Background: an optimization exercise with open tools, aiming at small area. Do not read the settings as production practice. At most, simulation tests tie the RTL to the original design; equivalence was not proved. Some runs may be left out. An edit can pass the tests and still lose a function that they never use. No functional check of the RTL was part of run 2.

### Routing congestion map, run 1

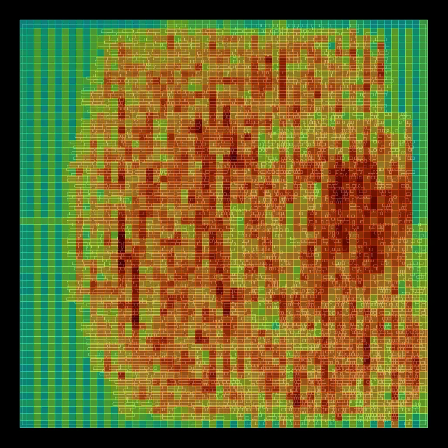
### I/O nets highlighted, run 1

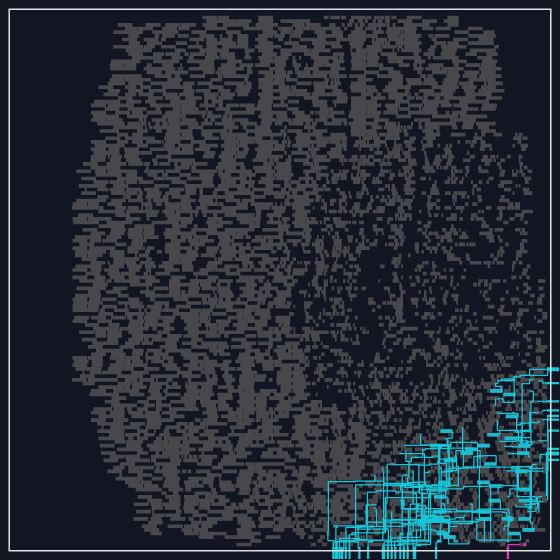
### Clock network drawn from the DEF, run 1

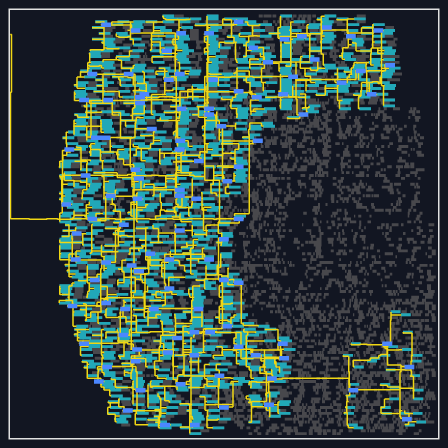
==> design/flow/design.v <==
`timescale 1ns / 1ps
module alu_decoder (
    input            opb5,
    input [2:0]      funct3,
    input            funct7b5,
    input [1:0]      ALUOp,
    output reg [3:0] ALUControl
);
always @(*) begin
    case (ALUOp)
        2'b00: ALUControl = 4'b0000;              
        2'b01: ALUControl = 4'b0001;              
        default:
            case (funct3)  
                3'b000: begin
                    if   (funct7b5 & opb5) ALUControl = 4'b0001;  
                    else ALUControl = 4'b0000;  
                end
                3'b001:  ALUControl = 4'b0100;  
                3'b010:  ALUControl = 4'b0101;  
                3'b011:  ALUControl = 4'b0101;  
                3'b100:  ALUControl = 4'b0110;  
                3'b101: begin
                    if (funct7b5) ALUControl = 4'b0111;  
                    else ALUControl = 4'b1000;           
                end
                3'b110:  ALUControl = 4'b0011;  
                3'b111:  ALUControl = 4'b0010;  
                default: ALUControl = 4'b0000;  
            endcase
    endcase
end
endmodule
module main_decoder (
    input  [6:0] op,
    input  [2:0] funct3,
    output [1:0] ResultSrc,
    output       MemWrite, Branch,
    input        ALUR31,
    output       ALUSrc,
    output       RegWrite,
    input        Zero,
    output       Jump, Jalr,
    output reg   Take_Branch,
    output [1:0] ImmSrc,
    output [1:0] ALUOp, Store,
    output [2:0] Load
);
reg [16:0] controls;
always @(*) begin
    case (op)
        7'b0000011: begin
                        case (funct3)
                        3'b000: controls = 17'b1_00_1_0_01_0_00_0_00_000_0;  
                        3'b001: controls = 17'b1_00_1_0_01_0_00_0_00_001_0;  
                        3'b010: controls = 17'b1_00_1_0_01_0_00_0_00_010_0;  
                        3'b100: controls = 17'b1_00_1_0_01_0_00_0_00_011_0;  
                        3'b101: controls = 17'b1_00_1_0_01_0_00_0_00_100_0;  
                        default: controls = 17'b0;
                        endcase
                    end
        7'b0100011: begin
                        case (funct3)
                        3'b000: controls = 17'b0_01_1_1_00_0_00_0_00_000_0;  
                        3'b001: controls = 17'b0_01_1_1_00_0_00_0_01_000_0;  
                        3'b010: controls = 17'b0_01_1_1_00_0_00_0_10_000_0;  
                        default: controls = 17'b0;
                        endcase
                    end
        7'b0110011: controls = 17'b1_00_0_0_00_0_10_0_00_010_0;  
        7'b1100011: controls = 17'b0_10_0_0_00_1_01_0_00_010_0;  
        7'b0010011: controls = 17'b1_00_1_0_00_0_10_0_00_010_0;  
        7'b1100111: controls = 17'b1_00_1_0_10_0_00_0_00_010_1;  
        7'b1101111: controls = 17'b1_11_0_0_10_0_00_1_00_010_0;  
        7'b0010111: controls = 17'b1_00_0_0_11_0_00_0_00_010_0;  
        7'b0110111: controls = 17'b1_00_0_0_11_0_00_0_00_010_0;  
        default:    controls = 17'b0;  
    endcase
    Take_Branch = 0;
    if (Branch) begin
        case (funct3)
            3'b000:  Take_Branch = Zero;
            3'b001:  Take_Branch = ~Zero;
            3'b100:  Take_Branch = ALUR31;
            3'b101:  Take_Branch = !ALUR31;
            default: Take_Branch = 0;
        endcase
    end
end
assign {RegWrite, ImmSrc, ALUSrc, MemWrite, ResultSrc, Branch, ALUOp, Jump, Store, Load, Jalr} = controls;
endmodule
module controller (
    input [6:0]  op,
    input [2:0]  funct3,
    input        funct7b5,
    input        Zero, ALUR31,
    output [1:0] ResultSrc,
    output       MemWrite,
    output       PCSrc, Jalr, ALUSrc,
    output       RegWrite, Op5,
    output [1:0] ImmSrc, Store,
    output [2:0] Load,
    output [3:0] ALUControl
);
wire [1:0] ALUOp;
wire       Branch, Jump, Take_Branch;
main_decoder    md (op, funct3, ResultSrc, MemWrite, Branch, ALUR31,
                    ALUSrc, RegWrite, Zero, Jump, Jalr, Take_Branch,
                    ImmSrc, ALUOp, Store, Load);
alu_decoder     ad (op[5], funct3, funct7b5, ALUOp, ALUControl);
assign PCSrc = (Branch & Take_Branch) | Jump;
assign Op5 = op[5];
endmodule
`timescale 1ns / 1ps
module store_extend (
    input   [31:0] y,
    input   [1:0] sel,
    output reg [31:0] data
);
always @(*) begin
    case(sel)
        2'b00: data = y;
        2'b01: data = {24'b0, y[7:0]};
        2'b10: data = {16'b0, y[15:0]};
        default: data = y;
    endcase
end
endmodule
module reg_file #(parameter DATA_WIDTH = 32) (
    input       clk,
    input       wr_en,
    input       [4:0] rd_addr1, rd_addr2, wr_addr,
    input       [DATA_WIDTH-1:0] wr_data,
    output      [DATA_WIDTH-1:0] rd_data1, rd_data2
);
reg [DATA_WIDTH-1:0] reg_file_arr [0:31];
always @(posedge clk) begin
    if (wr_en) reg_file_arr[wr_addr] <= wr_data;
end
assign rd_data1 = ( rd_addr1 != 0 ) ? reg_file_arr[rd_addr1] : 0;
assign rd_data2 = ( rd_addr2 != 0 ) ? reg_file_arr[rd_addr2] : 0;
endmodule
module mux4 #(parameter WIDTH = 8) (
    input       [WIDTH-1:0] d0, d1, d2, d3,
    input       [1:0] sel,
    output      [WIDTH-1:0] y
);
assign y = sel[1] ? (sel[0] ? d3 : d2) : (sel[0] ? d1 : d0);
endmodule
module reset_ff #(parameter WIDTH = 8) (
    input       clk, rst,
    input       [WIDTH-1:0] d,
    output reg  [WIDTH-1:0] q
);
always @(posedge clk or posedge rst) begin
    if (rst) q <= 0;
    else     q <= d;
end
endmodule
module mux2 #(parameter WIDTH = 8) (
    input       [WIDTH-1:0] d0, d1,
    input       sel,
    output      [WIDTH-1:0] y
);
assign y = sel ? d1 : d0;
endmodule
module load_extend (
    input [31:0] y,
    input [ 2:0] sel,
    output reg [31:0] data
);
always @(*) begin
    case (sel)
    3'b000: data = {{24{y[7]}}, y[7:0]};
    3'b001: data = {{16{y[15]}}, y[15:0]};
    3'b010: data = y;
    3'b011: data = {24'b0, y[7:0]};
    3'b100: data = {16'b0, y[15:0]};
    default: data = y;
    endcase
end
endmodule
module imm_extend (
    input  [31:7]     instr,
    input  [ 1:0]     immsrc,
    output reg [31:0] immext
);
always @(*) begin
    case(immsrc)
        2'b00:   immext = {{20{instr[31]}}, instr[31:20]};
        2'b01:   immext = {{20{instr[31]}}, instr[31:25], instr[11:7]};
        2'b10:   immext = {{20{instr[31]}}, instr[7], instr[30:25], instr[11:8], 1'b0};
        2'b11:   immext = {{12{instr[31]}}, instr[19:12], instr[20], instr[30:21], 1'b0};
        default: immext = 32'bx;  
    endcase
end
endmodule
module adder #(parameter WIDTH = 32) (
    input       [WIDTH-1:0] a, b,
    output      [WIDTH-1:0] sum
);
assign sum = a + b;
endmodule
module alu #(parameter WIDTH = 32) (
    input       [WIDTH-1:0] a, b,        
    input       [3:0] alu_ctrl,          
    output reg  [WIDTH-1:0] alu_out,     
    output      zero                     
);
always @(a, b, alu_ctrl) begin
    case (alu_ctrl)
        4'b0000: alu_out <= a + b;        
        4'b0001: alu_out <= a + ~b + 1;   
        4'b0010: alu_out <= a & b;        
        4'b0011: alu_out <= a | b;        
        4'b0100: alu_out <= a << b[4:0];  
        4'b0101: begin                    
                    if (a[31] != b[31]) alu_out <= a[31] ? 0 : 1;
                    else alu_out <= a < b ? 1 : 0;
                end
        4'b0110: alu_out <= a ^ b;          
        4'b0111: alu_out <= a >> b[4:0];    
        4'b1000: alu_out <= a >>> b[4:0];   
        default: alu_out = 0;
    endcase
end
assign zero = (alu_out == 0) ? 1'b1 : 1'b0;
endmodule
module datapath (
    input         clk, reset,
    input   [1:0] ResultSrc,
    input         PCSrc, Jalr, ALUSrc,
    input         RegWrite, Op5,
    input   [1:0] ImmSrc, Store,
    input   [2:0] Load,
    input   [3:0] ALUControl,
    output        Zero, ALUR31,
    output [31:0] PC,
    input  [31:0] Instr,
    output [31:0] Mem_WrAddr, Mem_WrData,
    input  [31:0] ReadData
);
wire [31:0] PCNext, PCNextJalr, PCPlus4, PCTarget;
wire [31:0] ImmExt, SrcA, SrcB, Result, WriteData, ALUResult;
wire [31:0] ReadDataMem, AUIPc, URd;
reset_ff #(32)  pcreg (clk, reset, PCNextJalr, PC);
adder           pcadd4 (PC, 32'd4, PCPlus4);
adder           pcaddbranch (PC, ImmExt, PCTarget);
mux2 #(32)      pcjalrmux(PCNext, ALUResult, Jalr, PCNextJalr);
mux2 #(32)      pcmux (PCPlus4, PCTarget, PCSrc, PCNext);
reg_file       rf (clk, RegWrite, Instr[19:15], Instr[24:20], Instr[11:7], Result, SrcA, WriteData);
imm_extend    ext (Instr[31:7], ImmSrc, ImmExt);
mux2 #(32)     srcbmux (WriteData, ImmExt, ALUSrc, SrcB);
alu            alu (SrcA, SrcB, ALUControl, ALUResult, Zero);
load_extend     ldextd (ReadData, Load, ReadDataMem);
adder       auipcadd  (PC, {Instr[31:12], 12'b0}, AUIPc);
mux2 #(32)  luipcmux  (AUIPc, {Instr[31:12], 12'b0}, Op5, URd);
mux4 #(32)  resultmux (ALUResult, ReadDataMem, PCPlus4, URd, ResultSrc, Result);
store_extend strextd (WriteData, Store, Mem_WrData);
assign Mem_WrAddr = ALUResult;
assign ALUR31 = ALUResult[31];
endmodule
`timescale 1ns / 1ps
module risc_cpu (
    input         clk, reset,
    output [31:0] PC,
    input  [31:0] Instr,
    output        MemWrite,
    output [31:0] Mem_WrAddr, Mem_WrData,
    input  [31:0] ReadData
);
wire       ALUSrc, RegWrite, Zero, ALUR31;
wire       PCSrc, Jalr, Jump, Op5;
wire [1:0] ResultSrc, ImmSrc, Store;
wire [3:0] ALUControl;
wire [2:0] Load;
controller  c  (Instr[6:0], Instr[14:12], Instr[30], Zero, ALUR31,
                ResultSrc, MemWrite, PCSrc, Jalr, ALUSrc, RegWrite,
                Op5, ImmSrc, Store, Load, ALUControl);
datapath    dp (clk, reset, ResultSrc, PCSrc, Jalr, ALUSrc, RegWrite,
                Op5, ImmSrc, Store, Load, ALUControl, Zero, ALUR31, PC,
                Instr, Mem_WrAddr, Mem_WrData, ReadData);
endmodule
==> design/flow/run.sh <==
#!/bin/bash
# synth_recipe.tcl (not shown) runs the flow's synth.tcl, then flattens the netlist and writes it again
# the make line also repeats each setting of config.mk as NAME=value (left out here)
make -C /OpenROAD-flow-scripts/flow DESIGN_CONFIG=/design/flow/config.mk WORK_HOME=/design/flow/orfs CLKGATE_MAP_FILE= SYNTH_SCRIPT=/design/flow/synth_recipe.tcl finish
==> design/flow/config.mk <==
export PLATFORM = sky130hd
export DESIGN_NAME = risc_cpu
export DESIGN_NICKNAME = risc_cpu
export VERILOG_FILES = /design/flow/design.v
export SDC_FILE = /design/flow/constraint.sdc
export NUM_CORES = 4
export LEC_CHECK = 0
export CAP_MARGIN = 20
export CORE_MARGIN = 2
export CORE_UTILIZATION = 40
export SLEW_MARGIN = 20
==> design/flow/constraint.sdc <==
create_clock -name core_clock -period 20.0 [get_ports {clk}]
set_input_delay 4.0000 -clock core_clock [delete_from_list [all_inputs] [get_ports {clk}]]
set_output_delay 4.0000 -clock core_clock [all_outputs]
set_load 0.01 [all_outputs]
==> results.yml, run 1 <==
synthesis:
  synth.distinct_cells: 102
  synth_top_family_by_area: "multiplexers"
  synthFlopType: "edfxtp_1"
  post-synth-top-count-cell: "edfxtp_1"
  yosys.area_share.simple_pct: 7.961
  synth_edf_count: 1024
clocking:
  cts-root-buf: "clkbuf_16"
  path_clk_slew_ps: 70
  cts_resized: 0
  cts_sinks: 1056
  clock_path_buffers: 3
  cts_htree_levels: 3
finish:
  top_regs: "dp.rf.reg_file_arr (1024), dp.pcreg.q (32)"
  nNonClkInverters: 158
  final_cell_mix: "edfxtp_1 (1024), mux4_2 (510), nand2_1 (292)"
  nonClockBufferCount: 336
  multi_input_area_share_pct: 42.20
  final_common_cell: "edfxtp_1"
  area_growth_pct: 12.69
  largest_reg_flops: 1024
grt:
  use_met3_pct: 5.816
  grt_start_max_net_pins: 85
  gr-total-overflow: 0
  met2_usage_pct: 49.60
critical_path:
  slowest_delay_ps: 850
  crit_end: "Mem_WrAddr[31]"
  critical_path.cell_chain: "clkdlybuf4s50_1, buf_4, inv_1, nand4_1, o211a_1, o31a_1, buf_4, nor2_8, inv_4, ha_1, nand2b_1, a2111oi_0, or3_1, a211oi_1, o41ai_1, a221oi_1, a211o_1, a211oi_1, or3_1, a21oi_1, or4_1, clkdlybuf4s50_1"
  timing.rr.end: "dp.pcreg.q[19]$_DFF_PP0_"
  crit_path_start: "Instr[3]"
sta:
  whs_ps: 637.5
  finalCriticalPeriod_ps: 16890
die:
  die_h_um: 401.3
  die_x_um: 401.3
  rows: 145
drt:
  highest_layer: "met5"
  routed_wl_mm: 254.1
hold_path:
  hp-class: "flip-flop to flip-flop"
power_and_ir_drop:
  seqPwrFrac_pct: 39.3
  switchingPower_mw: 2.584
run_status:
  outcome: "finished clean"
placed_design:
  placed_area_um2: 67690
  io_buffers: 162
Back to the opening pictures, 'Routing congestion map':
Post-Route Utilization: 45.46%
gr busiest metal: met2

Back to the opening pictures, 'I/O nets highlighted':
Key: PC = cyan [bits 32, direction output, end cells 32, buffers 32, wire 4390 um]; reset = magenta [bits 1, direction input, end cells 1, buffers 1, wire 12.9 um]

Back to the opening pictures, 'Clock network drawn from the DEF':
Key: clock wires = yellow [length 13200 um]; flip-flops = cyan [count 1056]; cells driving clock nets = blue [count 107]
There are 108 routed clock nets.

### Cells coloured by class, run 1

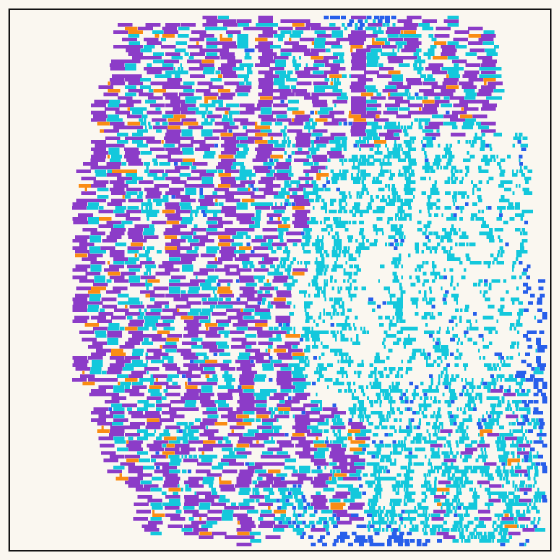

## Run 2: files that changed since run 1, shown whole
==> design/flow/design.v <==
module controller (
    input  [31:0] instr,
    output        is_load, is_store, is_branch, is_jump,
    output        reg_write,
    output        a_pc, a_rs1,          
    output        b_rs2,                
    output        alu_class,            
    output        sub,                  
    output [31:0] imm
);
wire [2:0] f3 = instr[14:12];
assign is_load   = ~instr[6] & ~instr[5] & ~instr[4];
assign is_store  = ~instr[6] &  instr[5] & ~instr[4];
assign is_branch =  instr[6] & ~instr[2];
wire   is_jal    =  instr[6] &  instr[3];
assign is_jump   =  instr[6] &  instr[2];
wire   is_u      = ~instr[6] &  instr[4] & instr[2];
assign alu_class = ~instr[6] &  instr[4] & ~instr[2];
assign reg_write = ~is_store & ~is_branch;
assign a_pc  = instr[2] & (instr[3] | ~instr[5]);    
assign a_rs1 = ~instr[2] | (instr[6] & ~instr[3]);   
assign b_rs2 = instr[5] & ~instr[2] & (instr[4] | instr[6]);
assign sub = is_branch | (alu_class & ((f3 == 3'b000 & instr[30] & instr[5]) |
                                       (f3[2:1] == 2'b01)));
wire t_s = is_store;
wire t_b = is_branch;
wire t_u = is_u;
wire t_j = is_jal;
wire t_i = ~(t_s | t_b | t_u | t_j);
wire s   = instr[31];
assign imm[0]     = t_i ? instr[20] : t_s ? instr[7] : 1'b0;
assign imm[4:1]   = t_u ? 4'b0 : (t_s | t_b) ? instr[11:8] : instr[24:21];
assign imm[10:5]  = t_u ? 6'b0 : instr[30:25];
assign imm[11]    = t_u ? 1'b0 : t_b ? instr[7] : t_j ? instr[20] : s;
assign imm[19:12] = (t_u | t_j) ? instr[19:12] : {8{s}};
assign imm[30:20] = t_u ? instr[30:20] : {11{s}};
assign imm[31]    = s;
endmodule
module rf_row (
    input             clk,
    input             s, ns,
    input      [31:0] wdx,
    output reg [31:0] q
);
always @(posedge clk) q <= ~((q & {32{ns}}) | (wdx & {32{s}}));
endmodule
module rf_aoi3 (
    input  [2:0] a, b,
    output       y
);
assign y = ~|(a & b);
endmodule
module rf_rdbit (
    input  [30:0] q,
    input  [30:0] sel,
    input         t,
    output        y
);
wire [10:0] n;
genvar g;
generate
    for (g = 0; g < 10; g = g + 1) begin : g3
        rf_aoi3 a (q[3*g+2:3*g], sel[3*g+2:3*g], n[g]);
    end
endgenerate
assign n[10] = ~(q[30] & sel[30]);
rf_rdcomb c (n, t, y);
endmodule
module rf_rdcomb (
    input  [10:0] n,
    input         t,
    output        y
);
assign y = ~&n ^ t;
endmodule
module rf_dec (
    input  [4:0]  a,
    input         en,
    output [30:0] sel
);
genvar g;
generate
    for (g = 1; g < 32; g = g + 1) begin : d
        assign sel[g-1] = en & (a == g);
    end
endgenerate
endmodule
module reg_file (
    input         clk,
    input         we,
    input  [4:0]  ra1, ra2, wa,
    input  [31:0] wd,
    output [31:0] rd1, rd2
);
reg t;
always @(posedge clk) t <= ~t;
wire [30:0] ws, s1, s2;
rf_dec dw (wa, we, ws);
rf_dec d1 (ra1, 1'b1, s1);
rf_dec d2 (ra2, 1'b1, s2);
wire [31:0] wdx = wd ^ {32{t}};
wire [31:0] q [0:30];
genvar g, b;
generate
    for (g = 0; g < 31; g = g + 1) begin : row
        rf_row r (clk, ws[g], ~ws[g], wdx, q[g]);
    end
    for (b = 0; b < 32; b = b + 1) begin : col_b
        wire [30:0] col;
        for (g = 0; g < 31; g = g + 1) begin : c
            assign col[g] = q[g][b];
        end
        rf_rdbit p1 (col, s1, t & (ra1 != 0), rd1[b]);
        rf_rdbit p2 (col, s2, t & (ra2 != 0), rd2[b]);
    end
endgenerate
endmodule
module alu (
    input  [31:0] a, b,
    input         sub,
    input         alu_class,
    input  [2:0]  f3,
    output [31:0] sum,
    output [31:0] y
);
assign sum = a + (b ^ {32{sub}}) + {31'b0, sub};
wire slt = (a[31] ^ b[31]) ? ~a[31] : sum[31];
wire        right = f3[2];
reg  [31:0] a_rev;
integer i;
always @(*) for (i = 0; i < 32; i = i + 1) a_rev[i] = a[31-i];
wire [31:0] sh_in = right ? a_rev : a;
wire [31:0] sh    = sh_in << b[4:0];
reg  [31:0] sh_rev;
always @(*) for (i = 0; i < 32; i = i + 1) sh_rev[i] = sh[31-i];
reg [31:0] res;
always @(*) begin
    case (f3)
        3'b000:  res = sum;
        3'b001:  res = sh;
        3'b010,
        3'b011:  res = {31'b0, slt};
        3'b100:  res = a ^ b;
        3'b101:  res = sh_rev;
        3'b110:  res = a | b;
        default: res = a & b;
    endcase
end
assign y = alu_class ? res : sum;
endmodule
module risc_cpu (
    input         clk, reset,
    output [31:0] PC,
    input  [31:0] Instr,
    output        MemWrite,
    output [31:0] Mem_WrAddr, Mem_WrData,
    input  [31:0] ReadData
);
wire        is_load, is_store, is_branch, is_jump, reg_write;
wire        a_pc, a_rs1, b_rs2, alu_class, sub;
wire [31:0] imm;
wire [2:0]  f3 = Instr[14:12];
controller c (Instr, is_load, is_store, is_branch, is_jump, reg_write,
              a_pc, a_rs1, b_rs2, alu_class, sub, imm);
wire [31:0] rs1, rs2, result;
reg_file rf (clk, reg_write, Instr[19:15], Instr[24:20], Instr[11:7],
             result, rs1, rs2);
wire [31:0] a = ({32{a_rs1}} & rs1) | ({32{a_pc}} & PC);
wire [31:0] b = b_rs2 ? rs2 : imm;
wire [31:0] sum, alu_y;
alu alu (a, b, sub, alu_class, f3, sum, alu_y);
wire zero  = (sum == 32'b0);
wire taken = is_branch & ~f3[1] & (f3[2] ? (sum[31] ^ f3[0]) : (zero ^ f3[0]));
wire [31:0] pc_add = PC + (taken ? imm : 32'd4);
reg [31:0] pc_q;
always @(posedge clk or posedge reset)
    if (reset) pc_q <= 32'b0;
    else       pc_q <= is_jump ? sum : pc_add;
assign PC = pc_q;
wire        ld_word = f3[1];
wire        ld_half = f3[0];
wire        ld_sign = ~f3[2] & (ld_half ? ReadData[15] : ReadData[7]);
wire [31:0] ld_data = {ld_word ? ReadData[31:16] : {16{ld_sign}},
                       (ld_word | ld_half) ? ReadData[15:8] : {8{ld_sign}},
                       ReadData[7:0]};
assign result = is_load ? ld_data : is_jump ? pc_add : alu_y;
assign MemWrite   = is_store;
assign Mem_WrAddr = sum;
assign Mem_WrData = {(f3[1:0] == 2'b00) ? rs2[31:16] : 16'b0,
                     f3[0] ? 8'b0 : rs2[15:8],
                     rs2[7:0]};
endmodule
==> design/flow/config.mk <==
export PLATFORM = sky130hd
export DESIGN_NAME = risc_cpu
export DESIGN_NICKNAME = risc_cpu
export VERILOG_FILES = /design/flow/design.v
export SDC_FILE = /design/flow/constraint.sdc
export NUM_CORES = 4
export LEC_CHECK = 0
export CAP_MARGIN = 20
export CORE_MARGIN = 2
export CORE_UTILIZATION = 40
export SLEW_MARGIN = 20
export SYNTH_HIERARCHICAL = 1
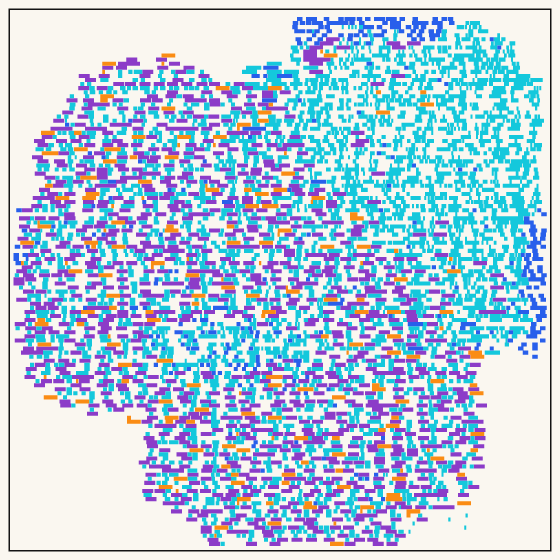
*Cells coloured by class, run 2*
Key: flip-flops = purple [cells 1025]; clock drivers and dummy loads = orange [cells 195]; other buffers and delay cells = blue [cells 344]; all other logic = cyan [cells 3717]

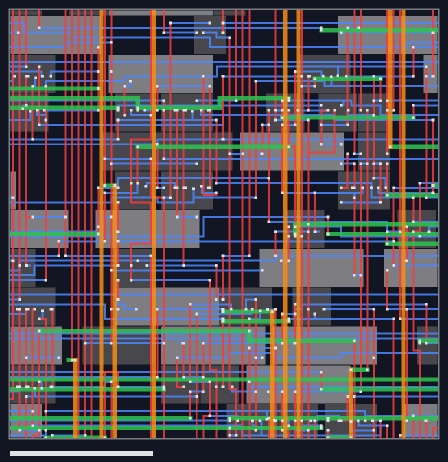
*Close-up of the layout, run 2*
Bar = 10 um. Window x 75 to 105, y 256 to 286 um. Cells in grey, sequential cells in the stronger grey; small squares are vias.
Key: met3 = green; met4 = orange; met2 = red; met1 = blue
Netlist names of flops here include rf.row.r.q (12). 40 logic cells have their middle in the window. Sequential cells in the window: 12. Most frequent: dfxtp_1 (12), a222oi_1 (11), a22oi_1 (11).

==> results.yml, run 2 <==
run_status:
  outcome: "finished clean"
synthesis:
  post-synth-top-count-cell: "a22oi_1"
  synth_top_family_by_area: "compound AO/OA/AOI/OAI gates"
  synthFlopType: "dfxtp_1"
  synth_edf_count: 0
finish:
  nNonClkInverters: 120
  nonClockBufferCount: 344
  final_cell_mix: "a22oi_1 (1008), dfxtp_1 (992), a222oi_1 (644)"
  top_regs: "rf.row.r.q (992), pc_q (32), rf.t (1)"
grt:
  use_met3_pct: 10.86
  top_usage_layer: "met2"
  gr-total-overflow: 0
critical_path:
  crit_path_start: "Instr[21]"
  timing.rr.end: "rf.row[28].r.q[15]$_DFF_P_"
clocking:
  cts_sinks: 1025
  clock_path_buffers: 3
  path_clk_slew_ps: 60
  cts_resized: 0
drt:
  highest_layer: "met5"
placed_design:
  io_buffers: 160
power_and_ir_drop:
  seqPwrFrac_pct: 39.8
  switchingPower_mw: 3.812
die:
  die_h_um: 361.0
sta:
  whs_ps: 483.9
  finalCriticalPeriod_ps: 17230
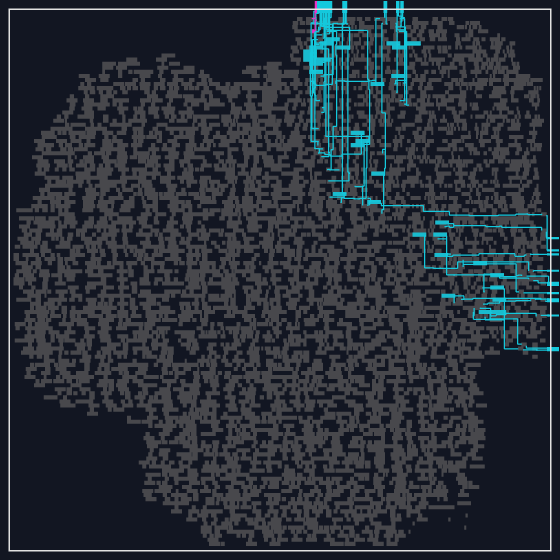
*I/O nets highlighted, run 2*
Key: reset = magenta [bits 1, direction input, end cells 1, buffers 1, wire 18.3 um]; PC = cyan [bits 32, direction output, end cells 32, buffers 32, wire 3120 um]

### Routing congestion map, run 2

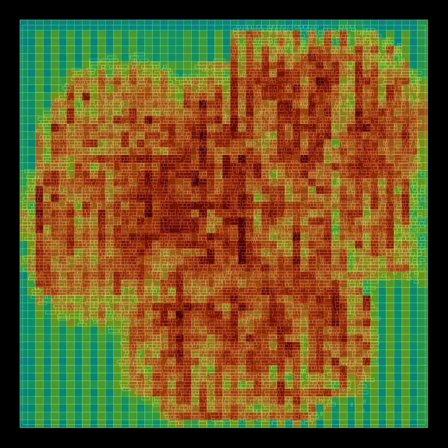

--- run 3: outline of the changes from run 2 ---
design/flow/design.v: 192 -> 965 lines; modules unchanged: 1
  controller: edited, 38 -> 49 lines
  rf_row: edited, 8 -> 8 lines
  rf_wdec: new, 13 lines
  rf_toggle: new, 6 lines
  rf_pol: new, 9 lines
  reg_file: edited, 30 -> 37 lines
  alu_flags: new, 14 lines
  sh_sel: new, 9 lines
  ld_sel: new, 13 lines
  pc_reg: new, 9 lines
  g_inv: new, 3 lines
  g_nand2: new, 3 lines
  g_nor2: new, 3 lines
  g_and2: new, 3 lines
  g_nand3: new, 3 lines
  g_nor3: new, 3 lines
  g_nand4: new, 3 lines
  g_xor2: new, 3 lines
  g_xnor2: new, 3 lines
  g_a21oi: new, 3 lines
  g_a21o: new, 3 lines
  g_a22oi: new, 3 lines
  g_a221oi: new, 3 lines
  g_a222oi: new, 3 lines
  g_o211ai: new, 3 lines
  g_ha: new, 3 lines
  g_fa: new, 3 lines
  alu_shift: new, 174 lines
  alu_add: new, 87 lines
  pc_add: new, 38 lines
  and 5 more new or edited modules
  removed: rf_aoi3, rf_rdcomb, alu
==> module g_nand2 as of run 3 <==
module g_nand2 (input a, b, output y);
assign y = ~(a & b);
endmodule
==> module g_inv as of run 3 <==
module g_inv (input a, output y);
assign y = ~a;
endmodule
==> module g_xor2 as of run 3 <==
module g_xor2 (input a, b, output y);
assign y = a ^ b;
endmodule
==> module rf_toggle as of run 3 <==
module rf_toggle (
    input      clk,
    output reg t
);
always @(posedge clk) t <= ~t;
endmodule
==> module g_a222oi as of run 3 <==
module g_a222oi (input a1, a2, b1, b2, c1, c2, output y);
assign y = ~((a1 & a2) | (b1 & b2) | (c1 & c2));
endmodule
==> module risc_cpu as of run 3 <==
module risc_cpu (
    input         clk, reset,
    output [31:0] PC,
    input  [31:0] Instr,
    output        MemWrite,
    output [31:0] Mem_WrAddr, Mem_WrData,
    input  [31:0] ReadData
);
wire        is_load, is_store, is_branch, is_jump, reg_write;
wire        a_pc, a_rs1, b_rs2, sub;
wire        s_sum, s_xor, s_and, ns_sh, s_slt, s_j, st_mid, st_hi;
wire [31:0] imm, immm;
wire [2:0]  f3 = Instr[14:12];
controller c (Instr, is_load, is_store, is_branch, is_jump, reg_write,
              a_pc, a_rs1, b_rs2, sub, imm, immm,
              s_sum, s_xor, s_and, ns_sh, s_slt, s_j, st_mid, st_hi);
wire [31:0] a, rs2x, wdx;
wire        t;
reg_file rf (clk, reg_write, Instr[11:7], wdx,
             Instr[19:15], a_rs1, PC, a_pc,
             Instr[24:20], sub, a, rs2x, t);
wire [31:0] bx, sum, shn, pc4, pcimm, pcn;
wire [4:0]  k0, kl, kr;
wire        slt, p_j, p_t, p_n;
wire        s_ld0, s_ld1, s_ld2, sx1, sx2;
alu_add   add (a, bx, sub, sum);
sh_sel    ss  (bx[4:0], f3[2], k0, kl, kr);
alu_shift shf (a, k0, kl, kr, shn);
alu_flags flg (sum, a[31], bx[31], is_branch, is_jump, f3, slt, p_j, p_t, p_n);
ld_sel    ls  (f3, is_load, ReadData[7], ReadData[15], s_ld0, s_ld1, s_ld2, sx1, sx2);
pc_inc    inc (PC, pc4);
pc_add    pad (PC, imm, pcimm);
dp_slices sl (a, rs2x, immm, sum, shn, pc4, pcimm, ReadData,
              b_rs2,
              s_sum, s_xor, s_and, ns_sh, s_slt, slt,
              s_ld0, s_ld1, s_ld2, sx1, sx2, s_j,
              p_j, p_t, p_n,
              t,
              st_mid, st_hi,
              bx, wdx, pcn, Mem_WrData);
pc_reg pcr (clk, reset, pcn, PC);
assign MemWrite   = is_store;
assign Mem_WrAddr = sum;
endmodule
==> module controller as of run 3 <==
module controller (
    input  [31:0] instr,
    output        is_load, is_store, is_branch, is_jump,
    output        reg_write,
    output        a_pc, a_rs1,          
    output        b_rs2,                
    output        sub,                  
    output [31:0] imm,                  
    output [31:0] immm,                 
    output        s_sum, s_xor, s_and, ns_sh, s_slt, s_j,
    output        st_mid, st_hi
);
wire [2:0] f3 = instr[14:12];
assign is_load   = ~instr[6] & ~instr[5] & ~instr[4];
assign is_store  = ~instr[6] &  instr[5] & ~instr[4];
assign is_branch =  instr[6] & ~instr[2];
wire   is_jal    =  instr[6] &  instr[3];
assign is_jump   =  instr[6] &  instr[2];
wire   is_u      = ~instr[6] &  instr[4] & instr[2];
wire   alu_class = ~instr[6] &  instr[4] & ~instr[2];
assign reg_write = ~is_store & ~is_branch;
assign a_pc  = instr[2] & (instr[3] | ~instr[5]);    
assign a_rs1 = ~instr[2] | (instr[6] & ~instr[3]);   
assign b_rs2 = instr[5] & ~instr[2] & (instr[4] | instr[6]);
assign sub = is_branch | (alu_class & ((f3 == 3'b000 & instr[30] & instr[5]) |
                                       (f3[2:1] == 2'b01)));
wire t_s = is_store;
wire t_b = is_branch;
wire t_u = is_u;
wire t_j = is_jal;
wire t_i = ~(t_s | t_b | t_u | t_j);
wire s   = instr[31];
assign imm[0]     = t_i ? instr[20] : t_s ? instr[7] : 1'b0;
assign imm[4:1]   = t_u ? 4'b0 : (t_s | t_b) ? instr[11:8] : instr[24:21];
assign imm[10:5]  = t_u ? 6'b0 : instr[30:25];
assign imm[11]    = t_u ? 1'b0 : t_b ? instr[7] : t_j ? instr[20] : s;
assign imm[19:12] = (t_u | t_j) ? instr[19:12] : {8{s}};
assign imm[30:20] = t_u ? instr[30:20] : {11{s}};
assign imm[31]    = s;
assign immm = b_rs2 ? 32'b0 : imm ^ {32{sub}};
assign s_sum = ~is_load & ~is_jump & (~alu_class | f3 == 3'b000);
assign s_xor = alu_class & f3[2] & ~f3[0];           
assign s_and = alu_class & f3[2] & f3[1];            
assign ns_sh = ~(alu_class & ~f3[1] & f3[0]);        
assign s_slt = alu_class & ~f3[2] & f3[1];           
assign s_j   = is_jump;
assign st_mid = ~f3[0];
assign st_hi  = ~f3[1] & ~f3[0];
endmodule
==> module g_and2 as of run 3 <==
module g_and2 (input a, b, output y);
assign y = a & b;
endmodule
==> module alu_flags as of run 3 <==
module alu_flags (
    input  [31:0] sum,
    input         a31, bx31,
    input         is_branch, is_jump,
    input  [2:0]  f3,
    output        slt, p_j, p_t, p_n
);
wire zero = (sum == 32'b0);
assign slt = (a31 == bx31) ? ~a31 : sum[31];
wire taken = is_branch & ~f3[1] & (f3[2] ? (sum[31] ^ f3[0]) : (zero ^ f3[0]));
assign p_j = is_jump;
assign p_t = taken;
assign p_n = ~is_jump & ~taken;
endmodule
==> module g_ha as of run 3 <==
module g_ha (input a, b, output s, co);
assign {co, s} = a + b;
endmodule
==> module pc_inc as of run 3 <==
module pc_inc (
    input  [31:0] pc,
    output [31:0] y
);
    wire [31:0] c;
    assign y[1:0] = pc[1:0];
    assign c[1] = 1'b1;
    g_inv u269 (pc[2], y[2]);
    assign c[2] = pc[2];
    g_ha u270 (pc[3], c[2], y[3], c[3]);
    g_ha u271 (pc[4], c[3], y[4], c[4]);
    g_ha u272 (pc[5], c[4], y[5], c[5]);
    g_ha u273 (pc[6], c[5], y[6], c[6]);
    g_ha u274 (pc[7], c[6], y[7], c[7]);
    g_ha u275 (pc[8], c[7], y[8], c[8]);
    g_ha u276 (pc[9], c[8], y[9], c[9]);
    g_ha u277 (pc[10], c[9], y[10], c[10]);
    g_ha u278 (pc[11], c[10], y[11], c[11]);
    g_ha u279 (pc[12], c[11], y[12], c[12]);
    g_ha u280 (pc[13], c[12], y[13], c[13]);
    g_ha u281 (pc[14], c[13], y[14], c[14]);
    g_ha u282 (pc[15], c[14], y[15], c[15]);
    g_ha u283 (pc[16], c[15], y[16], c[16]);
    g_ha u284 (pc[17], c[16], y[17], c[17]);
    g_ha u285 (pc[18], c[17], y[18], c[18]);
    g_ha u286 (pc[19], c[18], y[19], c[19]);
    g_ha u287 (pc[20], c[19], y[20], c[20]);
    g_ha u288 (pc[21], c[20], y[21], c[21]);
    g_ha u289 (pc[22], c[21], y[22], c[22]);
    g_ha u290 (pc[23], c[22], y[23], c[23]);
    g_ha u291 (pc[24], c[23], y[24], c[24]);
    g_ha u292 (pc[25], c[24], y[25], c[25]);
    g_ha u293 (pc[26], c[25], y[26], c[26]);
    g_ha u294 (pc[27], c[26], y[27], c[27]);
    g_ha u295 (pc[28], c[27], y[28], c[28]);
    g_ha u296 (pc[29], c[28], y[29], c[29]);
    g_ha u297 (pc[30], c[29], y[30], c[30]);
    g_xor2 u298 (pc[31], c[30], y[31]);
endmodule
==> module g_a22oi as of run 3 <==
module g_a22oi (input a1, a2, b1, b2, output y);
assign y = ~((a1 & a2) | (b1 & b2));
endmodule
==> module sh_sel as of run 3 <==
module sh_sel (
    input  [4:0] n,
    input        right,
    output [4:0] k0, kl, kr
);
assign k0 = ~n;
assign kl = n & {5{~right}};
assign kr = n & {5{right}};
endmodule
==> module g_a21o as of run 3 <==
module g_a21o (input a1, a2, b1, output y);
assign y = (a1 & a2) | b1;
endmodule
==> module pc_add as of run 3 <==
module pc_add (
    input  [31:0] pc, imm,
    output [31:0] y
);
    wire [31:0] c;
    assign y[0] = pc[0];
    g_ha u238 (pc[1], imm[1], y[1], c[1]);
    g_fa u239 (pc[2], imm[2], c[1], y[2], c[2]);
    g_fa u240 (pc[3], imm[3], c[2], y[3], c[3]);
    g_fa u241 (pc[4], imm[4], c[3], y[4], c[4]);
    g_fa u242 (pc[5], imm[5], c[4], y[5], c[5]);
    g_fa u243 (pc[6], imm[6], c[5], y[6], c[6]);
    g_fa u244 (pc[7], imm[7], c[6], y[7], c[7]);
    g_fa u245 (pc[8], imm[8], c[7], y[8], c[8]);
    g_fa u246 (pc[9], imm[9], c[8], y[9], c[9]);
    g_fa u247 (pc[10], imm[10], c[9], y[10], c[10]);
    g_fa u248 (pc[11], imm[11], c[10], y[11], c[11]);
    g_fa u249 (pc[12], imm[12], c[11], y[12], c[12]);
    g_fa u250 (pc[13], imm[13], c[12], y[13], c[13]);
    g_fa u251 (pc[14], imm[14], c[13], y[14], c[14]);
    g_fa u252 (pc[15], imm[15], c[14], y[15], c[15]);
    g_fa u253 (pc[16], imm[16], c[15], y[16], c[16]);
    g_fa u254 (pc[17], imm[17], c[16], y[17], c[17]);
    g_fa u255 (pc[18], imm[18], c[17], y[18], c[18]);
    g_fa u256 (pc[19], imm[19], c[18], y[19], c[19]);
    g_fa u257 (pc[20], imm[20], c[19], y[20], c[20]);
    g_fa u258 (pc[21], imm[21], c[20], y[21], c[21]);
    g_fa u259 (pc[22], imm[22], c[21], y[22], c[22]);
    g_fa u260 (pc[23], imm[23], c[22], y[23], c[23]);
    g_fa u261 (pc[24], imm[24], c[23], y[24], c[24]);
    g_fa u262 (pc[25], imm[25], c[24], y[25], c[25]);
    g_fa u263 (pc[26], imm[26], c[25], y[26], c[26]);
    g_fa u264 (pc[27], imm[27], c[26], y[27], c[27]);
    g_fa u265 (pc[28], imm[28], c[27], y[28], c[28]);
    g_fa u266 (pc[29], imm[29], c[28], y[29], c[29]);
    g_fa u267 (pc[30], imm[30], c[29], y[30], c[30]);
    g_fa u268 (pc[31], imm[31], c[30], y[31], c[31]);
endmodule
==> module rf_rdbit2 as of run 3 <==
module rf_rdbit2 (
    input  [30:0] q,
    input  [30:0] sel,
    input         pol,
    output        y
);
    wire [10:0] n;
    wire [2:0]  o;
    wire        on;
    g_a222oi u595 (q[0], sel[0], q[1], sel[1], q[2], sel[2], n[0]);
    g_a222oi u596 (q[3], sel[3], q[4], sel[4], q[5], sel[5], n[1]);
    g_a222oi u597 (q[6], sel[6], q[7], sel[7], q[8], sel[8], n[2]);
    g_a222oi u598 (q[9], sel[9], q[10], sel[10], q[11], sel[11], n[3]);
    g_a222oi u599 (q[12], sel[12], q[13], sel[13], q[14], sel[14], n[4]);
    g_a222oi u600 (q[15], sel[15], q[16], sel[16], q[17], sel[17], n[5]);
    g_a222oi u601 (q[18], sel[18], q[19], sel[19], q[20], sel[20], n[6]);
    g_a222oi u602 (q[21], sel[21], q[22], sel[22], q[23], sel[23], n[7]);
    g_a222oi u603 (q[24], sel[24], q[25], sel[25], q[26], sel[26], n[8]);
    g_a222oi u604 (q[27], sel[27], q[28], sel[28], q[29], sel[29], n[9]);
    g_nand2 u605 (q[30], sel[30], n[10]);
    g_nand4 u606 (n[0], n[1], n[2], n[3], o[0]);
    g_nand4 u607 (n[4], n[5], n[6], n[7], o[1]);
    g_nand3 u608 (n[8], n[9], n[10], o[2]);
    g_nor3 u609 (o[0], o[1], o[2], on);
    g_xnor2 u610 (on, pol, y);
endmodule
==> module g_fa as of run 3 <==
module g_fa (input a, b, ci, output s, co);
assign {co, s} = a + b + ci;
endmodule
==> module ld_sel as of run 3 <==
module ld_sel (
    input  [2:0] f3,
    input        is_load,
    input        r7, r15,
    output       s_ld0, s_ld1, s_ld2, sx1, sx2
);
wire sign = ~f3[2] & (f3[0] ? r15 : r7);
assign s_ld0 = is_load;
assign s_ld1 = is_load & (f3[0] | f3[1]);
assign s_ld2 = is_load & f3[1];
assign sx1   = is_load & ~f3[0] & ~f3[1] & sign;
assign sx2   = is_load & ~f3[1] & sign;
endmodule
==> module reg_file as of run 3 <==
module reg_file (
    input         clk,
    input         we,
    input  [4:0]  wa,
    input  [31:0] wdx,
    input  [4:0]  ra1,
    input         en1,
    input  [31:0] x1,
    input         x1sel,
    input  [4:0]  ra2,
    input         inv2,
    output [31:0] rd1, rd2,
    output        t
);
wire [30:0] ws, wns, s1, s2;
wire        pol1, pol2;
rf_toggle tg (clk, t);
rf_wdec   dw (wa, we, ws, wns);
rf_dec    d1 (ra1, en1, s1);
rf_dec    d2 (ra2, 1'b1, s2);
rf_pol    pl (t, ra1, ra2, en1, inv2, pol1, pol2);
wire [31:0] q [0:30];
genvar g, b;
generate
    for (g = 0; g < 31; g = g + 1) begin : row
        rf_row r (clk, ws[g], wns[g], wdx, q[g]);
    end
    for (b = 0; b < 32; b = b + 1) begin : col_b
        wire [30:0] col;
        for (g = 0; g < 31; g = g + 1) begin : c
            assign col[g] = q[g][b];
        end
        rf_rdbit  p1 (col, s1, x1[b], x1sel, pol1, rd1[b]);
        rf_rdbit2 p2 (col, s2, pol2, rd2[b]);
    end
endgenerate
endmodule
==> module rf_rdbit as of run 3 <==
module rf_rdbit (
    input  [30:0] q,
    input  [30:0] sel,
    input         x, xsel,
    input         pol,
    output        y
);
    wire [10:0] n;
    wire [2:0]  o;
    wire        on;
    g_a222oi u579 (q[0], sel[0], q[1], sel[1], q[2], sel[2], n[0]);
    g_a222oi u580 (q[3], sel[3], q[4], sel[4], q[5], sel[5], n[1]);
    g_a222oi u581 (q[6], sel[6], q[7], sel[7], q[8], sel[8], n[2]);
    g_a222oi u582 (q[9], sel[9], q[10], sel[10], q[11], sel[11], n[3]);
    g_a222oi u583 (q[12], sel[12], q[13], sel[13], q[14], sel[14], n[4]);
    g_a222oi u584 (q[15], sel[15], q[16], sel[16], q[17], sel[17], n[5]);
    g_a222oi u585 (q[18], sel[18], q[19], sel[19], q[20], sel[20], n[6]);
    g_a222oi u586 (q[21], sel[21], q[22], sel[22], q[23], sel[23], n[7]);
    g_a222oi u587 (q[24], sel[24], q[25], sel[25], q[26], sel[26], n[8]);
    g_a222oi u588 (q[27], sel[27], q[28], sel[28], q[29], sel[29], n[9]);
    g_a22oi u589 (q[30], sel[30], x, xsel, n[10]);
    g_nand4 u590 (n[0], n[1], n[2], n[3], o[0]);
    g_nand4 u591 (n[4], n[5], n[6], n[7], o[1]);
    g_nand3 u592 (n[8], n[9], n[10], o[2]);
    g_nor3 u593 (o[0], o[1], o[2], on);
    g_xnor2 u594 (on, pol, y);
endmodule
==> module g_xnor2 as of run 3 <==
module g_xnor2 (input a, b, output y);
assign y = ~(a ^ b);
endmodule
==> module g_nor3 as of run 3 <==
module g_nor3 (input a, b, c, output y);
assign y = ~(a | b | c);
endmodule
==> module g_a221oi as of run 3 <==
module g_a221oi (input a1, a2, b1, b2, c1, output y);
assign y = ~((a1 & a2) | (b1 & b2) | c1);
endmodule
==> module g_nor2 as of run 3 <==
module g_nor2 (input a, b, output y);
assign y = ~(a | b);
endmodule
==> module rf_wdec as of run 3 <==
module rf_wdec (
    input  [4:0]  a,
    input         en,
    output [30:0] s, ns
);
genvar g;
generate
    for (g = 1; g < 32; g = g + 1) begin : d
        assign s[g-1]  = en & (a == g);
        assign ns[g-1] = ~(en & (a == g));
    end
endgenerate
endmodule
==> module g_a21oi as of run 3 <==
module g_a21oi (input a1, a2, b1, output y);
assign y = ~((a1 & a2) | b1);
endmodule
==> module g_nand4 as of run 3 <==
module g_nand4 (input a, b, c, d, output y);
assign y = ~(a & b & c & d);
endmodule
==> module pc_reg as of run 3 <==
module pc_reg (
    input             clk, reset,
    input      [31:0] d,
    output reg [31:0] q
);
always @(posedge clk or posedge reset)
    if (reset) q <= 32'b0;
    else       q <= d;
endmodule
==> module rf_pol as of run 3 <==
module rf_pol (
    input        t,
    input  [4:0] ra1, ra2,
    input        en1, inv2,
    output       pol1, pol2
);
assign pol1 = t & en1 & (ra1 != 5'd0);
assign pol2 = (t & (ra2 != 5'd0)) ^ inv2;
endmodule
==> module g_nand3 as of run 3 <==
module g_nand3 (input a, b, c, output y);
assign y = ~(a & b & c);
endmodule
==> module rf_row as of run 3 <==
module rf_row (
    input             clk,
    input             s, ns,
    input      [31:0] wdx,
    output reg [31:0] q
);
always @(posedge clk) q <= ~((q | {32{s}}) & (wdx | {32{ns}}));
endmodule
==> module g_o211ai as of run 3 <==
module g_o211ai (input a1, a2, b1, c1, output y);
assign y = ~((a1 | a2) & b1 & c1);
endmodule
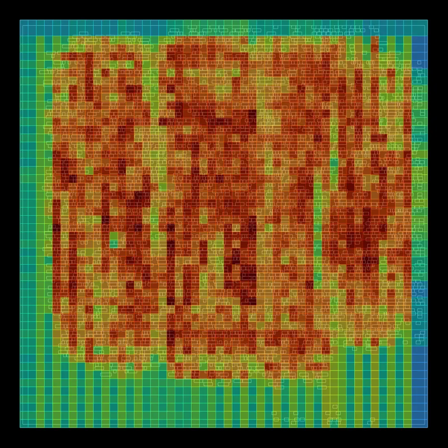
*Routing congestion map, run 3*
GRT Total Usage: 35.34%
Post-Route Utilization: 47.55%
met1 Track Usage GR: 44.72%
met2 usage: 51.78%
met3 usage: 13.26%

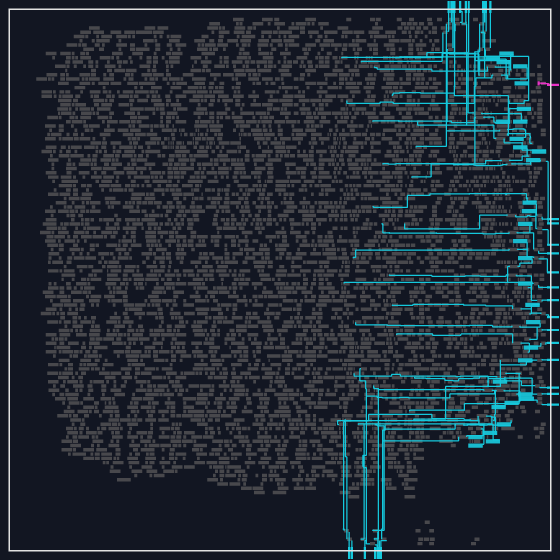
*I/O nets highlighted, run 3*
Key: reset = magenta [bits 1, direction input, end cells 1, buffers 1, wire 11.4 um]; PC = cyan [bits 32, direction output, end cells 32, buffers 32, wire 4940 um]

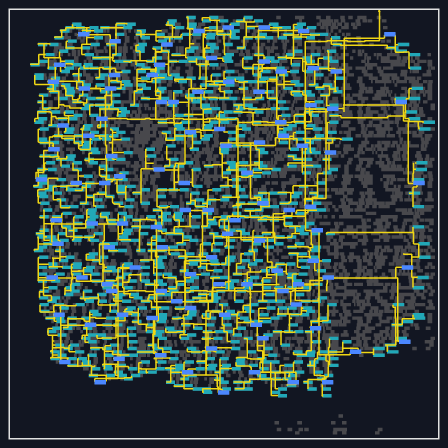
*Clock network drawn from the DEF, run 3*
Key: cells driving clock nets = blue [count 104]; flip-flops = cyan [count 1025]; clock wires = yellow [length 12300 um]
There are 105 routed clock nets.

==> results.yml, run 3 <==
die:
  die_h_um: 344.7
  rows: 124
  die_x_um: 344.7
placed_design:
  placed_area_um2: 50800
  io_buffers: 160
sta:
  setup_viol_count_final: 0
  finalCriticalPeriod_ps: 19440
drt:
  routed_wl_mm: 221.3
  highest_layer: "met5"
grt:
  top_usage_layer: "met2"
  grt_start_max_net_pins: 66
  gr-total-overflow: 0
critical_path:
  rrSetupSlack_ps: 6530
  slowest_delay_ps: 850
  crit_end: "Mem_WrAddr[27]"
  timing.rr.end: "pcr.q[31]$_DFF_PP0_"
power_and_ir_drop:
  switchingPower_mw: 3.585
  powerSeq_mw: 3.84
  seqPwrFrac_pct: 42.3
finish:
  multi_input_area_share_pct: 45.14
  final_common_cell: "o22ai_1"
  area_growth_pct: 17.45
  nonClockBufferCount: 395
  largest_reg_flops: 992
  sh_seq_area_pct: 37.94
clocking:
  cts_htree_levels: 3
  cts_sinks: 1025
  clock_path_buffers: 3
  path_clk_slew_ps: 60
  cts-root-buf: "clkbuf_16"
  cts_resized: 0
run_status:
  outcome: "finished clean"
hold_path:
  hp-class: "flip-flop to flip-flop"
### Close-up of the layout, run 3

Bar = 10 um. Window x 71 to 101, y 243 to 273 um. Cells in grey, sequential cells in the stronger grey; small squares are vias.
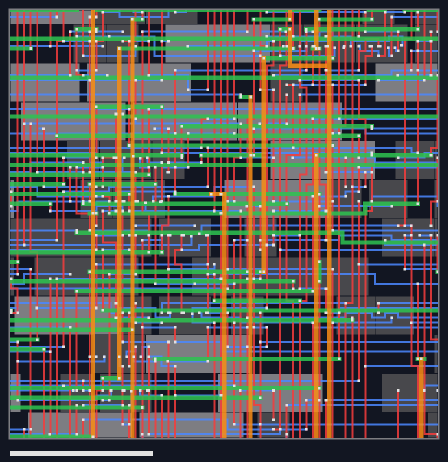

## Run 4: large edit since run 3, in outline
design/flow/design.v: 965 -> 998 lines; modules unchanged: 28
  controller: edited, 49 -> 47 lines
  rf_pol: edited, 9 -> 9 lines
  reg_file: edited, 37 -> 39 lines
  alu_flags: edited, 14 -> 14 lines
  dp_slices: edited, 300 -> 332 lines
  rf_rdbit: edited, 27 -> 27 lines
  rf_rdbit2: edited, 26 -> 26 lines
  risc_cpu: edited, 44 -> 45 lines
==> module rf_rdbit2 as of run 4 <==
module rf_rdbit2 (
    input  [30:0] q,
    input  [30:0] sel,
    input         pol,
    output        y
);
    wire [10:0] n;
    wire [2:0]  o;
    wire        on;
    g_a222oi u627 (q[0], sel[0], q[1], sel[1], q[2], sel[2], n[0]);
    g_a222oi u628 (q[3], sel[3], q[4], sel[4], q[5], sel[5], n[1]);
    g_a222oi u629 (q[6], sel[6], q[7], sel[7], q[8], sel[8], n[2]);
    g_a222oi u630 (q[9], sel[9], q[10], sel[10], q[11], sel[11], n[3]);
    g_a222oi u631 (q[12], sel[12], q[13], sel[13], q[14], sel[14], n[4]);
    g_a222oi u632 (q[15], sel[15], q[16], sel[16], q[17], sel[17], n[5]);
    g_a222oi u633 (q[18], sel[18], q[19], sel[19], q[20], sel[20], n[6]);
    g_a222oi u634 (q[21], sel[21], q[22], sel[22], q[23], sel[23], n[7]);
    g_a222oi u635 (q[24], sel[24], q[25], sel[25], q[26], sel[26], n[8]);
    g_a222oi u636 (q[27], sel[27], q[28], sel[28], q[29], sel[29], n[9]);
    g_nand2 u637 (q[30], sel[30], n[10]);
    g_nand4 u638 (n[0], n[1], n[2], n[3], o[0]);
    g_nand4 u639 (n[4], n[5], n[6], n[7], o[1]);
    g_nand3 u640 (n[8], n[9], n[10], o[2]);
    g_nor3 u641 (o[0], o[1], o[2], on);
    g_xnor2 u642 (on, pol, y);
endmodule
==> module reg_file as of run 4 <==
module reg_file (
    input         clk,
    input         we,
    input  [4:0]  wa,
    input  [31:0] wdx_lo, wdx_hi,    
    input  [4:0]  ra1,
    input         en1, inv1,
    input  [31:0] x1,
    input         x1sel,
    input  [4:0]  ra2,
    input         inv2,
    output [31:0] rd1, rd2,
    output        t
);
wire [30:0] ws, wns, s1a, s1b, s2a, s2b;
wire        pol1, pol2;
rf_toggle tg  (clk, t);
rf_wdec   dw  (wa, we, ws, wns);
rf_dec    d1a (ra1, en1, s1a);
rf_dec    d1b (ra1, en1, s1b);
rf_dec    d2a (ra2, 1'b1, s2a);
rf_dec    d2b (ra2, 1'b1, s2b);
rf_pol    pl (t, ra1, ra2, en1, inv1, inv2, pol1, pol2);
wire [31:0] q [0:30];
genvar g, b;
generate
    for (g = 0; g < 31; g = g + 1) begin : row
        rf_row r (clk, ws[g], wns[g], (g < 16) ? wdx_lo : wdx_hi, q[g]);
    end
    for (b = 0; b < 32; b = b + 1) begin : col_b
        wire [30:0] col;
        for (g = 0; g < 31; g = g + 1) begin : c
            assign col[g] = q[g][b];
        end
        rf_rdbit  p1 (col, (b < 16) ? s1a : s1b, x1[b], x1sel, pol1, rd1[b]);
        rf_rdbit2 p2 (col, (b < 16) ? s2a : s2b, pol2, rd2[b]);
    end
endgenerate
endmodule
==> module alu_flags as of run 4 <==
module alu_flags (
    input  [31:0] sum,
    input         ax31, bx31,
    input         is_branch, is_jump,
    input  [2:0]  f3,
    output        slt, p_j, p_t, p_n
);
wire zero = (sum == 32'b0);
assign slt = (ax31 == bx31) ? ax31 : ~sum[31];
wire taken = is_branch & ~f3[1] & (f3[2] ? (sum[31] ^ f3[0]) : (zero ^ f3[0]));
assign p_j = is_jump;
assign p_t = taken;
assign p_n = ~is_jump & ~taken;
endmodule
==> module rf_rdbit as of run 4 <==
module rf_rdbit (
    input  [30:0] q,
    input  [30:0] sel,
    input         x, xsel,
    input         pol,
    output        y
);
    wire [10:0] n;
    wire [2:0]  o;
    wire        on;
    g_a222oi u611 (q[0], sel[0], q[1], sel[1], q[2], sel[2], n[0]);
    g_a222oi u612 (q[3], sel[3], q[4], sel[4], q[5], sel[5], n[1]);
    g_a222oi u613 (q[6], sel[6], q[7], sel[7], q[8], sel[8], n[2]);
    g_a222oi u614 (q[9], sel[9], q[10], sel[10], q[11], sel[11], n[3]);
    g_a222oi u615 (q[12], sel[12], q[13], sel[13], q[14], sel[14], n[4]);
    g_a222oi u616 (q[15], sel[15], q[16], sel[16], q[17], sel[17], n[5]);
    g_a222oi u617 (q[18], sel[18], q[19], sel[19], q[20], sel[20], n[6]);
    g_a222oi u618 (q[21], sel[21], q[22], sel[22], q[23], sel[23], n[7]);
    g_a222oi u619 (q[24], sel[24], q[25], sel[25], q[26], sel[26], n[8]);
    g_a222oi u620 (q[27], sel[27], q[28], sel[28], q[29], sel[29], n[9]);
    g_a22oi u621 (q[30], sel[30], x, xsel, n[10]);
    g_nand4 u622 (n[0], n[1], n[2], n[3], o[0]);
    g_nand4 u623 (n[4], n[5], n[6], n[7], o[1]);
    g_nand3 u624 (n[8], n[9], n[10], o[2]);
    g_nor3 u625 (o[0], o[1], o[2], on);
    g_xnor2 u626 (on, pol, y);
endmodule
==> module controller as of run 4 <==
module controller (
    input  [31:0] instr,
    output        is_load, is_store, is_branch, is_jump,
    output        reg_write,
    output        a_pc, a_rs1,          
    output        b_rs2,                
    output        sub,                  
    output        inv_a,                
    output [31:0] immm,                 
    output        s_sum, s_xor, s_and, ns_sh, s_slt, s_j,
    output        st_mid, st_hi
);
wire [2:0] f3 = instr[14:12];
assign is_load   = ~instr[6] & ~instr[5] & ~instr[4];
assign is_store  = ~instr[6] &  instr[5] & ~instr[4];
assign is_branch =  instr[6] & ~instr[2];
wire   is_jal    =  instr[6] &  instr[3];
assign is_jump   =  instr[6] &  instr[2];
wire   is_u      = ~instr[6] &  instr[4] & instr[2];
wire   alu_class = ~instr[6] &  instr[4] & ~instr[2];
assign reg_write = ~is_store & ~is_branch;
assign a_pc  = instr[2] & (instr[3] | ~instr[5]);    
assign a_rs1 = ~instr[2] | (instr[6] & ~instr[3]);   
assign b_rs2 = instr[5] & ~instr[2] & (instr[4] | instr[6]);
assign sub   = is_branch | (alu_class & f3 == 3'b000 & instr[30] & instr[5]);
assign inv_a = alu_class & f3[2:1] == 2'b01;
wire t_s = is_store;
wire t_u = is_u;
wire t_j = is_jal;
wire t_i = ~b_rs2 & ~(t_s | t_u | t_j);
wire s   = instr[31];
assign immm[0]     = (t_i & instr[20]) | (t_s & instr[7]);
assign immm[4:1]   = t_s ? instr[11:8] : (t_i | t_j) ? instr[24:21] : 4'b0;
assign immm[10:5]  = (t_i | t_s | t_j) ? instr[30:25] : 6'b0;
assign immm[11]    = t_j ? instr[20] : (t_i | t_s) & s;
assign immm[19:12] = (t_u | t_j) ? instr[19:12] : {8{(t_i | t_s) & s}};
assign immm[30:20] = t_u ? instr[30:20] : {11{(t_i | t_s | t_j) & s}};
assign immm[31]    = ~b_rs2 & s;
assign s_sum = ~is_load & ~is_jump & (~alu_class | f3 == 3'b000);
assign s_xor = alu_class & f3[2] & ~f3[0];           
assign s_and = alu_class & f3[2] & f3[1];            
assign ns_sh = ~(alu_class & ~f3[1] & f3[0]);        
assign s_slt = alu_class & ~f3[2] & f3[1];           
assign s_j   = is_jump;
assign st_mid = ~f3[0];
assign st_hi  = ~f3[1] & ~f3[0];
endmodule
==> module risc_cpu as of run 4 <==
module risc_cpu (
    input         clk, reset,
    output [31:0] PC,
    input  [31:0] Instr,
    output        MemWrite,
    output [31:0] Mem_WrAddr, Mem_WrData,
    input  [31:0] ReadData
);
wire        is_load, is_store, is_branch, is_jump, reg_write;
wire        a_pc, a_rs1, b_rs2, sub, inv_a;
wire        s_sum, s_xor, s_and, ns_sh, s_slt, s_j, st_mid, st_hi;
wire [31:0] immm;
wire [2:0]  f3 = Instr[14:12];
controller c (Instr, is_load, is_store, is_branch, is_jump, reg_write,
              a_pc, a_rs1, b_rs2, sub, inv_a, immm,
              s_sum, s_xor, s_and, ns_sh, s_slt, s_j, st_mid, st_hi);
wire [31:0] a, rs2x, wdx_lo, wdx_hi;
wire        t;
reg_file rf (clk, reg_write, Instr[11:7], wdx_lo, wdx_hi,
             Instr[19:15], a_rs1, inv_a, PC, a_pc,
             Instr[24:20], sub, a, rs2x, t);
wire [31:0] bx, sum, shn, pc4, pcimm, pcn;
wire [4:0]  k0, kl, kr;
wire        slt, p_j, p_t, p_n;
wire        s_ld0, s_ld1, s_ld2, sx1, sx2;
alu_add   add (a, bx, sub, sum);
sh_sel    ss  (bx[4:0], f3[2], k0, kl, kr);
alu_shift shf (a, k0, kl, kr, shn);
alu_flags flg (sum, a[31], bx[31], is_branch, is_jump, f3, slt, p_j, p_t, p_n);
ld_sel    ls  (f3, is_load, ReadData[7], ReadData[15], s_ld0, s_ld1, s_ld2, sx1, sx2);
pc_inc    inc (PC, pc4);
wire [31:0] boff = {{20{Instr[31]}}, Instr[7], Instr[30:25], Instr[11:8], 1'b0};
pc_add    pad (PC, boff, pcimm);
dp_slices sl (a, rs2x, immm, sum, shn, pc4, pcimm, ReadData,
              b_rs2,
              s_sum, s_xor, s_and, ns_sh, s_slt, slt,
              s_ld0, s_ld1, s_ld2, sx1, sx2, s_j,
              p_j, p_t, p_n,
              t,
              st_mid, st_hi,
              bx, wdx_lo, wdx_hi, pcn, Mem_WrData);
pc_reg pcr (clk, reset, pcn, PC);
assign MemWrite   = is_store;
assign Mem_WrAddr = sum;
endmodule
==> module rf_pol as of run 4 <==
module rf_pol (
    input        t,
    input  [4:0] ra1, ra2,
    input        en1, inv1, inv2,
    output       pol1, pol2
);
assign pol1 = (t & en1 & (ra1 != 5'd0)) ^ inv1;
assign pol2 = (t & (ra2 != 5'd0)) ^ inv2;
endmodule
==> design/flow/flow/run.sh (new file) <==
#!/bin/bash
# Own flow: the standard layout (standard.sh) with
#  - the synthesised cells taken down to drive strength 1 after the
#    floorplan (the later repair steps size up what timing, slew and
#    capacitance need),
#  - drive-strength-1 port buffers,
#  - a clock tree of clkbuf_8 with larger sink clusters and no dummy loads,
#  - power recovery (downsizing of non-critical cells) after global routing.
# Each step's full output goes to a log file of its own here.
set -euo pipefail
HERE=$(pwd)
KNOBS=(
  "POST_FLOORPLAN_TCL=$HERE/flow/downsize_hook.tcl"
  "BUFFER_PORTS_ARGS=-buffer_cell sky130_fd_sc_hd__buf_1"
  "CTS_ARGS=-sink_clustering_enable -repair_clock_nets -dont_use_dummy_load -buf_list sky130_fd_sc_hd__clkbuf_8 -sink_clustering_size 12 -sink_clustering_max_diameter 80"
  "RECOVER_POWER=100"
)
bash standard.sh synth > synth.log 2>&1
bash standard.sh "${KNOBS[@]}" floorplan > floorplan.log 2>&1
bash standard.sh "${KNOBS[@]}" place > place.log 2>&1
bash standard.sh "${KNOBS[@]}" cts > cts.log 2>&1
bash standard.sh "${KNOBS[@]}" finish > finish.log 2>&1
==> design/flow/flow/downsize_hook.tcl (new file) <==
# POST_FLOORPLAN hook: swap every cell for the drive-strength-1 cell of its
# kind; the later repair steps size up what timing, slew and capacitance need.
set db [ord::get_db]
set n 0
foreach inst [[ord::get_db_block] getInsts] {
  set name [[$inst getMaster] getName]
  if {[regexp {^(sky130_fd_sc_hd__[a-z0-9]+)_([0-9]+)$} $name -> base drv] && $drv > 1} {
    set m [$db findMaster ${base}_1]
    if {$m != "NULL"} {
      $inst swapMaster $m
      incr n
    }
  }
}
puts "downsized $n cells"
==> design/flow/standard.sh (new file) <==
#!/bin/bash
# synth_recipe.tcl (not shown) runs the flow's synth.tcl, then flattens the netlist and writes it again
# the make line also repeats each setting of config.mk as NAME=value (left out here)
make -C /OpenROAD-flow-scripts/flow DESIGN_CONFIG=/design/flow/config.mk WORK_HOME=/design/flow/orfs CLKGATE_MAP_FILE= SYNTH_SCRIPT=/design/flow/synth_recipe.tcl "${@:-finish}"
--- a/design/flow/config.mk
+++ b/design/flow/config.mk
@@ -7,6 +7,9 @@
 export LEC_CHECK = 0
 export CAP_MARGIN = 20
+export CELL_PAD_IN_SITES_DETAIL_PLACEMENT = 1
+export CELL_PAD_IN_SITES_GLOBAL_PLACEMENT = 1
 export CORE_MARGIN = 2
-export CORE_UTILIZATION = 40
+export CORE_UTILIZATION = 35
+export GPL_TIMING_DRIVEN = 0
 export SLEW_MARGIN = 20
 export SYNTH_HIERARCHICAL = 1
removed: design/flow/run.sh
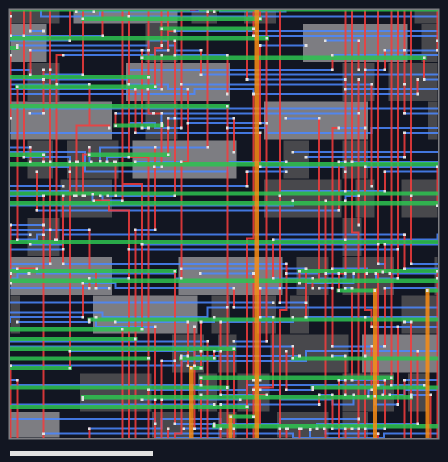
*Close-up of the layout, run 4*
Bar = 10 um. Window x 77 to 107, y 262 to 292 um. Cells in grey, sequential cells in the stronger grey; small squares are vias.
Key: met2 = red; met3 = green; met1 = blue; met4 = orange
Most frequent: dfxtp_1 (9), buf_1 (8), o22ai_1 (8). 42 logic cells have their middle in the window. Netlist names of flops here include rf.row.r.q (9). Sequential cells in the window: 9.

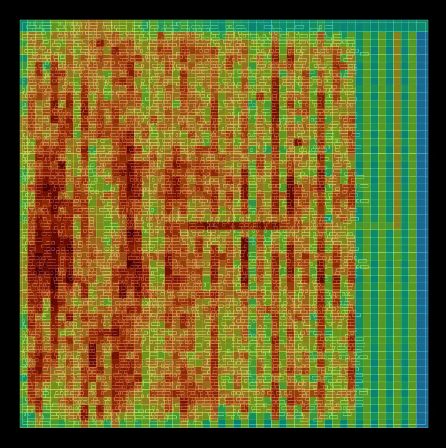
*Routing congestion map, run 4*
GRT Total Usage: 30.85%
detailed-route wire length per cell: 34.49 um
Post-Route Utilization: 37.66%
met1 Track Usage GR: 40.06%

==> results.yml, run 4 <==
run_status:
  so_faults: "max-capacitance violations, max-slew violations"
  outcome: "finished with violations"
sta:
  whs_ps: 476.7
  finalCriticalPeriod_ps: 19750
  setup_viol_count_final: 0
  final_max_slew_viol_count: 243
grt:
  grt_start_max_net_pins: 33
  use_met3_pct: 6.910
  gr-total-overflow: 0
  top_usage_layer: "met2"
die:
  rows: 134
  die_h_um: 369.4
finish:
  top_regs: "rf.row.r.q (992), pcr.q (32), rf.tg.t (1)"
  nNonClkInverters: 44
  sh_seq_area_pct: 41.31
  area_growth_pct: 7.150
  multi_input_area_share_pct: 46.63
  final_cell_mix: "o22ai_1 (993), dfxtp_1 (993), a222oi_1 (803)"
critical_path:
  timing.rr.end: "pcr.q[31]$_DFF_PP0_"
  crit_path_start: "Instr[21]"
  crit_end: "Mem_WrAddr[31]"
  slowest_delay_ps: 840
  rrSetupSlack_ps: 6490
drt:
  routed_wl_mm: 220.3
run:
  cap_violations: 16
clocking:
  clock_path_buffers: 3
  cts_htree_levels: 3
  cts-root-buf: "clkbuf_8"
  cts_resized: 0
  cts_sinks: 1025
power_and_ir_drop:
  switchingPower_mw: 3.431
  powerSeq_mw: 3.84
  seqPwrFrac_pct: 48.6
hold_path:
  hp-class: "flip-flop to flip-flop"
placed_design:
  placed_area_um2: 49300
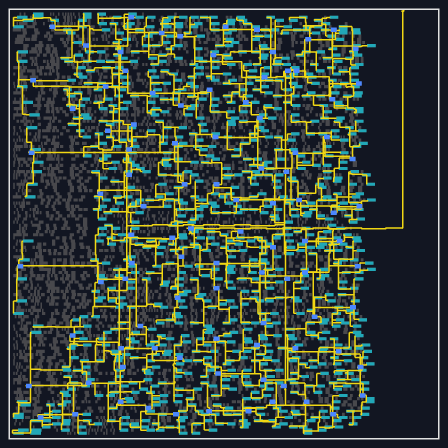
*Clock network drawn from the DEF, run 4*
Key: clock wires = yellow [length 13900 um]; flip-flops = cyan [count 1025]; cells driving clock nets = blue [count 97]
There are 98 routed clock nets.

[static timing again, ports no longer ideal]
No port has a modelled driver above. Below, the same layouts with a new extraction and two added sets of constraints. Step 1 (the two cells are an assumption about what drives the block):
set clk [get_ports {clk}]
set_driving_cell -lib_cell sky130_fd_sc_hd__clkbuf_16 $clk
set_driving_cell -lib_cell sky130_fd_sc_hd__buf_2 [delete_from_list [all_inputs] $clk]
Step 2 also shifts input and output timing later by t, the mid clock arrival at the registers, as if the neighbouring blocks saw the same clock. Three values: ideal ports, drivers, drivers and shift; two values: the first two.
run	t, ns	setup slack, ns	clock arrival spread, ns	slew at the worst register clock pin (ns)
run 1	0.806	3.105 / 3.074 / 3.074	0.052 / 0.051	0.07 / 0.07
run 2	0.790	2.770 / 2.815 / 2.025	0.052 / 0.052	0.07 / 0.07
run 3	0.779	0.560 / 0.533 / 0.533	0.034 / 0.034	0.07 / 0.07
run 4	0.862	0.251 / 0.207 / 0.207	0.094 / 0.094	0.10 / 0.10
The setup slack of run 2, which loses most, moves by +0.045 ns with the drivers and by -0.745 ns with both steps.
